This design comes from an exercise in tuning for a short achievable clock period and few clock cycles on the open sky130 flow, not from production work. In this exercise RTL edits were held to simulation tests only and were not proved equivalent to the original. Not every run is shown, and edits may drop behaviour that the tests do not exercise.

==> config.mk <==
export PLATFORM = sky130hd
export DESIGN_NAME = MIPS
export DESIGN_NICKNAME = MIPS
export VERILOG_FILES = /design/flow/design.v
export SDC_FILE = /design/flow/constraint.sdc
export NUM_CORES = 4
export LEC_CHECK = 0
export CAP_MARGIN = 20
export CORE_MARGIN = 2
export CORE_UTILIZATION = 40
export SLEW_MARGIN = 20
==> constraint.sdc <==
create_clock -name core_clock -period 110.0 [get_ports {clk}]
set_input_delay 22.0000 -clock core_clock [delete_from_list [all_inputs] [get_ports {clk}]]
set_output_delay 22.0000 -clock core_clock [all_outputs]
set_load 0.01 [all_outputs]
==> design.v <==
`timescale 1ns / 1ps
`default_nettype none
module OR #(parameter WIDTH = 2)(
	input wire [WIDTH-1:0] in,
	output wire out
);
assign out = |in;
endmodule
module MUX #(
    parameter WIDTH  = 1,
    parameter INPUTS = 2
)(
    input wire [$clog2(INPUTS)-1:0] select,
    input wire [(WIDTH*INPUTS)-1:0] in,
    output wire [WIDTH-1:0] out
);
assign out = (in >> (select*WIDTH));
endmodule
`timescale 1ns / 1ps
module REGISTER #(parameter WIDTH = 8)(
	input wire rst,
	input wire clk,
	input wire load,
	input wire [WIDTH-1:0] D,
	output reg [WIDTH-1:0] Q
);
always @(posedge clk or posedge rst)
begin
    if (rst)
    begin
    	Q <= 0;
    end
    else if(load)
    begin
        Q <= D;
    end
end
endmodule
`timescale 1ns / 1ps
`default_nettype none
module MIPS(
    input wire clk,
    input wire rst,
    output wire [3:0] MemWrite,
    output wire MemRead,
    output wire [32-1:0] AddressBus,
    output wire [32-1:0] DataOut,
    input wire  [32-1:0] DataIn,
    output wire [32-1:0] ProgramCounter,
    input wire  [32-1:0] Instruction
);
parameter BYTE = 2'd2;
parameter HALF = 2'd1;
parameter WORD = 2'd0;
assign AddressBus                   = (BusCycle) ? alu_result : 32'b0;
assign ProgramCounter               = pc;
assign mips_instruction             = Instruction;
assign data_out_bus_select          = (MemWrite == 4'b1111) ? WORD : (MemWrite == 4'b0011 || MemWrite == 4'b1100) ? HALF : BYTE;
wire BusCycle;
wire [32-1:0] mips_instruction;
wire [ 5:0] opcode                 = mips_instruction[31:26];
wire [ 4:0] register_source        = mips_instruction[25:21];
wire [ 4:0] register_target        = mips_instruction[20:16];
wire [ 4:0] register_destination   = mips_instruction[15:11];
wire [ 4:0] shift_amount           = mips_instruction[10:6];
wire [ 5:0] funct                  = mips_instruction[5:0];
wire [15:0] immediate              = mips_instruction[15:0];
wire [25:0] jump_address           = mips_instruction[25:0];
wire [32-1:0] final_pc;
wire [32-1:0] next_pc;
wire [32-1:0] branch_pc_offset;
wire [32-1:0] branch_pc_offset_sign_extended;
wire [32-1:0] branch_pc;
wire [32-1:0] pc;
wire [6-1:0] ALUOp;
wire [1:0] RegInSelect;
wire [1:0] RegWriteDst;
wire [1:0] PCSrc;
wire ALUSrc;
wire RegWrite;
wire SignExtImm;
wire [32-1:0] alu_b;
wire [32-1:0] alu_result;
wire [32-1:0] memory_to_reg_data;
wire zero;
wire tribuffer_enable;
wire less_than_eq;
wire greater_than;
wire [32-1:0] read_data_1;
wire [32-1:0] read_data_2;
wire [$clog2(32)-1:0] write_address;
wire [32-1:0] immediate_extended;
wire [32-1:0] DataBusByteShifted;
wire [32-1:0] DataBusByte = DataBusByteShifted & 8'hFF;
wire [32-1:0] write_data;
wire [1:0] data_out_bus_select;
wire [32-1:0] data_out;
PROCESSOR_DECODER decoder(
    .opcode(opcode),
    .funct(funct),
    .alu_result(alu_result),
    .zero(zero),
    .less_than_eq(less_than_eq),
    .greater_than(greater_than),
    .BusCycle(BusCycle),
    .RegWriteDst(RegWriteDst),
    .RegInSelect(RegInSelect),
    .PCSrc(PCSrc),
    .ALUSrc(ALUSrc),
    .SignExtImm(SignExtImm),
    .RegWrite(RegWrite),
    .MemWrite(MemWrite),
    .MemRead(MemRead),
    .ALUOp(ALUOp)
);
REGISTER #(.WIDTH(32)) pc_register (
	.rst(rst),
	.clk(clk),
	.load(1'b1),
	.D(final_pc),
	.Q(pc)
);
ADDER #(.WIDTH(32)) adder (
	.a(pc),
    .b(32'h4),
	.y(next_pc)
);
MUX #(
    .WIDTH($clog2(32)),
    .INPUTS(3)
) register_destination_mux (
    .select(RegWriteDst),
    .in({ 31, register_target, register_destination }),
    .out(write_address)
);
REGFILE regfile(
	.clk(clk),
	.read_address_1(register_source),
    .read_address_2(register_target),
    .write_address(write_address),
	.write_enable(RegWrite),
	.write_data(write_data),
	.read_data_1(read_data_1),
    .read_data_2(read_data_2)
);
VALUE_EXTEND #(
    .INPUT_WIDTH(16),
    .OUTPUT_WIDTH(32)
) sign_extend_immediate (
    .sign_extend(SignExtImm),
	.a(immediate),
	.y(immediate_extended)
);
SHIFT_LEFT #(.AMOUNT(2))
branch_shift_immediate
(
	.a(immediate_extended),
    .y(branch_pc_offset)
);
VALUE_EXTEND #(
    .INPUT_WIDTH(16),
    .OUTPUT_WIDTH(32)
) branch_pc_offset_sign_extend
(
    .sign_extend(1),
	.a(branch_pc_offset),
	.y(branch_pc_offset_sign_extended)
);
ADDER #(.WIDTH(32)) branch_pc_adder (
	.a(branch_pc_offset_sign_extended),
    .b(next_pc),
	.y(branch_pc)
);
MUX #(
    .WIDTH(32),
    .INPUTS(4)
) final_pc_mux (
    .select(PCSrc),
    .in({ alu_result, branch_pc_offset, branch_pc, next_pc }),
    .out(final_pc)
);
MUX #(
    .WIDTH(32),
    .INPUTS(2)
) alu_source_mux (
    .select(ALUSrc),
    .in({immediate_extended, read_data_2}),
    .out(alu_b)
);
ALU alu(
    .clk(clk),
    .a(read_data_1),
    .b(alu_b),
    .ALUOp(ALUOp),
    .shift_amount(shift_amount),
    .result(alu_result),
    .zero(zero),
    .less_than_eq(less_than_eq),
    .greater_than(greater_than)
);
OR #(.WIDTH(4)
) mem_write_or (
    .in(MemWrite),
    .out(tribuffer_enable)
);
MUX #(
    .WIDTH(32),
    .INPUTS(3)
) data_out_bus_mux (
    .select(data_out_bus_select),
    .in({
        { read_data_2[ 7:0], read_data_2[7:0], read_data_2[ 7:0], read_data_2[7:0] },
        { read_data_2[15:8], read_data_2[7:0], read_data_2[15:8], read_data_2[7:0] },
        read_data_2
    }),
    .out(data_out)
);
assign DataOut = data_out;
SHIFT_RIGHT #(.WIDTH(32)
) shift_data_memory_by_address_offset (
	.a(DataIn),
    .b({ {(32-5){1'b0}}, AddressBus[1:0], 3'b0 }),
	.y(DataBusByteShifted)
);
MUX #(
    .WIDTH(32),
    .INPUTS(4)
) final_stage_write_data (
    .select(RegInSelect),
    .in({
        DataBusByte,
        next_pc,
        DataIn,
        alu_result
    }),
    .out(write_data)
);
endmodule
module PROCESSOR_DECODER(
    input wire [6-1:0]  opcode,
    input wire [6-1:0] funct,
    input wire [32-1:0] alu_result,
    input wire                      zero,
    input wire                      less_than_eq,
    input wire                      greater_than,
    output wire                     BusCycle,
    output reg [1:0]                RegWriteDst,
    output reg [1:0]                RegInSelect,
    output reg [1:0]                PCSrc,
    output reg                      ALUSrc,
    output reg                      SignExtImm,
    output reg                      RegWrite,
    output reg [3:0]                MemWrite,
    output reg                      MemRead,
    output reg [6-1:0]  ALUOp
);
assign BusCycle = (MemRead | (|MemWrite));
wire [6-1:0] immediate_funct;
IMMEDIATE_TO_ALU_CONVERTER imm_to_alu (
    .opcode(opcode),
    .instruction_function(funct),
    .alu_funct(immediate_funct)
);
always @(*)
begin
    case(opcode)
        6'b00_0000: begin
            RegWrite    <= 1;
            SignExtImm  <= 0;
            RegWriteDst <= 0;
            ALUSrc      <= 0;
            RegInSelect <= 0;
            case(funct)
                6'b00_1000,
                6'b00_1001: begin
                    PCSrc       <= 3;
                end
                default: begin
                    PCSrc       <= 0;
                end
            endcase
            MemWrite    <= 0;
            MemRead     <= 0;
            ALUOp       <= funct;
        end
        6'b00_1000,
        6'b00_1001,
        6'b00_1010,
        6'b00_1011,
        6'b00_1111: begin
            RegWrite    <= 1;
            SignExtImm  <= 1;
            RegWriteDst <= 1;
            ALUSrc      <= 1;
            RegInSelect <= 0;
            PCSrc       <= 0;
            MemWrite    <= 0;
            MemRead     <= 0;
            ALUOp       <= immediate_funct;
        end
        6'b00_1100,
        6'b00_1101,
        6'b00_1110: begin
            RegWrite    <= 1;
            SignExtImm  <= 0;
            RegWriteDst <= 1;
            ALUSrc      <= 1;
            RegInSelect <= 0;
            PCSrc       <= 0;
            MemWrite    <= 0;
            MemRead     <= 0;
            ALUOp       <= immediate_funct;
        end
        6'b00_0100: begin
            RegWrite    <= 0;
            SignExtImm  <= 0;
            RegWriteDst <= 0;
            ALUSrc      <= 0;
            RegInSelect <= 0;
            PCSrc       <= (zero) ? 1 : 0;
            MemWrite    <= 0;
            MemRead     <= 0;
            ALUOp       <= 6'b10_0010;
        end
        6'b00_0101: begin
            RegWrite    <= 0;
            SignExtImm  <= 0;
            RegWriteDst <= 0;
            ALUSrc      <= 0;
            RegInSelect <= 0;
            PCSrc       <= (!zero) ? 1 : 0;
            MemWrite    <= 0;
            MemRead     <= 0;
            ALUOp       <= 6'b10_0010;
        end
        6'b00_0111: begin
            RegWrite    <= 0;
            SignExtImm  <= 0;
            RegWriteDst <= 0;
            ALUSrc      <= 0;
            RegInSelect <= 0;
            PCSrc       <= (greater_than) ? 1 : 0;
            MemWrite    <= 0;
            MemRead     <= 0;
            ALUOp       <= 6'b10_0010;
        end
        6'b00_0110: begin
            RegWrite    <= 0;
            SignExtImm  <= 0;
            RegWriteDst <= 0;
            ALUSrc      <= 0;
            RegInSelect <= 0;
            PCSrc       <= (less_than_eq) ? 1 : 0;
            MemWrite    <= 0;
            MemRead     <= 0;
            ALUOp       <= 6'b10_0010;
        end
        6'b00_0001,
        6'b00_0001: begin
            RegWrite    <= 1'bx; 
            SignExtImm  <= 1'bx; 
            RegWriteDst <= 1'bx; 
            ALUSrc      <= 1'bx; 
            RegInSelect <= 1'bx; 
            PCSrc       <= 1'bx; 
            MemWrite    <= 1'bx; 
            MemRead     <= 1'bx; 
            ALUOp       <= 1'bx;
        end
        6'b00_0010: begin
            RegWrite    <= 0;
            SignExtImm  <= 0;
            RegWriteDst <= 0;
            ALUSrc      <= 0;
            RegInSelect <= 0;
            PCSrc       <= 2;
            MemWrite    <= 0;
            MemRead     <= 0;
            ALUOp       <= 6'b0;
        end
        6'b00_0011: begin
            RegWrite    <= 1;
            SignExtImm  <= 0;
            RegWriteDst <= 2;
            ALUSrc      <= 0;
            RegInSelect <= 2;
            PCSrc       <= 2;
            MemWrite    <= 0;
            MemRead     <= 0;
            ALUOp       <= 6'b0;
        end
        6'b10_0001,
        6'b10_0101,
        6'b11_0000:begin
            RegWrite    <= 1'bx; 
            SignExtImm  <= 1'bx; 
            RegWriteDst <= 1'bx; 
            ALUSrc      <= 1'bx; 
            RegInSelect <= 1'bx; 
            PCSrc       <= 1'bx; 
            MemWrite    <= 1'bx; 
            MemRead     <= 1'bx; 
            ALUOp       <= 1'bx;
        end
        6'b10_0100,
        6'b10_0000: begin
            RegWrite    <= 1;
            SignExtImm  <= 0;
            RegWriteDst <= 1;
            ALUSrc      <= 1;
            RegInSelect <= 3;
            PCSrc       <= 0;
            MemWrite    <= 0;
            MemRead     <= 1;
            ALUOp       <= 6'b10_0000;
        end
        6'b10_0011: begin
            RegWrite    <= 1;
            SignExtImm  <= 0;
            RegWriteDst <= 1;
            ALUSrc      <= 1;
            RegInSelect <= 1;
            PCSrc       <= 0;
            MemWrite    <= 0;
            MemRead     <= 1;
            ALUOp       <= 6'b10_0000;
        end
        6'b10_1000: begin
            RegWrite    <= 0;
            SignExtImm  <= 0;
            RegWriteDst <= 1;
            ALUSrc      <= 1;
            RegInSelect <= 0;
            PCSrc       <= 0;
            MemWrite    <= 4'b0001 << alu_result[1:0];
            MemRead     <= 0;
            ALUOp       <= 6'b10_0000;
        end
        6'b10_1001: begin
            RegWrite    <= 0;
            SignExtImm  <= 0;
            RegWriteDst <= 1;
            ALUSrc      <= 1;
            RegInSelect <= 0;
            PCSrc       <= 0;
            MemWrite    <= 4'b0011 << (alu_result[1] << 1);
            MemRead     <= 0;
            ALUOp       <= 6'b10_0000;
        end
        6'b10_1011: begin
            RegWrite    <= 0;
            SignExtImm  <= 0;
            RegWriteDst <= 1;
            ALUSrc      <= 1;
            RegInSelect <= 0;
            PCSrc       <= 0;
            MemWrite    <= 4'b1111;
            MemRead     <= 0;
            ALUOp       <= 6'b10_0000;
        end
        default: begin  
            RegWrite    <= 1'bx; 
            SignExtImm  <= 1'bx; 
            RegWriteDst <= 1'bx; 
            ALUSrc      <= 1'bx; 
            RegInSelect <= 1'bx; 
            PCSrc       <= 1'bx; 
            MemWrite    <= 1'bx; 
            MemRead     <= 1'bx; 
            ALUOp       <= 1'bx;
        end
    endcase
end
endmodule
module IMMEDIATE_TO_ALU_CONVERTER (
    input wire [6-1:0]         opcode,
    input wire [6-1:0]        instruction_function,
    output reg [6-1:0]    alu_funct
);
always @(*)
begin
    case (opcode)
        6'b00_0000:  alu_funct <= instruction_function;
        6'b00_1000:    alu_funct <= 6'b10_0000;
        6'b00_1001:   alu_funct <= 6'b10_0000;
        6'b00_1100:    alu_funct <= 6'b10_0100;
        6'b00_0100:     alu_funct <= 6'b10_0010;
        6'b00_1111:     alu_funct <= 6'b11_1101;
        6'b00_1101:     alu_funct <= 6'b10_0101;
        6'b00_1010:    alu_funct <= 6'b10_1010;
        6'b00_1110 :   alu_funct <= 6'b10_0110;
        default:     alu_funct <= 6'b0;
    endcase
end
endmodule
module ADDER #(parameter WIDTH = 32)
(
	input  wire signed [WIDTH-1:0]	a,
    input  wire signed [WIDTH-1:0]	b,
	output wire signed [WIDTH-1:0]	y
);
assign y = a + b;
endmodule
module REGFILE #(
    parameter WIDTH = 32,
    parameter COUNT = 32
)
(
	input wire  clk,
	input wire  [$clog2(COUNT)-1:0] read_address_1,
    input wire  [$clog2(COUNT)-1:0] read_address_2,
    input wire  [$clog2(COUNT)-1:0] write_address,
	input wire  write_enable,
	input wire  [WIDTH-1:0] write_data,
	output wire [WIDTH-1:0] read_data_1,
    output wire [WIDTH-1:0] read_data_2
);
reg		[31:0]	register_file [0:COUNT-1];
assign read_data_1 = (read_address_1 != 0) ? register_file[read_address_1] : 0;
assign read_data_2 = (read_address_2 != 0) ? register_file[read_address_2] : 0;
always @(posedge clk)
begin
    if (write_enable)
    begin
        register_file[write_address] <= write_data;
    end
end
endmodule
module ALU(
    input wire                              clk,
	input wire 	[32-1:0]	    a,
    input wire 	[32-1:0]       b,
	input wire 	[6-1:0]   ALUOp,
    input wire  [4:0]                       shift_amount,
	output reg	[32-1:0]       result,
	output wire			                    zero,
    output wire			                    less_than_eq,
    output wire			                    greater_than
);
wire signed [32-1:0] signed_a;
wire signed [32-1:0] signed_b;
assign signed_a = a;
assign signed_b = b;
assign zero         = (result == 32'b0);
assign less_than_eq = (signed_a <= 0);
assign greater_than = (signed_a > 0);
reg	[32-1:0] high_result;
reg	[32-1:0]  low_result;
always @(*)
begin
    case(ALUOp)
        6'b10_0000:       result <=  (signed_a + signed_b);
        6'b10_0001:      result <=  (a + b);
        6'b10_0100:       result <=  (a & b);
        6'b10_0001:       result <= 32'hxxxxxxxx;  
        6'b10_0000:       result <= 32'hxxxxxxxx;  
        6'b00_1001:      result <=  a;
        6'b00_1000:        result <=  a;
        6'b01_0000:      result <=  high_result;
        6'b01_0010:      result <=  low_result;
        6'b10_0111:       result <= ~(a | b);
        6'b10_0101:        result <=  (a | b);
        6'b00_0000:       result <=  (b << shift_amount);
        6'b00_0100:      result <=  (a << b);
        6'b10_1010:       result <=  (signed_a < signed_b) ? 32'b1 : 32'b0;
        6'b10_1011:      result <=  (a < b) ? 32'b1 : 32'b0;
        6'b00_0011:       result <=  (b >>> shift_amount);
        6'b00_0111:      result <=  (a >>> b);
        6'b00_0010:       result <=  (b >> shift_amount);
        6'b00_0110:      result <=  (a >> b);
        6'b10_0010:       result <=  (signed_a - signed_b);
        6'b10_0011:      result <=  (a - b);
        6'b10_0110:       result <=  (a ^ b);
        6'b11_1101:     result <= (b << 32/2);
        default:                result <= 32'hxxxxxxxx;
        6'b01_1000, 6'b01_1001,
        6'b01_1010, 6'b01_1011:
                                result <= 0;
    endcase
end
wire [63:0] product = $signed(signed_a) * $signed(signed_b);
wire [32-1:0] abs_a = signed_a[32-1] ? -a : a;
wire [32-1:0] abs_b = signed_b[32-1] ? -b : b;
wire [32-1:0] abs_q = abs_a / abs_b;
wire [32-1:0] abs_r = abs_a % abs_b;
wire [32-1:0] quotient  = (b == 0) ? {32{1'b1}} :
                                       (a[32-1] ^ b[32-1]) ? -abs_q : abs_q;
wire [32-1:0] remainder = (b == 0) ? a :
                                       a[32-1] ? -abs_r : abs_r;
always @(posedge clk)
begin
    case(ALUOp)
        6'b01_1000, 6'b01_1001:
            { high_result, low_result } <= product;
        6'b01_1010, 6'b01_1011:
        begin
            high_result <= remainder;
            low_result  <= quotient;
        end
        default: ;
    endcase
end
endmodule
module VALUE_EXTEND #(
    parameter INPUT_WIDTH = 16,
    parameter OUTPUT_WIDTH = 32
)
(
    input  wire                     sign_extend,
	input  wire [INPUT_WIDTH-1:0]   a,
	output wire [OUTPUT_WIDTH-1:0]  y
);
wire [OUTPUT_WIDTH-1:0] sign_extended_value = { { (OUTPUT_WIDTH-INPUT_WIDTH){ a[INPUT_WIDTH-1] } }, a };
wire [OUTPUT_WIDTH-1:0] zero_extended_value = { { (OUTPUT_WIDTH-INPUT_WIDTH){ 1'b0 } }, a };
assign y = (sign_extend) ? sign_extended_value : zero_extended_value;
endmodule
module SHIFT_LEFT #(parameter AMOUNT = 2)
(
	input wire [32-1:0]	a,
	output wire	[32-1:0]	y
);
assign y = (a << AMOUNT);
endmodule
module SHIFT_RIGHT #(parameter WIDTH = 32)
(
	input wire  [WIDTH-1:0]	a,
    input wire  [WIDTH-1:0] b,
	output wire	[WIDTH-1:0]	y
);
assign y = (a >> b);
endmodule
module MULT #(parameter WIDTH = 32)(
    input wire              sign,
    input  wire [WIDTH-1:0] a,
    input  wire [WIDTH-1:0] b,
    output wire [(WIDTH*2)-1:0] out
);
wire [WIDTH-1:0] signed_a = a;
wire [WIDTH-1:0] signed_b = b;
wire [(WIDTH*2)-1:0] signed_product   = signed_a * signed_b;
wire [(WIDTH*2)-1:0] unsigned_product =        a * b;
assign out = (sign) ? signed_product : unsigned_product;
endmodule
module DIV #(parameter WIDTH = 32)(
    input  wire [WIDTH-1:0] a,
    input  wire [WIDTH-1:0] b,
    output wire [WIDTH-1:0] quotient,
    output wire [WIDTH-1:0] modulus
);
assign quotient = a / b;
assign modulus  = a % b;
endmodule
==> run.sh <==
#!/bin/bash
# synth_recipe.tcl (not shown) runs the flow's synth.tcl, then flattens the netlist and writes it again
# the make line also repeats each setting of config.mk as NAME=value (left out here)
make -C /OpenROAD-flow-scripts/flow DESIGN_CONFIG=/design/flow/config.mk WORK_HOME=/design/flow/orfs CLKGATE_MAP_FILE= SYNTH_SCRIPT=/design/flow/synth_recipe.tcl finish
run_1/wires.png
Two of the layers only.
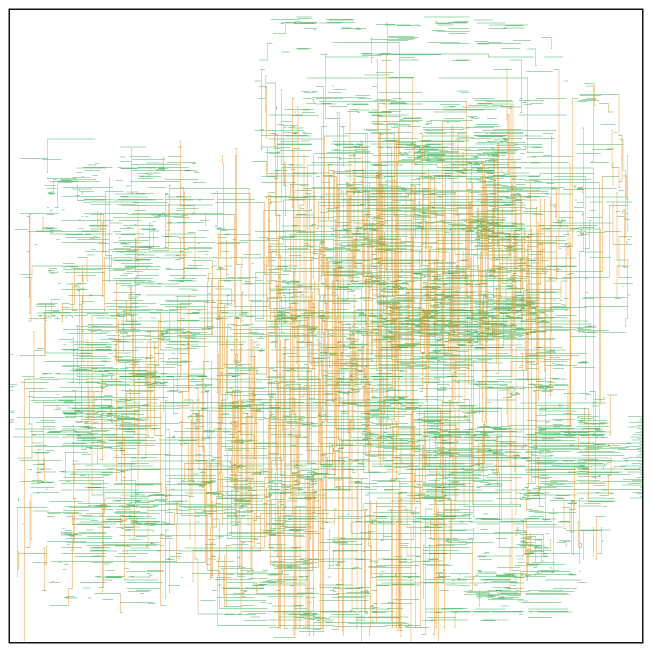
layer	colour	wire length
metal 3	green	85.2 mm
metal 4	orange	56.9 mm
WL per Instance: 35.8 µm
vias after detailed routing: 129,000
Total Wirelength: 706,000 µm

run_1/layer_met1.png
Scale bar: 200 µm.
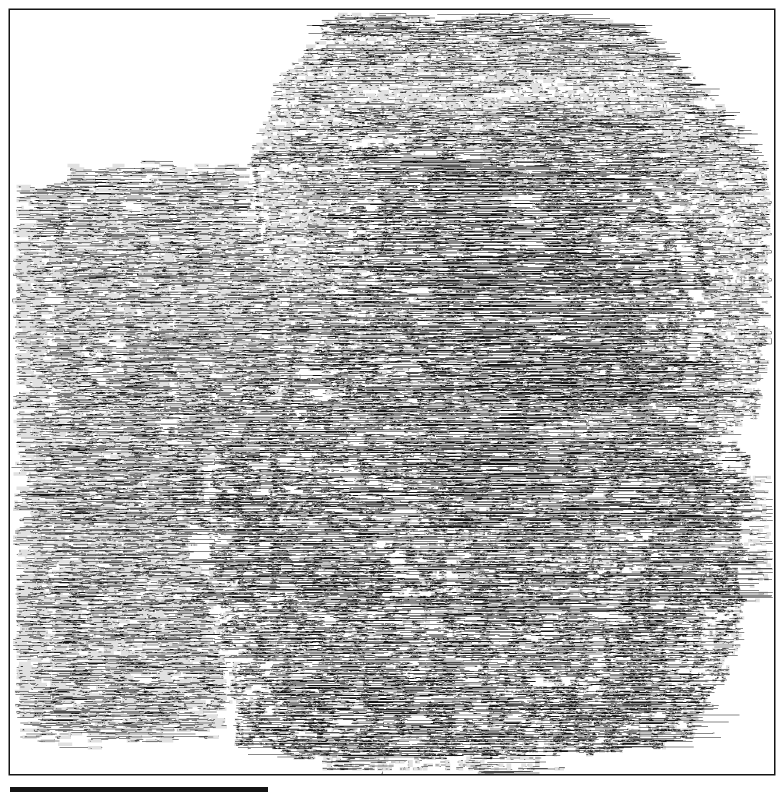
nets with wire on the layer	16,097
longest straight run	143 µm

run_1/clock_tree.png
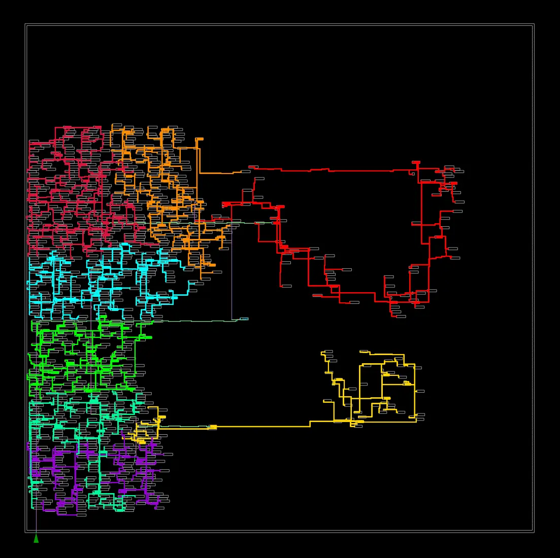
Inserted Clock Buffers: 118
Clock H-tree levels: 3
FF+latch count: 1,120
Clock Root Buffer: clkbuf_16

run_1/flops_by_reg.png
Scale bar: 200 µm. Other sequential cells in the stronger grey, the rest of the logic in the fainter grey.
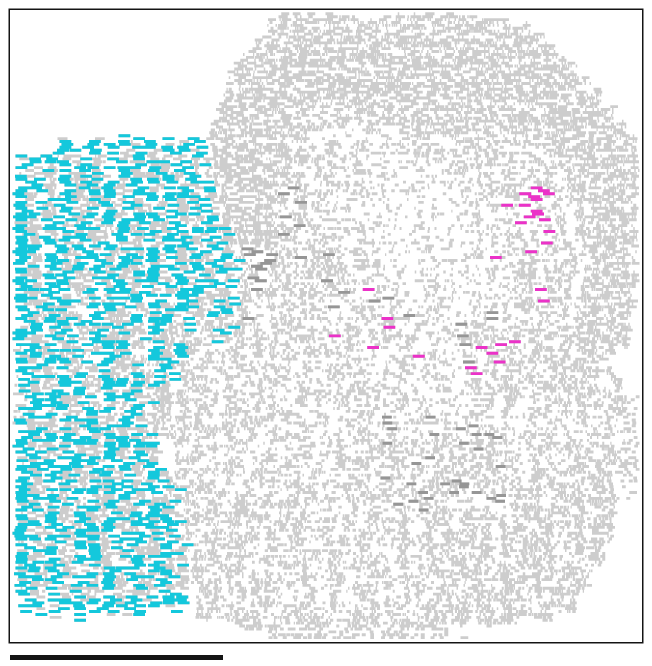
netlist name	colour	sequential cells
alu.low_result	magenta	32
regfile.register_file	cyan	1,024
Seq area share: 21.3%
register area: 0.0335 mm²
Core Util, Final: 45.5%

[run 1: path summary, 6_finish.rpt]
path / to / slack (ns) / cells after the start
max in group asynchronous: pc_register.Q[27] / 87.71 / 3
setup reg to reg: alu.low_result[19] / 24.95 / 399
min in group asynchronous: pc_register.Q[8] / 21.89 / 3
hold reg to reg: pc_register.Q[1] / 0.85 / 2
setup / recovery: alu.low_result[19] / 3.57 / 402
hold / removal: pc_register.Q[1] / 0.85 / 2
[run 1: Yosys cell counts, drive strengths merged, types with 202 or more instances]
| library cell | instances | area [µm²] |
|---|---|---|
| a21oi | 737 | 3700 |
| buf | 319 | 1610 |
| clkbuf | 525 | 1970 |
| edfxtp | 1088 | 32700 |
| fa | 1087 | 21800 |
| ha | 876 | 11000 |
| inv | 1504 | 5650 |
| mux2i | 410 | 4100 |
| mux4 | 528 | 11900 |
| nand2 | 1774 | 6660 |
| nand3 | 241 | 1210 |
| nor2 | 1238 | 4660 |
| nor3 | 353 | 1830 |
| o21a | 202 | 1520 |
| o21ai | 603 | 3030 |
| xnor2 | 442 | 3870 |
[run 1: timing repair]
action	4_1_cts	5_1_grt
setup endpoints to repair	62	64
endpoints found under the hold margin	0	0
buffers inserted	3	41
resized for setup	35	245
pin swaps	4	46
gates cloned	0	3
[run 1: layer usage]
layer  wire length [µm]  track usage (%)  up-vias  part of all wire (%)
li1                   -                -    53000                     -
met1             267000             51.2    64800                    38
met2             297000             57.7     8965                    42
met3              85200             10.7     2054                    12
met4              56900             26.2       48                   8.1
met5                329                0        -                 0.047
[run 1: metrics by stage]
step / utilization (%) / setup WS [ns] / TNS [ns] / instance area, µm²
2_1_floorplan: - / 0.0547 / 0 / 139000
3_5_place_dp: 43.8 / -2.64 / -110.17 / 151000
6_report: 45.5 / 3.57 / 0 / 157000
5_1_grt: 45.4 / -0.360 / -7.32 / 157000
3_3_place_gp: 43.8 / -2.10 / -74.72 / 151000
4_1_cts: 45.0 / 0.0480 / 0 / 156000
[run 1: tightest hold or removal path: stages, from the launching register on]
cell and delay, ns:
dfrtp_1 0.61, nand2_1 0.13, o21ai_0 0.07
[run 1: kinds of logic after synthesis]
logic type	after synthesis	share of synthesized area, %
adders and majority gates	1963	23.6
AOI/OAI and AO/OA	3093	15.0
DFF	1120	24.2
xor gates and xnor gates	605	3.83
and+or+nand+nor	4436	14.4
muxes	1033	12.3
buffers and inverters	2362	6.70
[run 1: flip-flops by register name, indices dropped and copies added (netlist names)]
name,cells
alu.low_result,32
regfile.register_file,1024
pc_register.Q,32
alu.high_result,32
[run 1: final cells by class]
cell class | count | area, µm² | share of cell area [%]
Tap cell | 4578 | 5730 | 3.65
Antenna cell | 44 | 110 | 0.0701
Clock inverter | 89 | 1060 | 0.673
Timing Repair Buffer | 1134 | 9510 | 6.05
Clock buffer | 135 | 3020 | 1.92
Multi-Input combinational cell | 11100 | 98500 | 62.7
Inverter | 1518 | 5700 | 3.63
Sequential cell | 1120 | 33500 | 21.3
==> results.py, run 1 <==
metrics = {
    "clock_network": {
        "cts_hold_buf": 0,
        "path_clk_slew_ns": 0.07,
        "clock_path_buffers": 3,
        "cts_tree": "built",
    },
    "worst_setup_path": {
        "cp.arrival_ns": 106.96,
        "end_kind": "register",
        "path_delay_family": "compound AO/OA/AOI/OAI gates",
        "crit_top_cell": "o21a_1",
        "startpoint_type": "input port",
        "max_stage_delay_ns": 0.74,
        "slowest_stage": "o21ai_0",
        "timing.critical_path.buf_inv": 43,
        "reg2reg_from": "regfile.register_file[12][4]",
        "path_class": "in2reg",
    },
    "sta": {
        "setup_viol": 0,
        "max_freq_ghz": 0.00940,
        "min_period_ns": 106.43,
        "holdWs_ns": 0.847,
        "tightestPinTransition_ns": 1.43,
        "hold_viol_final": 0,
        "period_share_pct": 96.8,
    },
    "placement": {
        "port_buffers": 166,
        "dp_cells": 19400,
        "place_congestion": 1.13,
        "dp_hpwl_um": 533000,
    },
    "routing": {
        "dr.pass1.iters": 9,
        "drt_drc_violations_left": 0,
        "via_per_inst": 6.53,
    },
    "synthesis": {
        "avgSynthCellArea_um2": 9.48,
        "synthFlopType": "edfxtp_1",
        "syn-cell-area_mm2": 0.139,
        "ys_warn_count": 8,
        "synthArstFlopShare_pct": 2.86,
        "synth_edf_count": 1088,
        "ys_types": 125,
        "synth-seq-cells": 1120,
    },
    "hold_path": {
        "hp-class": "reg2reg",
    },
    "die": {
        "die_y_um": 592,
        "die_w_um": 592,
        "ios": 167,
        "rows": 216,
        "core_area_mm2": 0.345,
    },
    "global_routing": {
        "grt-ovfl-total": 0,
        "grt_first_pass_wirelength_um": 970000,
        "grt_max_degree": 81,
        "track_usage_pct": 39.4,
        "grt_pass1_vias": 122000,
        "antenna_found_initial": 82,
    },
    "run": {
        "max_cap_violations": 0,
    },
    "final_layout": {
        "layout_commonest_cell": "nand2_1",
        "instances_no_fill": 19700,
        "area_delta_synth_final_pct": 13.4,
        "fillers": 33100,
        "mostFrequentLayoutCells": "1,766 x nand2_1, 1,484 x inv_1, 1,171 x nor2_1, 1,088 x edfxtp_1, 1,086 x fa_1",
        "drive_gt1_share_pct": 15.8,
        "layout.nets": 17100,
    },
    "run_status": {
        "status": "complete, no violations",
    },
}
## Run 2: large edit since run 1, in outline
design.v: 652 -> 2362 lines; modules unchanged: 3
  MULS32: new, 1883 lines
  MIPS: edited, 198 -> 347 lines
  DIV4STEP: new, 35 lines
  FETCH_NEXT: new, 57 lines
  removed: PROCESSOR_DECODER, IMMEDIATE_TO_ALU_CONVERTER, ADDER, REGFILE, ALU, VALUE_EXTEND, SHIFT_LEFT, SHIFT_RIGHT, MULT, DIV
==> module DIV4STEP as of run 2 <==
module DIV4STEP (
    input  wire [31:0] d,
    input  wire [33:0] d3,
    input  wire [31:0] r,
    input  wire [1:0]  qin,
    output wire [31:0] r_out,
    output wire [1:0]  q
);
function [34:0] ks_add34;            
    input [33:0] a;
    input [33:0] b;
    input        cin;
    reg   [33:0] g, p, gg, pp;
    integer i, k;
    begin
        g  = a & b;
        p  = a ^ b;
        gg = g;
        pp = p;
        gg[0] = g[0] | (p[0] & cin);
        for (k = 1; k < 34; k = k * 2)
            for (i = 33; i >= k; i = i - 1) begin
                gg[i] = gg[i] | (pp[i] & gg[i-k]);
                pp[i] = pp[i] & pp[i-k];
            end
        ks_add34 = {gg[33], p ^ {gg[32:0], cin}};
    end
endfunction
wire [33:0] x  = {r, qin};
wire [34:0] s1 = ks_add34(x, ~{2'b00, d}, 1'b1);
wire [34:0] s2 = ks_add34(x, ~{1'b0, d, 1'b0}, 1'b1);
wire [34:0] s3 = ks_add34(x, ~d3, 1'b1);
assign q     = s3[34] ? 2'b11 : s2[34] ? 2'b10 : s1[34] ? 2'b01 : 2'b00;
assign r_out = s3[34] ? s3[31:0] : s2[34] ? s2[31:0] : s1[34] ? s1[31:0] : x[31:0];
endmodule
==> module MIPS as of run 2 <==
module MIPS(
    input wire clk,
    input wire rst,
    output wire [3:0] MemWrite,
    output wire MemRead,
    output wire [31:0] AddressBus,
    output wire [31:0] DataOut,
    input wire  [31:0] DataIn,
    output wire [31:0] ProgramCounter,
    input wire  [31:0] Instruction
);
function [34:0] ks_add34;            
    input [33:0] a;
    input [33:0] b;
    input        cin;
    reg   [33:0] g, p, gg, pp;
    integer i, d;
    begin
        g  = a & b;
        p  = a ^ b;
        gg = g;
        pp = p;
        gg[0] = g[0] | (p[0] & cin);
        for (d = 1; d < 34; d = d * 2)
            for (i = 33; i >= d; i = i - 1) begin
                gg[i] = gg[i] | (pp[i] & gg[i-d]);
                pp[i] = pp[i] & pp[i-d];
            end
        ks_add34 = {gg[33], p ^ {gg[32:0], cin}};
    end
endfunction
reg  [31:0] pc;
reg         x_v;
reg  [31:0] ir;
reg  [31:0] x_pc;
reg  [31:0] rf [1:31];
reg  [31:0] bus_addr;
reg         bus_rd;
reg  [3:0]  bus_we;
reg  [31:0] bus_dout;
reg         m_v;         
reg  [4:0]  m_rd;
reg         m_lb;
reg  [1:0]  m_off;
reg         w_v;         
reg  [4:0]  w_rd;
reg         w_lb;
reg  [1:0]  w_off;
reg  [31:0] w_data;
reg  [31:0] hi, lo;
localparam NE = 4;
reg  [NE-1:0] jr_v, j_v;
reg  [31:0]   jr_tag [0:NE-1];
reg  [31:0]   j_tag  [0:NE-1];
reg  [15:0]   j_tgt  [0:NE-1];
localparam RS = 6;                       
localparam NC = (16 + RS - 1) / RS;      
localparam QW = 2 * RS * NC;             
reg         div_busy;
reg  [3:0]  div_cnt;
reg  [QW-1:0] div_q;
reg  [31:0] div_r, div_d, div_a;
reg  [33:0] div_d3;
reg         div_sq, div_sr, div_z;
assign ProgramCounter = pc;
assign AddressBus     = bus_addr;
assign MemRead        = bus_rd;
assign MemWrite       = bus_we;
assign DataOut        = bus_dout;
wire [31:0] pci = pc;
function jr_hit;
    input [31:0] a;
    integer e;
    begin
        jr_hit = 1'b0;
        for (e = 0; e < NE; e = e + 1)
            if (jr_v[e] && jr_tag[e] == a)
                jr_hit = 1'b1;
    end
endfunction
function [31:0] j_fold;              
    input [31:0] a;
    integer e;
    begin
        j_fold = a;
        for (e = 0; e < NE; e = e + 1)
            if (j_v[e] && j_tag[e] == a)
                j_fold = {14'b0, j_tgt[e], 2'b00};
    end
endfunction
wire [5:0]  op   = ir[31:26];
wire [4:0]  rs_a = ir[25:21];
wire [4:0]  rt_a = ir[20:16];
wire [4:0]  rd_a = ir[15:11];
wire [4:0]  sh   = ir[10:6];
wire [5:0]  fn   = ir[5:0];
wire [15:0] imm  = ir[15:0];
wire is_r    = (op == 6'h00);
wire is_j    = (op == 6'h02) | (op == 6'h03);
wire is_jal  = (op == 6'h03);
wire is_br   = (op[5:2] == 4'b0001);
wire is_ld   = (op == 6'h23) | (op == 6'h20) | (op == 6'h24);
wire is_st   = (op == 6'h2b) | (op == 6'h29) | (op == 6'h28);
wire is_imm  = (op[5:3] == 3'b001);
wire r_jr    = is_r & (fn[5:1] == 5'b00100);
wire r_mul   = is_r & (fn[5:1] == 5'b01100);
wire r_div   = is_r & (fn[5:1] == 5'b01101);
wire r_mf    = is_r & ((fn == 6'h10) | (fn == 6'h12));
wire use_rs  = ~is_j;
wire use_rt  = is_r | is_st | (op == 6'h04) | (op == 6'h05);
wire [31:0] ld_val = w_lb ? {24'b0, w_data[{w_off, 3'b000} +: 8]} : w_data;
wire [31:0] rf_a = (rs_a == 5'd0) ? 32'd0 : rf[rs_a];
wire [31:0] rf_b = (rt_a == 5'd0) ? 32'd0 : rf[rt_a];
wire [31:0] A = (w_v && w_rd == rs_a) ? ld_val : rf_a;
wire [31:0] B = (w_v && w_rd == rt_a) ? ld_val : rf_b;
wire lu_stall = m_v & ((use_rs & (rs_a == m_rd)) | (use_rt & (rt_a == m_rd)));
wire mf_stall = r_mf & div_busy;
wire stall    = x_v & (lu_stall | mf_stall);
wire x_go     = x_v & ~stall;
wire [31:0] simm = {{16{imm[15]}}, imm};
wire [31:0] zimm = {16'b0, imm};
wire [31:0] sum_ab  = A + B;
wire [31:0] dif_ab  = A - B;
wire [31:0] sum_ai  = A + simm;
wire        slt_ab  = ($signed(A) < $signed(B));
wire        sltu_ab = (A < B);
wire        slt_ai  = ($signed(A) < $signed(simm));
wire [31:0] sll_c = B << sh;
wire [31:0] srl_c = B >> sh;
wire        vbig  = |B[31:5];
wire [31:0] sll_v = vbig ? 32'd0 : (A << B[4:0]);
wire [31:0] srl_v = vbig ? 32'd0 : (A >> B[4:0]);
reg [31:0] r_res;
always @(*) begin
    case (fn)
        6'h20, 6'h21: r_res = sum_ab;
        6'h22, 6'h23: r_res = dif_ab;
        6'h24:        r_res = A & B;
        6'h25:        r_res = A | B;
        6'h26:        r_res = A ^ B;
        6'h27:        r_res = ~(A | B);
        6'h2a:        r_res = {31'b0, slt_ab};
        6'h2b:        r_res = {31'b0, sltu_ab};
        6'h00:        r_res = sll_c;
        6'h02, 6'h03: r_res = srl_c;
        6'h04:        r_res = sll_v;
        6'h06, 6'h07: r_res = srl_v;
        6'h08, 6'h09: r_res = A;
        6'h10:        r_res = hi;
        6'h12:        r_res = lo;
        default:      r_res = 32'd0;
    endcase
end
reg [31:0] i_res;
always @(*) begin
    case (op[2:0])
        3'b000, 3'b001: i_res = sum_ai;
        3'b010:         i_res = {31'b0, slt_ai};
        3'b100:         i_res = A & zimm;
        3'b101:         i_res = A | zimm;
        3'b110:         i_res = A ^ zimm;
        3'b111:         i_res = {imm, 16'b0};
        default:        i_res = 32'd0;
    endcase
end
wire [31:0] x_pc4 = x_pc + 32'd4;
wire [4:0]  x_dst = is_r ? rd_a : is_jal ? 5'd31 : rt_a;
wire        x_wr  = is_r | is_imm | is_jal;
wire [31:0] x_res = is_r ? r_res : is_jal ? x_pc4 : i_res;
wire        x_we  = x_go & x_wr & (x_dst != 5'd0);
wire        x_ldw = x_v & is_ld;
wire [63:0] product;
MULS32 mul (.a(A), .b(B), .p(product));
reg br_t;
always @(*) begin
    case (op[1:0])
        2'b00: br_t = (A == B);
        2'b01: br_t = (A != B);
        2'b10: br_t = A[31] | (A == 32'd0);
        2'b11: br_t = ~A[31] & (A != 32'd0);
    endcase
end
wire [31:0] br_tgt = x_pc4 + {{16{imm[13]}}, imm[13:0], 2'b00};
wire        r31_unk = ((x_ldw & (rt_a == 5'd31)) | (m_v & (m_rd == 5'd31))) &
                      ~(x_wr & (x_dst == 5'd31));
wire [31:0] r31_aft = (x_wr & (x_dst == 5'd31)) ? x_res :
                      (w_v & (w_rd == 5'd31)) ? ld_val : rf[31];
wire [31:0] x_seq   = jr_hit(x_pc4) ? (r31_unk ? x_pc4 : j_fold(r31_aft)) :
                                      j_fold(x_pc4);
wire [31:0] x_npc  = is_j ? {14'b0, imm, 2'b00} :
                     r_jr ? j_fold(A) :
                     (is_br & br_t) ? br_tgt : x_seq;
wire redirect = x_go & (x_npc != pci);
wire [31:0] x_addr = A + zimm;
wire [3:0]  st_mask = (op == 6'h2b) ? 4'b1111 :
                      (op == 6'h29) ? 4'b0011 :
                      (4'b0001 << x_addr[1:0]);
wire [31:0] st_data = (op == 6'h2b) ? B :
                      (op == 6'h29) ? {B[15:0], B[15:0]} :
                      {4{B[7:0]}};
wire        xz    = (x_res == 32'd0);
wire [31:0] pc4  = pci + 32'd4;
wire [31:0] rf31 = rf[31];
wire [31:0] f_seq_pc = jr_hit(pc4) ? j_fold(rf31) : j_fold(pc4);
wire [31:0] f_jr_pc  = j_fold(rf31);
wire        hold   = redirect | stall;
wire [31:0] pc_nxt;
FETCH_NEXT fetch_next (
    .fi(Instruction),
    .pc4(pc4),
    .seq_pc(f_seq_pc),
    .jr_pc(f_jr_pc),
    .xk(x_v & x_wr & (x_dst != 5'd0)),
    .xd(x_dst),
    .xz(xz),
    .xle(x_res[31] | xz),
    .hold(hold),
    .hold_pc(redirect ? x_npc : pci),
    .pc_nxt(pc_nxt)
);
always @(posedge clk or posedge rst) begin
    if (rst) begin
        pc   <= 32'd0;
        x_v  <= 1'b0;
    end else begin
        pc   <= pc_nxt;
        x_v  <= ~redirect & (x_v | ~stall);
    end
end
always @(posedge clk) begin
    if (!stall) begin
        ir   <= Instruction;
        x_pc <= pci;
    end
end
integer k;
always @(posedge clk) begin
    for (k = 1; k < 32; k = k + 1) begin
        if (x_we && x_dst == k)
            rf[k] <= x_res;
        else if (w_v && w_rd == k)
            rf[k] <= ld_val;
    end
end
wire learn_jr = x_go & is_r & (fn == 6'h08) & (rs_a == 5'd31) & (rt_a == 5'd0) & (rd_a == 5'd0);
wire learn_j  = x_go & (op == 6'h02);
wire [1:0] x_ix = x_pc[3:2];
always @(posedge clk or posedge rst) begin
    if (rst) begin
        jr_v <= {NE{1'b0}};
        j_v  <= {NE{1'b0}};
    end else begin
        if (learn_jr) jr_v[x_ix] <= 1'b1;
        if (learn_j)  j_v[x_ix]  <= 1'b1;
    end
end
always @(posedge clk) begin
    if (learn_jr) jr_tag[x_ix] <= x_pc;
    if (learn_j) begin
        j_tag[x_ix] <= x_pc;
        j_tgt[x_ix] <= imm;
    end
end
always @(posedge clk or posedge rst) begin
    if (rst) begin
        bus_rd <= 1'b0;
        bus_we <= 4'b0;
        m_v    <= 1'b0;
        w_v    <= 1'b0;
    end else begin
        bus_rd <= x_go & is_ld;
        bus_we <= (x_go & is_st) ? st_mask : 4'b0;
        m_v    <= x_go & is_ld & (rt_a != 5'd0);
        w_v    <= m_v & ~(x_we & (x_dst == m_rd));
    end
end
always @(posedge clk) begin
    bus_addr <= x_addr;
    bus_dout <= st_data;
    if (x_go & is_ld) begin
        m_rd  <= rt_a;
        m_lb  <= (op != 6'h23);
        m_off <= x_addr[1:0];
    end
    w_rd     <= m_rd;
    w_lb     <= m_lb;
    w_off    <= m_off;
    w_data   <= DataIn;
end
wire [QW-1:0] dqs [0:RS];
wire [31:0]   drs [0:RS];
assign dqs[0] = div_q;
assign drs[0] = div_r;
genvar gs;
generate
    for (gs = 0; gs < RS; gs = gs + 1) begin : dstep
        DIV4STEP step (
            .d(div_d), .d3(div_d3),
            .r(drs[gs]), .qin(dqs[gs][QW-1:QW-2]),
            .r_out(drs[gs+1]), .q(dqs[gs+1][1:0])
        );
        assign dqs[gs+1][QW-1:2] = dqs[gs][QW-3:0];
    end
endgenerate
wire [QW-1:0] dq = dqs[RS];
wire [31:0]   dr = drs[RS];
wire div_last = div_busy & (div_cnt == NC - 1);
wire x_md = x_go & (r_mul | r_div);
wire [31:0] abs_b = B[31] ? -B : B;
always @(posedge clk or posedge rst) begin
    if (rst) begin
        div_busy <= 1'b0;
        div_cnt  <= 4'd0;
    end else begin
        if (x_md) begin
            div_busy <= r_div;
            div_cnt  <= 4'd0;
        end else if (div_busy) begin
            div_cnt <= div_cnt + 4'd1;
            if (div_last)
                div_busy <= 1'b0;
        end
    end
end
always @(posedge clk) begin
    if (x_go & r_div) begin
        div_q  <= {{(QW-32){1'b0}}, (A[31] ? -A : A)};
        div_r  <= 32'd0;
        div_d  <= abs_b;
        div_d3 <= {2'b00, abs_b} + {1'b0, abs_b, 1'b0};
        div_a  <= A;
        div_sq <= A[31] ^ B[31];
        div_sr <= A[31];
        div_z  <= (B == 32'd0);
    end else if (div_busy) begin
        div_q <= dq;
        div_r <= dr;
    end
    if (x_go & r_mul) begin
        hi <= product[63:32];
        lo <= product[31:0];
    end else if (div_last) begin
        lo <= div_z ? 32'hFFFF_FFFF : div_sq ? -dq[31:0] : dq[31:0];
        hi <= div_z ? div_a : div_sr ? -dr : dr;
    end
end
endmodule
==> module FETCH_NEXT as of run 2 <==
module FETCH_NEXT (
    input  wire [31:0] fi,
    input  wire [31:0] pc4,
    input  wire [31:0] seq_pc,
    input  wire [31:0] jr_pc,
    input  wire        xk,       
    input  wire [4:0]  xd,       
    input  wire        xz,
    input  wire        xle,
    input  wire        hold,
    input  wire [31:0] hold_pc,
    output wire [31:0] pc_nxt
);
function [13:0] ks_add14;
    input [13:0] a;
    input [13:0] b;
    reg   [13:0] g, p, gg, pp;
    integer i, d;
    begin
        g  = a & b;
        p  = a ^ b;
        gg = g;
        pp = p;
        for (d = 1; d < 14; d = d * 2)
            for (i = 13; i >= d; i = i - 1) begin
                gg[i] = gg[i] | (pp[i] & gg[i-d]);
                pp[i] = pp[i] & pp[i-d];
            end
        ks_add14 = p ^ {gg[12:0], 1'b0};
    end
endfunction
wire [5:0]  fop  = fi[31:26];
wire [4:0]  frs  = fi[25:21];
wire [4:0]  frt  = fi[20:16];
wire f_j    = (fop[5:1] == 5'b00001);
wire f_jr   = (fop == 6'h00) & (fi[5:1] == 5'b00100);
wire f_br   = (fop[5:2] == 4'b0001);
wire f_eq   = (frs == frt);
wire f_rt0  = (frt == 5'd0);
wire hx     = xk & (frs == xd);
wire f_rs0  = (frs == 5'd0);
wire z_rs   = hx ? xz  : f_rs0;
wire le_rs  = hx ? xle : f_rs0;
wire gt_rs  = hx ? ~xle : ~f_rs0;
wire f_z    = f_rt0 & z_rs;
wire f_bt   = f_br & (((fop[1:0] == 2'b00) & (f_eq | f_z)) |
                      ((fop[1:0] == 2'b01) & ~f_eq & ~f_z) |
                      ((fop[1:0] == 2'b10) & le_rs) |
                      ((fop[1:0] == 2'b11) & gt_rs));
wire f_seq  = ~(f_j | f_jr | f_bt);
wire [31:0] f_btgt = {pc4[31:16], ks_add14(pc4[15:2], fi[13:0]), pc4[1:0]};
wire [31:0] f_npc = ({32{f_j}}   & {14'b0, fi[15:0], 2'b00}) |
                    ({32{f_jr}}  & jr_pc) |
                    ({32{f_bt}}  & f_btgt) |
                    ({32{f_seq}} & seq_pc);
assign pc_nxt = hold ? hold_pc : f_npc;
endmodule
==> flow/run.sh (new file) <==
#!/bin/bash
# Own layout flow: the standard synthesis unchanged, then the standard
# layout steps with two changes:
#  - a larger setup slack margin, so that the resizer's timing repair works
#    on the paths of the design (with the design's 110 ns clock the slack is
#    never negative and repair does nothing). The constraints (SDC) are
#    the standard flow's, unchanged.
#  - every port still gets its buffer, but a plain buffer cell instead of the
#    delay cell buffer_ports picks by default.
set -euo pipefail
MARGIN=${MARGIN:-87}
bash standard.sh synth > synth.log 2>&1
bash standard.sh SETUP_SLACK_MARGIN=$MARGIN \
    "BUFFER_PORTS_ARGS=-inputs -outputs -buffer_cell sky130_fd_sc_hd__buf_4" \
    finish > layout.log 2>&1
==> standard.sh (new file) <==
#!/bin/bash
# synth_recipe.tcl (not shown) runs the flow's synth.tcl, then flattens the netlist and writes it again
# the make line also repeats each setting of config.mk as NAME=value (left out here)
make -C /OpenROAD-flow-scripts/flow DESIGN_CONFIG=/design/flow/config.mk WORK_HOME=/design/flow/orfs CLKGATE_MAP_FILE= SYNTH_SCRIPT=/design/flow/synth_recipe.tcl "${@:-finish}"
--- a/config.mk
+++ b/config.mk
@@ -8,4 +8,6 @@
 export CAP_MARGIN = 20
 export CORE_MARGIN = 2
-export CORE_UTILIZATION = 40
+export CORE_UTILIZATION = 30
+export PLACE_DENSITY = 0.5
 export SLEW_MARGIN = 20
+export SYNTH_HIERARCHICAL = 1
removed: run.sh
run_2/wires.png
Two of the layers only.
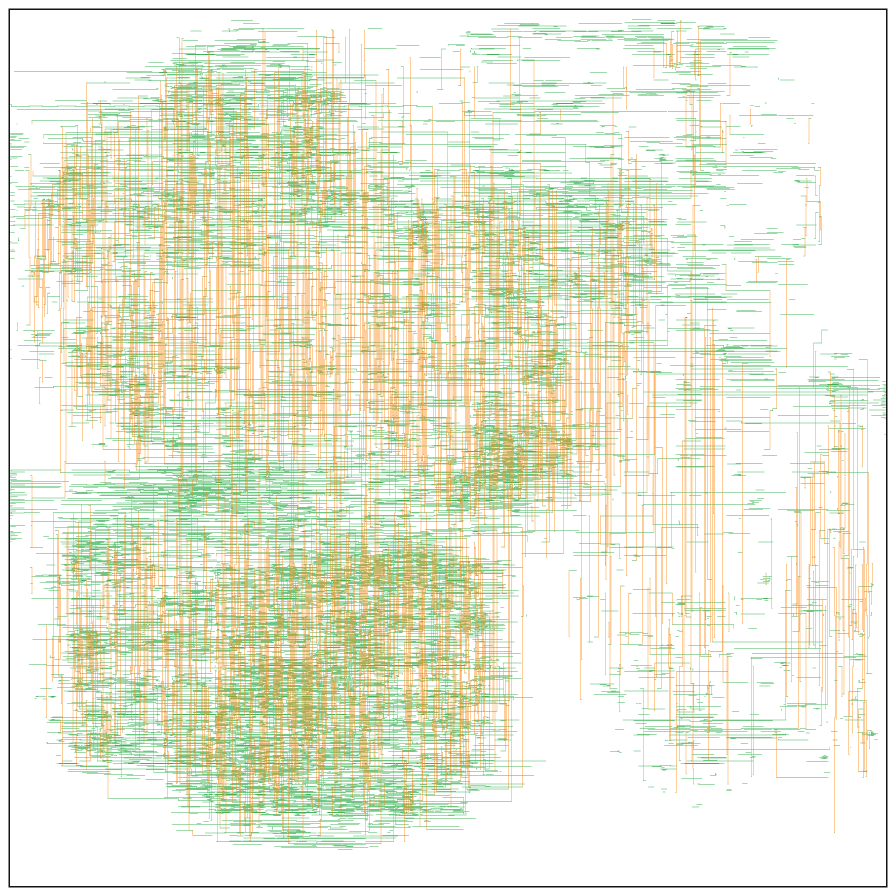
layer	colour	wire length
metal 3	green	193 mm
metal 4	orange	144 mm

run_2/layer_met1.png
Scale bar: 200 µm.
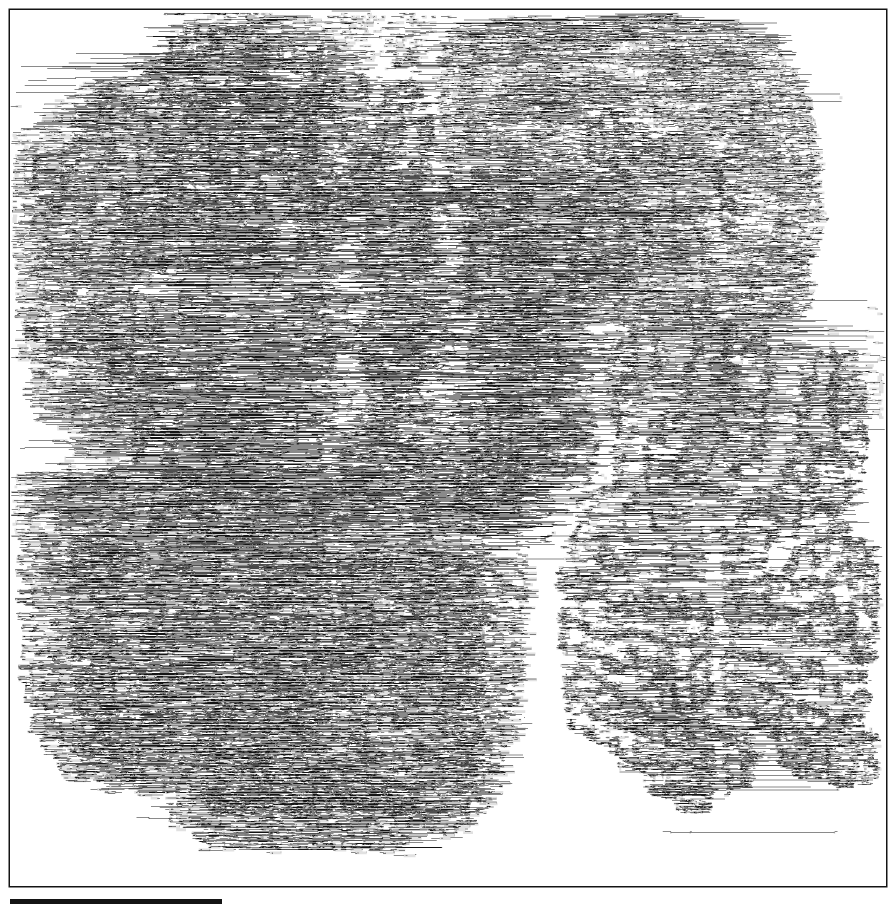
wire length on this layer	539 mm
share of all routed wire	37%
nets with wire on the layer	24,688
main direction	horizontal
Total Wirelength: 1,450,000 µm
met1 Usage GRT: 49.7%

run_2/flops_by_reg.png
Scale bar: 200 µm. Other sequential cells in the stronger grey, the rest of the logic in the fainter grey.
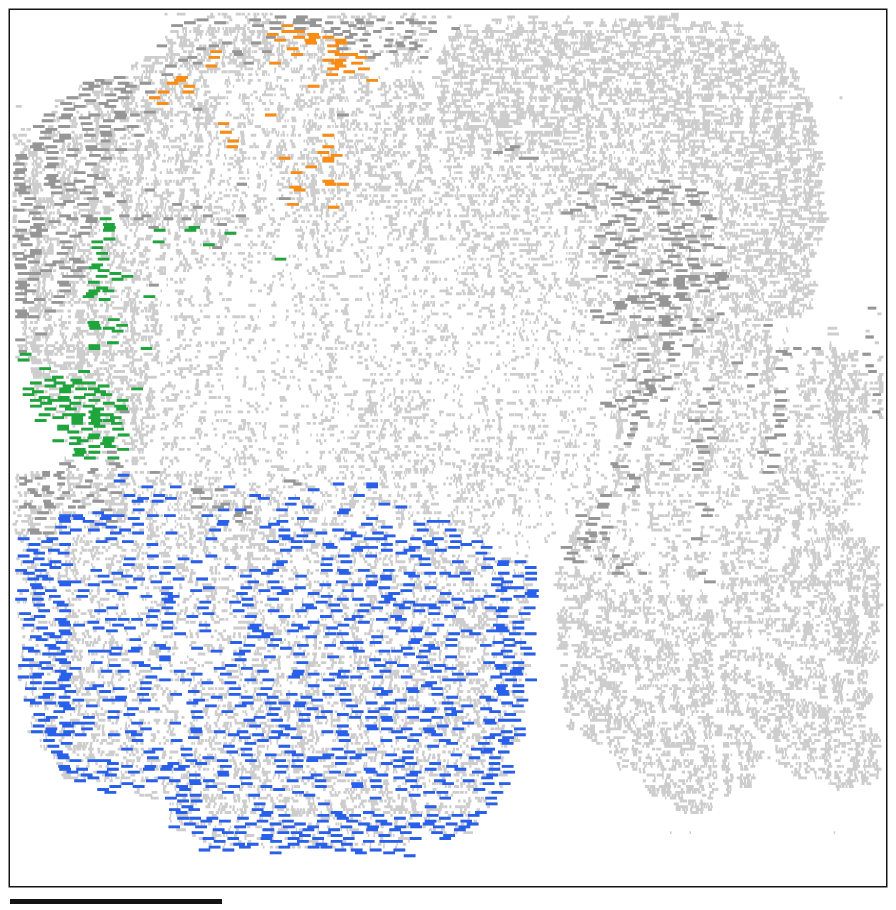
netlist name	colour	sequential cells
j_tgt	orange	64
rf	blue	992
j_tag	green	128
not coloured	588

==> run 2 against run 1 <==
  * The layout now fails its checks (antenna violations)
  * Sequential share of layout area grew 1.0 points
  * Die area is 95% higher
  * Area after synthesis up 47%
  * Critical path type is now reg2out
  * Worst setup slack improved by 83 ns
  * First-iteration DRC count grew 100%
  * Hold slack got worse by 0.53 ns
  * Synthesized cell count increased by 67%
  * Design area is 47% higher
  * Largest cell class unchanged
==> results.py, run 2 <==
metrics = {
    "final_layout": {
        "drive_gt1_share_pct": 12.5,
        "fillers": 70300,
        "layout.nets": 26200,
        "multi_input_area_mm2": 0.141,
        "layout_commonest_cell": "nand2_1",
        "area_delta_synth_final_pct": 14.0,
        "largest_reg_flops": 992,
        "largestRegisters": "rf (992), j_tag (128), jr_tag (128)",
        "instances_no_fill": 33600,
        "mostFrequentLayoutCells": "2,532 x nand2_1, 1,663 x o21ai_0, 1,658 x inv_1, 1,579 x edfxtp_1, 1,348 x nor2_1",
        "regArea_mm2": 0.0517,
        "regMostFlops": "rf",
    },
    "clock_network": {
        "cts_made_buffers": 228,
        "path_clk_slew_ns": 0.07,
        "cts_hold_buf": 0,
        "cts-root-buf": "clkbuf_16",
        "htreeDepth": 4,
        "cts_tree": "built",
        "clock_path_buffers": 4,
        "clock_sinks": 1772,
        "clkLatencyLatePin_ns": 1.17,
    },
    "global_routing": {
        "grt_first_pass_wirelength_um": 1900000,
        "grt_pass1_vias": 203000,
        "grt-ovfl-total": 0,
        "track_usage_pct": 40.7,
        "grt_max_degree": 92,
        "antenna_found_initial": 239,
    },
    "sta": {
        "maxSlewHeadroom_pct": 6.21,
        "finalMaxSlewViolations": 0,
        "period_share_pct": 21.6,
        "tightestPinTransition_ns": 1.41,
        "setup_viol": 0,
        "finClkSkew_ns": 0.278,
        "max_freq_ghz": 0.0421,
        "setup-tns-final_ns": 0,
        "holdWs_ns": 0.316,
        "hold_viol_final": 0,
        "rsz0062_at_grt": "true",
        "min_period_ns": 23.75,
        "worst_slack_ns": 86.25,
    },
    "die": {
        "core_area_mm2": 0.675,
        "die_w_um": 827,
        "die_y_um": 827,
        "initial_core_util_pct": 30.1,
        "die_area_mm2": 0.683,
        "ios": 167,
        "rows": 302,
    },
    "routing": {
        "antenna_left": 1,
        "drt_iter0_markers": 37500,
        "dr.pass1.iters": 15,
        "drt_drc_violations_left": 0,
        "vias": 221000,
        "wl_per_cell_um": 43.3,
        "via_per_inst": 6.60,
    },
    "worst_setup_path": {
        "slowest_stage": "dfrtp_2",
        "path_max_fanout": 3,
        "startpoint_type": "register",
        "timing.critical_path.buf_inv": 2,
        "crit_cells": 2,
        "required_ns": 88.00,
        "end_kind": "output port",
        "max_stage_delay_ns": 0.41,
        "r2r_end": "hi[30]",
        "reg2reg_setup_slack_ns": 87.55,
        "r2r_cells": 86,
        "path_delay_family": "flip-flops",
        "path_cells": "buf_12 > buf_6",
        "path_class": "reg2out",
        "reg2reg_from": "div_d[0]",
        "cp.arrival_ns": 1.75,
    },
    "hold_path": {
        "holdPathEnd": "w_off[0]",
        "hp-class": "reg2reg",
        "min_from": "m_off[0]",
        "hold_depth": 0,
    },
    "synthesis": {
        "synth_edf_count": 1579,
        "yosysMostFrequentCell": "nand2_1",
        "synthArstFlopShare_pct": 2.99,
        "ys_top_cells_by_count": "2,590 x nand2_1, 1,721 x o21ai_0, 1,679 x inv_1",
        "ys_warn_count": 44,
        "ys_seq_area_share_pct": 25.4,
        "synth-seq-cells": 1772,
        "avgSynthCellArea_um2": 8.34,
        "syn-cell-area_mm2": 0.203,
        "synth_top_area_share_pct": 23.4,
        "synth_top_area_cell": "edfxtp_1",
        "synthFlopType": "edfxtp_1",
        "synthCells": 24400,
        "ys_types": 132,
        "yosys-top-cells-area": "edfxtp_1 23%, fa_1 9.1%, ha_1 5.9%",
    },
    "placement": {
        "dp_cells": 32800,
        "place_congestion": 1.09,
        "port_buffers": 166,
        "dp_hpwl_um": 1040000,
        "place_ws_ns": 83.80,
    },
    "run_status": {
        "status": "finished with violations",
        "failed_checks": "antenna violations",
    },
    "run": {
        "max_cap_violations": 0,
    },
}
Testbench counts for the RTL of run 2, summed over its fixed seeds: cycles 233,147.
## run 2: changes by cell type after synthesis, sizes merged, moves of 220 or more
cell | before | now
a2111oi | 67 | 287
nand3 | 241 | 579
edfxtp | 1088 | 1579
xor2 | 163 | 649
and3 | 83 | 952
and2 | 71 | 879
nand2 | 1774 | 2592
a21oi | 737 | 1356
xnor2 | 442 | 1022
nand4 | 94 | 449
mux4 | 528 | 19
o21ai | 603 | 1824
clkbuf | 525 | 1555
## run 2: Yosys stat by module (local to each module, per instance)
module	cell area [µm²]	copies in the design	cells inside	flip-flops and latches
DIV4STEP	6180	6	891	0
FETCH_NEXT	2000	1	305	0
MIPS	132000	1	15200	1772
MULS32	31800	1	3525	0
## run 2: logic make-up after synthesis
kind of cell	synth area share [%]
XOR/XNOR	7.86
AO/OA/AOI/OAI	21.4
AND/OR/NAND/NOR	20.9
adder cells (fa/ha/maj)	15.0
flip-flops	25.4
multiplexers	2.60
buffers and inverters	6.86
## run 2: how the worst max path moves through the flow
| stage | startpoint | end | slack (ns) |
|---|---|---|---|
| CTS | pc[2] | ProgramCounter[2] | 86.25 |
| detailed placement | div_d[15] | hi[30] | 83.80 |
| global route | pc[5] | ProgramCounter[5] | 86.26 |
| global placement | div_d[11] | hi[30] | 83.73 |
| finish | pc[2] | ProgramCounter[2] | 86.25 |
| floorplan | Instruction[23] | pc[0] | 86.13 |
## run 2: layout make-up
| class | count | share of cell area (%) |
|---|---|---|
| inverter | 1721 | 2.80 |
| tap | 8968 | 4.85 |
| multi-input combinational | 19000 | 61.0 |
| clock buffer | 287 | 2.65 |
| timing repair buffer | 1492 | 5.51 |
| clock inverter | 130 | 0.661 |
| antenna | 190 | 0.205 |
| sequential | 1772 | 22.3 |
## run 2: repair_timing
item	in CTS	in global routing
pin swaps	42	61
endpoints found under the setup margin	220	182
gates cloned	7	6
endpoints found under the hold margin	0	0
setup buffers	83	50
resized for setup	378	170
## run 2: worst register-to-register path, delay by kind of cell, from the launching register on
kind                       cells  cell delay [ns]
xor gates and xnor gates       1             0.17
and+or+nand+nor               20             4.03
buffers and inverters          8             1.74
AOI/OAI and AO/OA             44            10.76
adders and majority gates      7             2.80
DFF                            1             0.39
muxes                          6             2.25
## run 2: metrics by stage
stage	area (µm²)	util [%]
final	232000	34.3
after global routing	231000	34.2
after CTS	230000	34.0
after detailed placement	220000	32.5
after global placement	219000	32.5
after floorplan	203000	-
## run 2: routing by layer
layer | up-vias | routed length [µm] | global-route usage (%)
met5 | - | 784 | 0.322
met4 | 100 | 144000 | 32.3
met3 | 5458 | 193000 | 15.6
met2 | 18900 | 576000 | 56.8
met1 | 109000 | 539000 | 49.7
li1 | 87700 | - | -
==> run 3, diff against run 2 <==
--- a/design.v
+++ b/design.v
@@ -1952,7 +1952,8 @@
         ks_add34 = {gg[33], p ^ {gg[32:0], cin}};
     end
 endfunction
-reg  [31:0] pc;
+reg  [31:0] pc;          
+reg  [31:0] pc_n;        
 reg         x_v;
 reg  [31:0] ir;
 reg  [31:0] x_pc;
@@ -1976,6 +1977,16 @@
 reg  [31:0]   jr_tag [0:NE-1];
 reg  [31:0]   j_tag  [0:NE-1];
 reg  [15:0]   j_tgt  [0:NE-1];
+reg  [NE-1:0] jal_v;
+reg  [31:0]   jal_tag [0:NE-1];
+reg  [15:0]   jal_tgt [0:NE-1];
+localparam NB = 8;
+reg  [NB-1:0] br_v;
+reg  [31:0]   br_tag [0:NB-1];
+reg  [1:0]    br_op  [0:NB-1];
+reg  [4:0]    br_rs  [0:NB-1];
+reg  [4:0]    br_rt  [0:NB-1];
+reg  [31:0]   brt_tgt [0:NB-1];
 localparam RS = 6;                       
 localparam NC = (16 + RS - 1) / RS;      
 localparam QW = 2 * RS * NC;             
@@ -1990,7 +2001,7 @@
 assign MemRead        = bus_rd;
 assign MemWrite       = bus_we;
 assign DataOut        = bus_dout;
-wire [31:0] pci = pc;
+wire [31:0] pci = ~pc_n;
 function jr_hit;
     input [31:0] a;
     integer e;
@@ -2011,6 +2022,46 @@
                 j_fold = {14'b0, j_tgt[e], 2'b00};
     end
 endfunction
+function jal_hit;
+    input [31:0] a;
+    integer e;
+    begin
+        jal_hit = 1'b0;
+        for (e = 0; e < NE; e = e + 1)
+            if (jal_v[e] && jal_tag[e] == a)
+                jal_hit = 1'b1;
+    end
+endfunction
+function [15:0] jal_target;
+    input [31:0] a;
+    integer e;
+    begin
+        jal_target = 16'd0;
+        for (e = 0; e < NE; e = e + 1)
+            if (jal_v[e] && jal_tag[e] == a)
+                jal_target = jal_tgt[e];
+    end
+endfunction
+function br_hit;
+    input [31:0] a;
+    integer e;
+    begin
+        br_hit = 1'b0;
+        for (e = 0; e < NB; e = e + 1)
+            if (br_v[e] && br_tag[e] == a)
+                br_hit = 1'b1;
+    end
+endfunction
+function [43:0] br_info;             
+    input [31:0] a;
+    integer e;
+    begin
+        br_info = 44'd0;
+        for (e = 0; e < NB; e = e + 1)
+            if (br_v[e] && br_tag[e] == a)
+                br_info = {br_op[e], br_rs[e], br_rt[e], brt_tgt[e]};
+    end
+endfunction
 wire [5:0]  op   = ir[31:26];
 wire [4:0]  rs_a = ir[25:21];
 wire [4:0]  rt_a = ir[20:16];
@@ -2108,12 +2159,51 @@
                       ~(x_wr & (x_dst == 5'd31));
 wire [31:0] r31_aft = (x_wr & (x_dst == 5'd31)) ? x_res :
                       (w_v & (w_rd == 5'd31)) ? ld_val : rf[31];
-wire [31:0] x_seq   = jr_hit(x_pc4) ? (r31_unk ? x_pc4 : j_fold(r31_aft)) :
-                                      j_fold(x_pc4);
+wire [43:0] xb      = br_info(x_pc4);
+wire [1:0]  xb_op   = xb[43:42];
+wire [4:0]  xb_rs   = xb[41:37];
+wire [4:0]  xb_rt   = xb[36:32];
+wire [31:0] xb_tgt  = xb[31:0];
+function post_unk;
+    input [4:0] r;
+    begin
+        post_unk = (r != 5'd0) & ~(x_wr & (x_dst == r)) &
+                   ((x_ldw & (rt_a == r)) | (m_v & (m_rd == r)));
+    end
+endfunction
+function [31:0] post_val;
+    input [4:0] r;
+    begin
+        post_val = (r == 5'd0) ? 32'd0 :
+                   (x_wr & (x_dst == r)) ? x_res :
+                   (w_v & (w_rd == r)) ? ld_val : rf[r];
+    end
+endfunction
+wire [31:0] xb_a    = post_val(xb_rs);
+wire [31:0] xb_b    = post_val(xb_rt);
+wire        xb_unk  = post_unk(xb_rs) | post_unk(xb_rt);
+reg         xb_t;
+always @(*) begin
+    case (xb_op)
+        2'b00: xb_t = (xb_a == xb_b);
+        2'b01: xb_t = (xb_a != xb_b);
+        2'b10: xb_t = xb_a[31] | (xb_a == 32'd0);
+        2'b11: xb_t = ~xb_a[31] & (xb_a != 32'd0);
+    endcase
+end
+wire        xh_jr   = jr_hit(x_pc4);
+wire        xh_jal  = jal_hit(x_pc4);
+wire        xh_br   = br_hit(x_pc4);
+wire [31:0] x_pc8   = x_pc + 32'd8;
+wire [31:0] x_seq   = xh_jr  ? (r31_unk ? x_pc4 : j_fold(r31_aft)) :
+                      xh_jal ? {14'b0, jal_target(x_pc4), 2'b00} :
+                      xh_br  ? (xb_unk ? x_pc4 : xb_t ? xb_tgt : x_pc8) :
+                               j_fold(x_pc4);
 wire [31:0] x_npc  = is_j ? {14'b0, imm, 2'b00} :
                      r_jr ? j_fold(A) :
                      (is_br & br_t) ? br_tgt : x_seq;
 wire redirect = x_go & (x_npc != pci);
+wire jal_fold = x_go & xh_jal & ~is_j & ~r_jr & ~(is_br & br_t);
 wire [31:0] x_addr = A + zimm;
 wire [3:0]  st_mask = (op == 6'h2b) ? 4'b1111 :
                       (op == 6'h29) ? 4'b0011 :
@@ -2122,9 +2212,44 @@
                       (op == 6'h29) ? {B[15:0], B[15:0]} :
                       {4{B[7:0]}};
 wire        xz    = (x_res == 32'd0);
+wire        lz    = (ld_val == 32'd0);
+reg  [31:0] fz, fle, fgt;
+integer j;
+always @(*) begin
+    fz[0] = 1'b1; fle[0] = 1'b1; fgt[0] = 1'b0;
+    for (j = 1; j < 32; j = j + 1) begin
+        if (x_v & x_wr & (x_dst == j)) begin
+            fz[j] = xz; fle[j] = x_res[31] | xz; fgt[j] = ~(x_res[31] | xz);
+        end else if ((x_ldw & (rt_a == j)) | (m_v & (m_rd == j))) begin
+            fz[j] = 1'b0; fle[j] = 1'b0; fgt[j] = 1'b1;
+        end else if (w_v & (w_rd == j)) begin
+            fz[j] = lz; fle[j] = ld_val[31] | lz; fgt[j] = ~(ld_val[31] | lz);
+        end else begin
+            fz[j]  = (rf[j] == 32'd0);
+            fle[j] = rf[j][31] | (rf[j] == 32'd0);
+            fgt[j] = ~(rf[j][31] | (rf[j] == 32'd0));
+        end
+    end
+end
 wire [31:0] pc4  = pci + 32'd4;
 wire [31:0] rf31 = rf[31];
-wire [31:0] f_seq_pc = jr_hit(pc4) ? j_fold(rf31) : j_fold(pc4);
+wire [43:0] fb    = br_info(pc4);
+wire [4:0]  fb_rs = fb[41:37];
+wire [4:0]  fb_rt = fb[36:32];
+reg         fb_t;
+always @(*) begin
+    case (fb[43:42])
+        2'b00: fb_t = (fb_rs == fb_rt) | ((fb_rt == 5'd0) & fz[fb_rs]);
+        2'b01: fb_t = (fb_rs != fb_rt) & ~((fb_rt == 5'd0) & fz[fb_rs]);
+        2'b10: fb_t = fle[fb_rs];
+        2'b11: fb_t = fgt[fb_rs];
+    endcase
+end
+wire [31:0] pc8  = pci + 32'd8;
+wire [31:0] f_seq_pc = jr_hit(pc4)  ? j_fold(rf31) :
+                       jal_hit(pc4) ? {14'b0, jal_target(pc4), 2'b00} :
+                       br_hit(pc4)  ? (fb_t ? fb[31:0] : pc8) :
+                                      j_fold(pc4);
 wire [31:0] f_jr_pc  = j_fold(rf31);
 wire        hold   = redirect | stall;
 wire [31:0] pc_nxt;
@@ -2133,10 +2258,9 @@
     .pc4(pc4),
     .seq_pc(f_seq_pc),
     .jr_pc(f_jr_pc),
-    .xk(x_v & x_wr & (x_dst != 5'd0)),
-    .xd(x_dst),
-    .xz(xz),
-    .xle(x_res[31] | xz),
+    .fz(fz),
+    .fle(fle),
+    .fgt(fgt),
     .hold(hold),
     .hold_pc(redirect ? x_npc : pci),
     .pc_nxt(pc_nxt)
@@ -2144,9 +2268,11 @@
 always @(posedge clk or posedge rst) begin
     if (rst) begin
         pc   <= 32'd0;
+        pc_n <= 32'hFFFF_FFFF;
         x_v  <= 1'b0;
     end else begin
         pc   <= pc_nxt;
+        pc_n <= ~pc_nxt;
         x_v  <= ~redirect & (x_v | ~stall);
     end
 end
@@ -2159,7 +2285,9 @@
 integer k;
 always @(posedge clk) begin
     for (k = 1; k < 32; k = k + 1) begin
-        if (x_we && x_dst == k)
+        if (jal_fold && k == 31)
+            rf[k] <= x_pc8;
+        else if (x_we && x_dst == k)
             rf[k] <= x_res;
         else if (w_v && w_rd == k)
             rf[k] <= ld_val;
@@ -2167,14 +2295,21 @@
 end
 wire learn_jr = x_go & is_r & (fn == 6'h08) & (rs_a == 5'd31) & (rt_a == 5'd0) & (rd_a == 5'd0);
 wire learn_j  = x_go & (op == 6'h02);
+wire learn_jal = x_go & is_jal;
+wire learn_br  = x_go & is_br;
 wire [1:0] x_ix = x_pc[3:2];
+wire [2:0] x_ib = x_pc[4:2];
 always @(posedge clk or posedge rst) begin
     if (rst) begin
-        jr_v <= {NE{1'b0}};
-        j_v  <= {NE{1'b0}};
+        jr_v  <= {NE{1'b0}};
+        j_v   <= {NE{1'b0}};
+        jal_v <= {NE{1'b0}};
+        br_v  <= {NB{1'b0}};
     end else begin
         if (learn_jr) jr_v[x_ix] <= 1'b1;
         if (learn_j)  j_v[x_ix]  <= 1'b1;
+        if (learn_jal) jal_v[x_ix] <= 1'b1;
+        if (learn_br)  br_v[x_ib]  <= 1'b1;
     end
 end
 always @(posedge clk) begin
@@ -2183,6 +2318,17 @@
         j_tag[x_ix] <= x_pc;
         j_tgt[x_ix] <= imm;
     end
+    if (learn_jal) begin
+        jal_tag[x_ix] <= x_pc;
+        jal_tgt[x_ix] <= imm;
+    end
+    if (learn_br) begin
+        br_tag[x_ib] <= x_pc;
+        br_op[x_ib]  <= op[1:0];
+        br_rs[x_ib]  <= rs_a;
+        br_rt[x_ib]  <= rt_a;
+        brt_tgt[x_ib] <= br_tgt;
+    end
 end
 always @(posedge clk or posedge rst) begin
     if (rst) begin
@@ -2193,8 +2339,8 @@
     end else begin
         bus_rd <= x_go & is_ld;
         bus_we <= (x_go & is_st) ? st_mask : 4'b0;
-        m_v    <= x_go & is_ld & (rt_a != 5'd0);
-        w_v    <= m_v & ~(x_we & (x_dst == m_rd));
+        m_v    <= x_go & is_ld & (rt_a != 5'd0) & ~(jal_fold & (rt_a == 5'd31));
+        w_v    <= m_v & ~(x_we & (x_dst == m_rd)) & ~(jal_fold & (m_rd == 5'd31));
     end
 end
 always @(posedge clk) begin
@@ -2210,23 +2356,30 @@
     w_off    <= m_off;
     w_data   <= DataIn;
 end
-wire [QW-1:0] dqs [0:RS];
-wire [31:0]   drs [0:RS];
-assign dqs[0] = div_q;
-assign drs[0] = div_r;
-genvar gs;
-generate
-    for (gs = 0; gs < RS; gs = gs + 1) begin : dstep
-        DIV4STEP step (
-            .d(div_d), .d3(div_d3),
-            .r(drs[gs]), .qin(dqs[gs][QW-1:QW-2]),
-            .r_out(drs[gs+1]), .q(dqs[gs+1][1:0])
-        );
-        assign dqs[gs+1][QW-1:2] = dqs[gs][QW-3:0];
-    end
-endgenerate
-wire [QW-1:0] dq = dqs[RS];
-wire [31:0]   dr = drs[RS];
+reg [QW-1:0] dq;
+reg [31:0] dr;
+reg [33:0] dx;
+reg [34:0] d1, d2, d3;
+integer s;
+always @(*) begin
+    dq = div_q;
+    dr = div_r;
+    for (s = 0; s < RS; s = s + 1) begin
+        dx = {dr, dq[QW-1:QW-2]};
+        d1 = ks_add34(dx, ~{2'b00, div_d}, 1'b1);
+        d2 = ks_add34(dx, ~{1'b0, div_d, 1'b0}, 1'b1);
+        d3 = ks_add34(dx, ~div_d3, 1'b1);
+        if (d3[34]) begin
+            dr = d3[31:0]; dq = {dq[QW-3:0], 2'b11};
+        end else if (d2[34]) begin
+            dr = d2[31:0]; dq = {dq[QW-3:0], 2'b10};
+        end else if (d1[34]) begin
+            dr = d1[31:0]; dq = {dq[QW-3:0], 2'b01};
+        end else begin
+            dr = dx[31:0]; dq = {dq[QW-3:0], 2'b00};
+        end
+    end
+end
 wire div_last = div_busy & (div_cnt == NC - 1);
 wire x_md = x_go & (r_mul | r_div);
 wire [31:0] abs_b = B[31] ? -B : B;
@@ -2268,50 +2421,14 @@
     end
 end
 endmodule
-module DIV4STEP (
-    input  wire [31:0] d,
-    input  wire [33:0] d3,
-    input  wire [31:0] r,
-    input  wire [1:0]  qin,
-    output wire [31:0] r_out,
-    output wire [1:0]  q
-);
-function [34:0] ks_add34;            
-    input [33:0] a;
-    input [33:0] b;
-    input        cin;
-    reg   [33:0] g, p, gg, pp;
-    integer i, k;
-    begin
-        g  = a & b;
-        p  = a ^ b;
-        gg = g;
-        pp = p;
-        gg[0] = g[0] | (p[0] & cin);
-        for (k = 1; k < 34; k = k * 2)
-            for (i = 33; i >= k; i = i - 1) begin
-                gg[i] = gg[i] | (pp[i] & gg[i-k]);
-                pp[i] = pp[i] & pp[i-k];
-            end
-        ks_add34 = {gg[33], p ^ {gg[32:0], cin}};
-    end
-endfunction
-wire [33:0] x  = {r, qin};
-wire [34:0] s1 = ks_add34(x, ~{2'b00, d}, 1'b1);
-wire [34:0] s2 = ks_add34(x, ~{1'b0, d, 1'b0}, 1'b1);
-wire [34:0] s3 = ks_add34(x, ~d3, 1'b1);
-assign q     = s3[34] ? 2'b11 : s2[34] ? 2'b10 : s1[34] ? 2'b01 : 2'b00;
-assign r_out = s3[34] ? s3[31:0] : s2[34] ? s2[31:0] : s1[34] ? s1[31:0] : x[31:0];
-endmodule
 module FETCH_NEXT (
     input  wire [31:0] fi,
     input  wire [31:0] pc4,
     input  wire [31:0] seq_pc,
     input  wire [31:0] jr_pc,
-    input  wire        xk,       
-    input  wire [4:0]  xd,       
-    input  wire        xz,
-    input  wire        xle,
+    input  wire [31:0] fz,
+    input  wire [31:0] fle,
+    input  wire [31:0] fgt,
     input  wire        hold,
     input  wire [31:0] hold_pc,
     output wire [31:0] pc_nxt
@@ -2342,16 +2459,11 @@
 wire f_br   = (fop[5:2] == 4'b0001);
 wire f_eq   = (frs == frt);
 wire f_rt0  = (frt == 5'd0);
-wire hx     = xk & (frs == xd);
-wire f_rs0  = (frs == 5'd0);
-wire z_rs   = hx ? xz  : f_rs0;
-wire le_rs  = hx ? xle : f_rs0;
-wire gt_rs  = hx ? ~xle : ~f_rs0;
-wire f_z    = f_rt0 & z_rs;
+wire f_z    = f_rt0 & fz[frs];
 wire f_bt   = f_br & (((fop[1:0] == 2'b00) & (f_eq | f_z)) |
                       ((fop[1:0] == 2'b01) & ~f_eq & ~f_z) |
-                      ((fop[1:0] == 2'b10) & le_rs) |
-                      ((fop[1:0] == 2'b11) & gt_rs));
+                      ((fop[1:0] == 2'b10) & fle[frs]) |
+                      ((fop[1:0] == 2'b11) & fgt[frs]));
 wire f_seq  = ~(f_j | f_jr | f_bt);
 wire [31:0] f_btgt = {pc4[31:16], ks_add14(pc4[15:2], fi[13:0]), pc4[1:0]};
 wire [31:0] f_npc = ({32{f_j}}   & {14'b0, fi[15:0], 2'b00}) |
--- a/config.mk
+++ b/config.mk
@@ -7,7 +7,6 @@
 export LEC_CHECK = 0
 export CAP_MARGIN = 20
 export CORE_MARGIN = 2
-export CORE_UTILIZATION = 30
-export PLACE_DENSITY = 0.5
+export CORE_UTILIZATION = 40
 export SLEW_MARGIN = 20
 export SYNTH_HIERARCHICAL = 1
==> run 3 against run 2 <==
  * The run now fails in global routing
  * Area after synthesis grew 28%
  * Synthesized cell count grew 24%
==> results.py, run 3 <==
metrics = {
    "die": {
        "die_w_um": 811,
        "initial_core_util_pct": 40.1,
        "die_y_um": 811,
        "rows": 296,
        "ios": 167,
    },
    "synthesis": {
        "ys_seq_area_share_pct": 29.2,
        "ys_types": 132,
        "synthArstFlopShare_pct": 3.73,
        "ys_top_cells_by_count": "2,918 x nand2_1, 2,363 x edfxtp_1, 2,230 x o21ai_0",
        "synth_top_area_share_pct": 27.2,
        "synth_xor_area_share_pct": 8.61,
        "yosysMostFrequentCell": "nand2_1",
        "ys_warn_count": 42,
        "synth-seq-cells": 2600,
        "synth_edf_count": 2363,
        "synthSimpleGateAreaFrac_pct": 19.2,
        "synth-compound-area-share_pct": 21.2,
        "yosys-top-cells-area": "edfxtp_1 27%, fa_1 7.0%, xnor2_1 6.0%",
        "syn-cell-area_mm2": 0.261,
        "synth_top_family_by_area": "compound AO/OA/AOI/OAI gates",
        "synthMuxAreaShare_pct": 4.20,
        "synth_top_area_cell": "edfxtp_1",
        "synthFlopType": "edfxtp_1",
        "avgSynthCellArea_um2": 8.61,
        "synthAdderAreaFrac_pct": 11.6,
        "synthCells": 30300,
    },
    "clock_network": {
        "clock_path_buffers": 4,
        "clock_sinks": 2600,
        "htreeDepth": 5,
        "cts_hold_buf": 0,
        "cts_made_buffers": 331,
        "cts-root-buf": "clkbuf_16",
    },
    "run_status": {
        "status": "stopped before the end",
        "lastStage": "global routing",
        "toolErrorMsg": "[ERROR GRT-0116] Global routing finished with congestion. Check the congestion regions in the DRC Viewer.",
    },
    "global_routing": {
        "grt_max_degree": 82,
    },
    "placement": {
        "place_congestion": 1.37,
        "port_buffers": 166,
        "dp_hpwl_um": 1650000,
    },
}
Testbench counts for the RTL of run 3, summed over its fixed seeds: cycles 219,970.
-- run 3: metrics by stage --
stage | instance area, µm² | worst slack [ns] | utilization (%) | instances
after floorplan | 261000 | 85.72 | - | 30300
after global placement | 281000 | 77.01 | 43.3 | 38500
after detailed placement | 282000 | 77.80 | 43.3 | 38500
after CTS | 302000 | 85.61 | 46.5 | 39600
-- run 3: what timing repair did --
item                                     CTS
gates resized for setup                 1165
pin swaps                                297
setup buffers                            403
endpoints found under the setup margin   299
cloned                                    27
-- run 3: modules after synthesis (local to each module, per instance) --
| module | cell area [µm²] | times used |
|---|---|---|
| MULS32 | 31700 | 1 |
| FETCH_NEXT | 2700 | 1 |
| MIPS | 226000 | 1 |
-- run 3: logic make-up after synthesis --
family	count (synthesis)
simple gates	10100
compound gates	8303
buf+inv	3986
flops	2600
xor+xnor	2501
fa+ha+maj	1869
mux	952
other cells	2
-- run 3: how the worst min path moves through the flow --
stage | start | endpoint | slack [ns] | cells after the start
4_1_cts | m_lb | w_lb | 0.37 | 0
3_3_place_gp | m_lb | w_lb | 0.36 | 0
2_1_floorplan | m_lb | w_lb | 0.32 | 0
3_5_place_dp | m_lb | w_lb | 0.34 | 0

[port drivers added, routing unchanged]
The results above use ideal ports. As a check the final layouts listed here were re-extracted and re-timed, cells and wires unchanged.
Step 1, drivers: a clkbuf_16 drives clk and a buf_2 each remaining input, both assumed.
Step 2 times the ports against the registers' clock, not the clock port: input delays grow and output delays shrink by t, the midpoint of the rising clock arrivals with the driver on.
Three values: ideal, step 1, step 2; two values: the first two.
run | shift t [ns] | setup slack, ns | hold WS [ns] | latest minus earliest clock arrival (ns) | worst data-port slew with drivers (ns)
run 1 | 0.897 | 3.572 / 3.596 / 2.698 | 0.847 / 0.847 / 0.847 | 0.091 / 0.091 | 0.18
run 2 | 1.188 | 86.252 / 86.094 / 85.313 | 0.316 / 0.316 / 0.316 | 0.278 / 0.278 | 0.08
The setup slack of run 2, which loses most, moves by -0.158 ns with the drivers and by -0.939 ns with both steps.
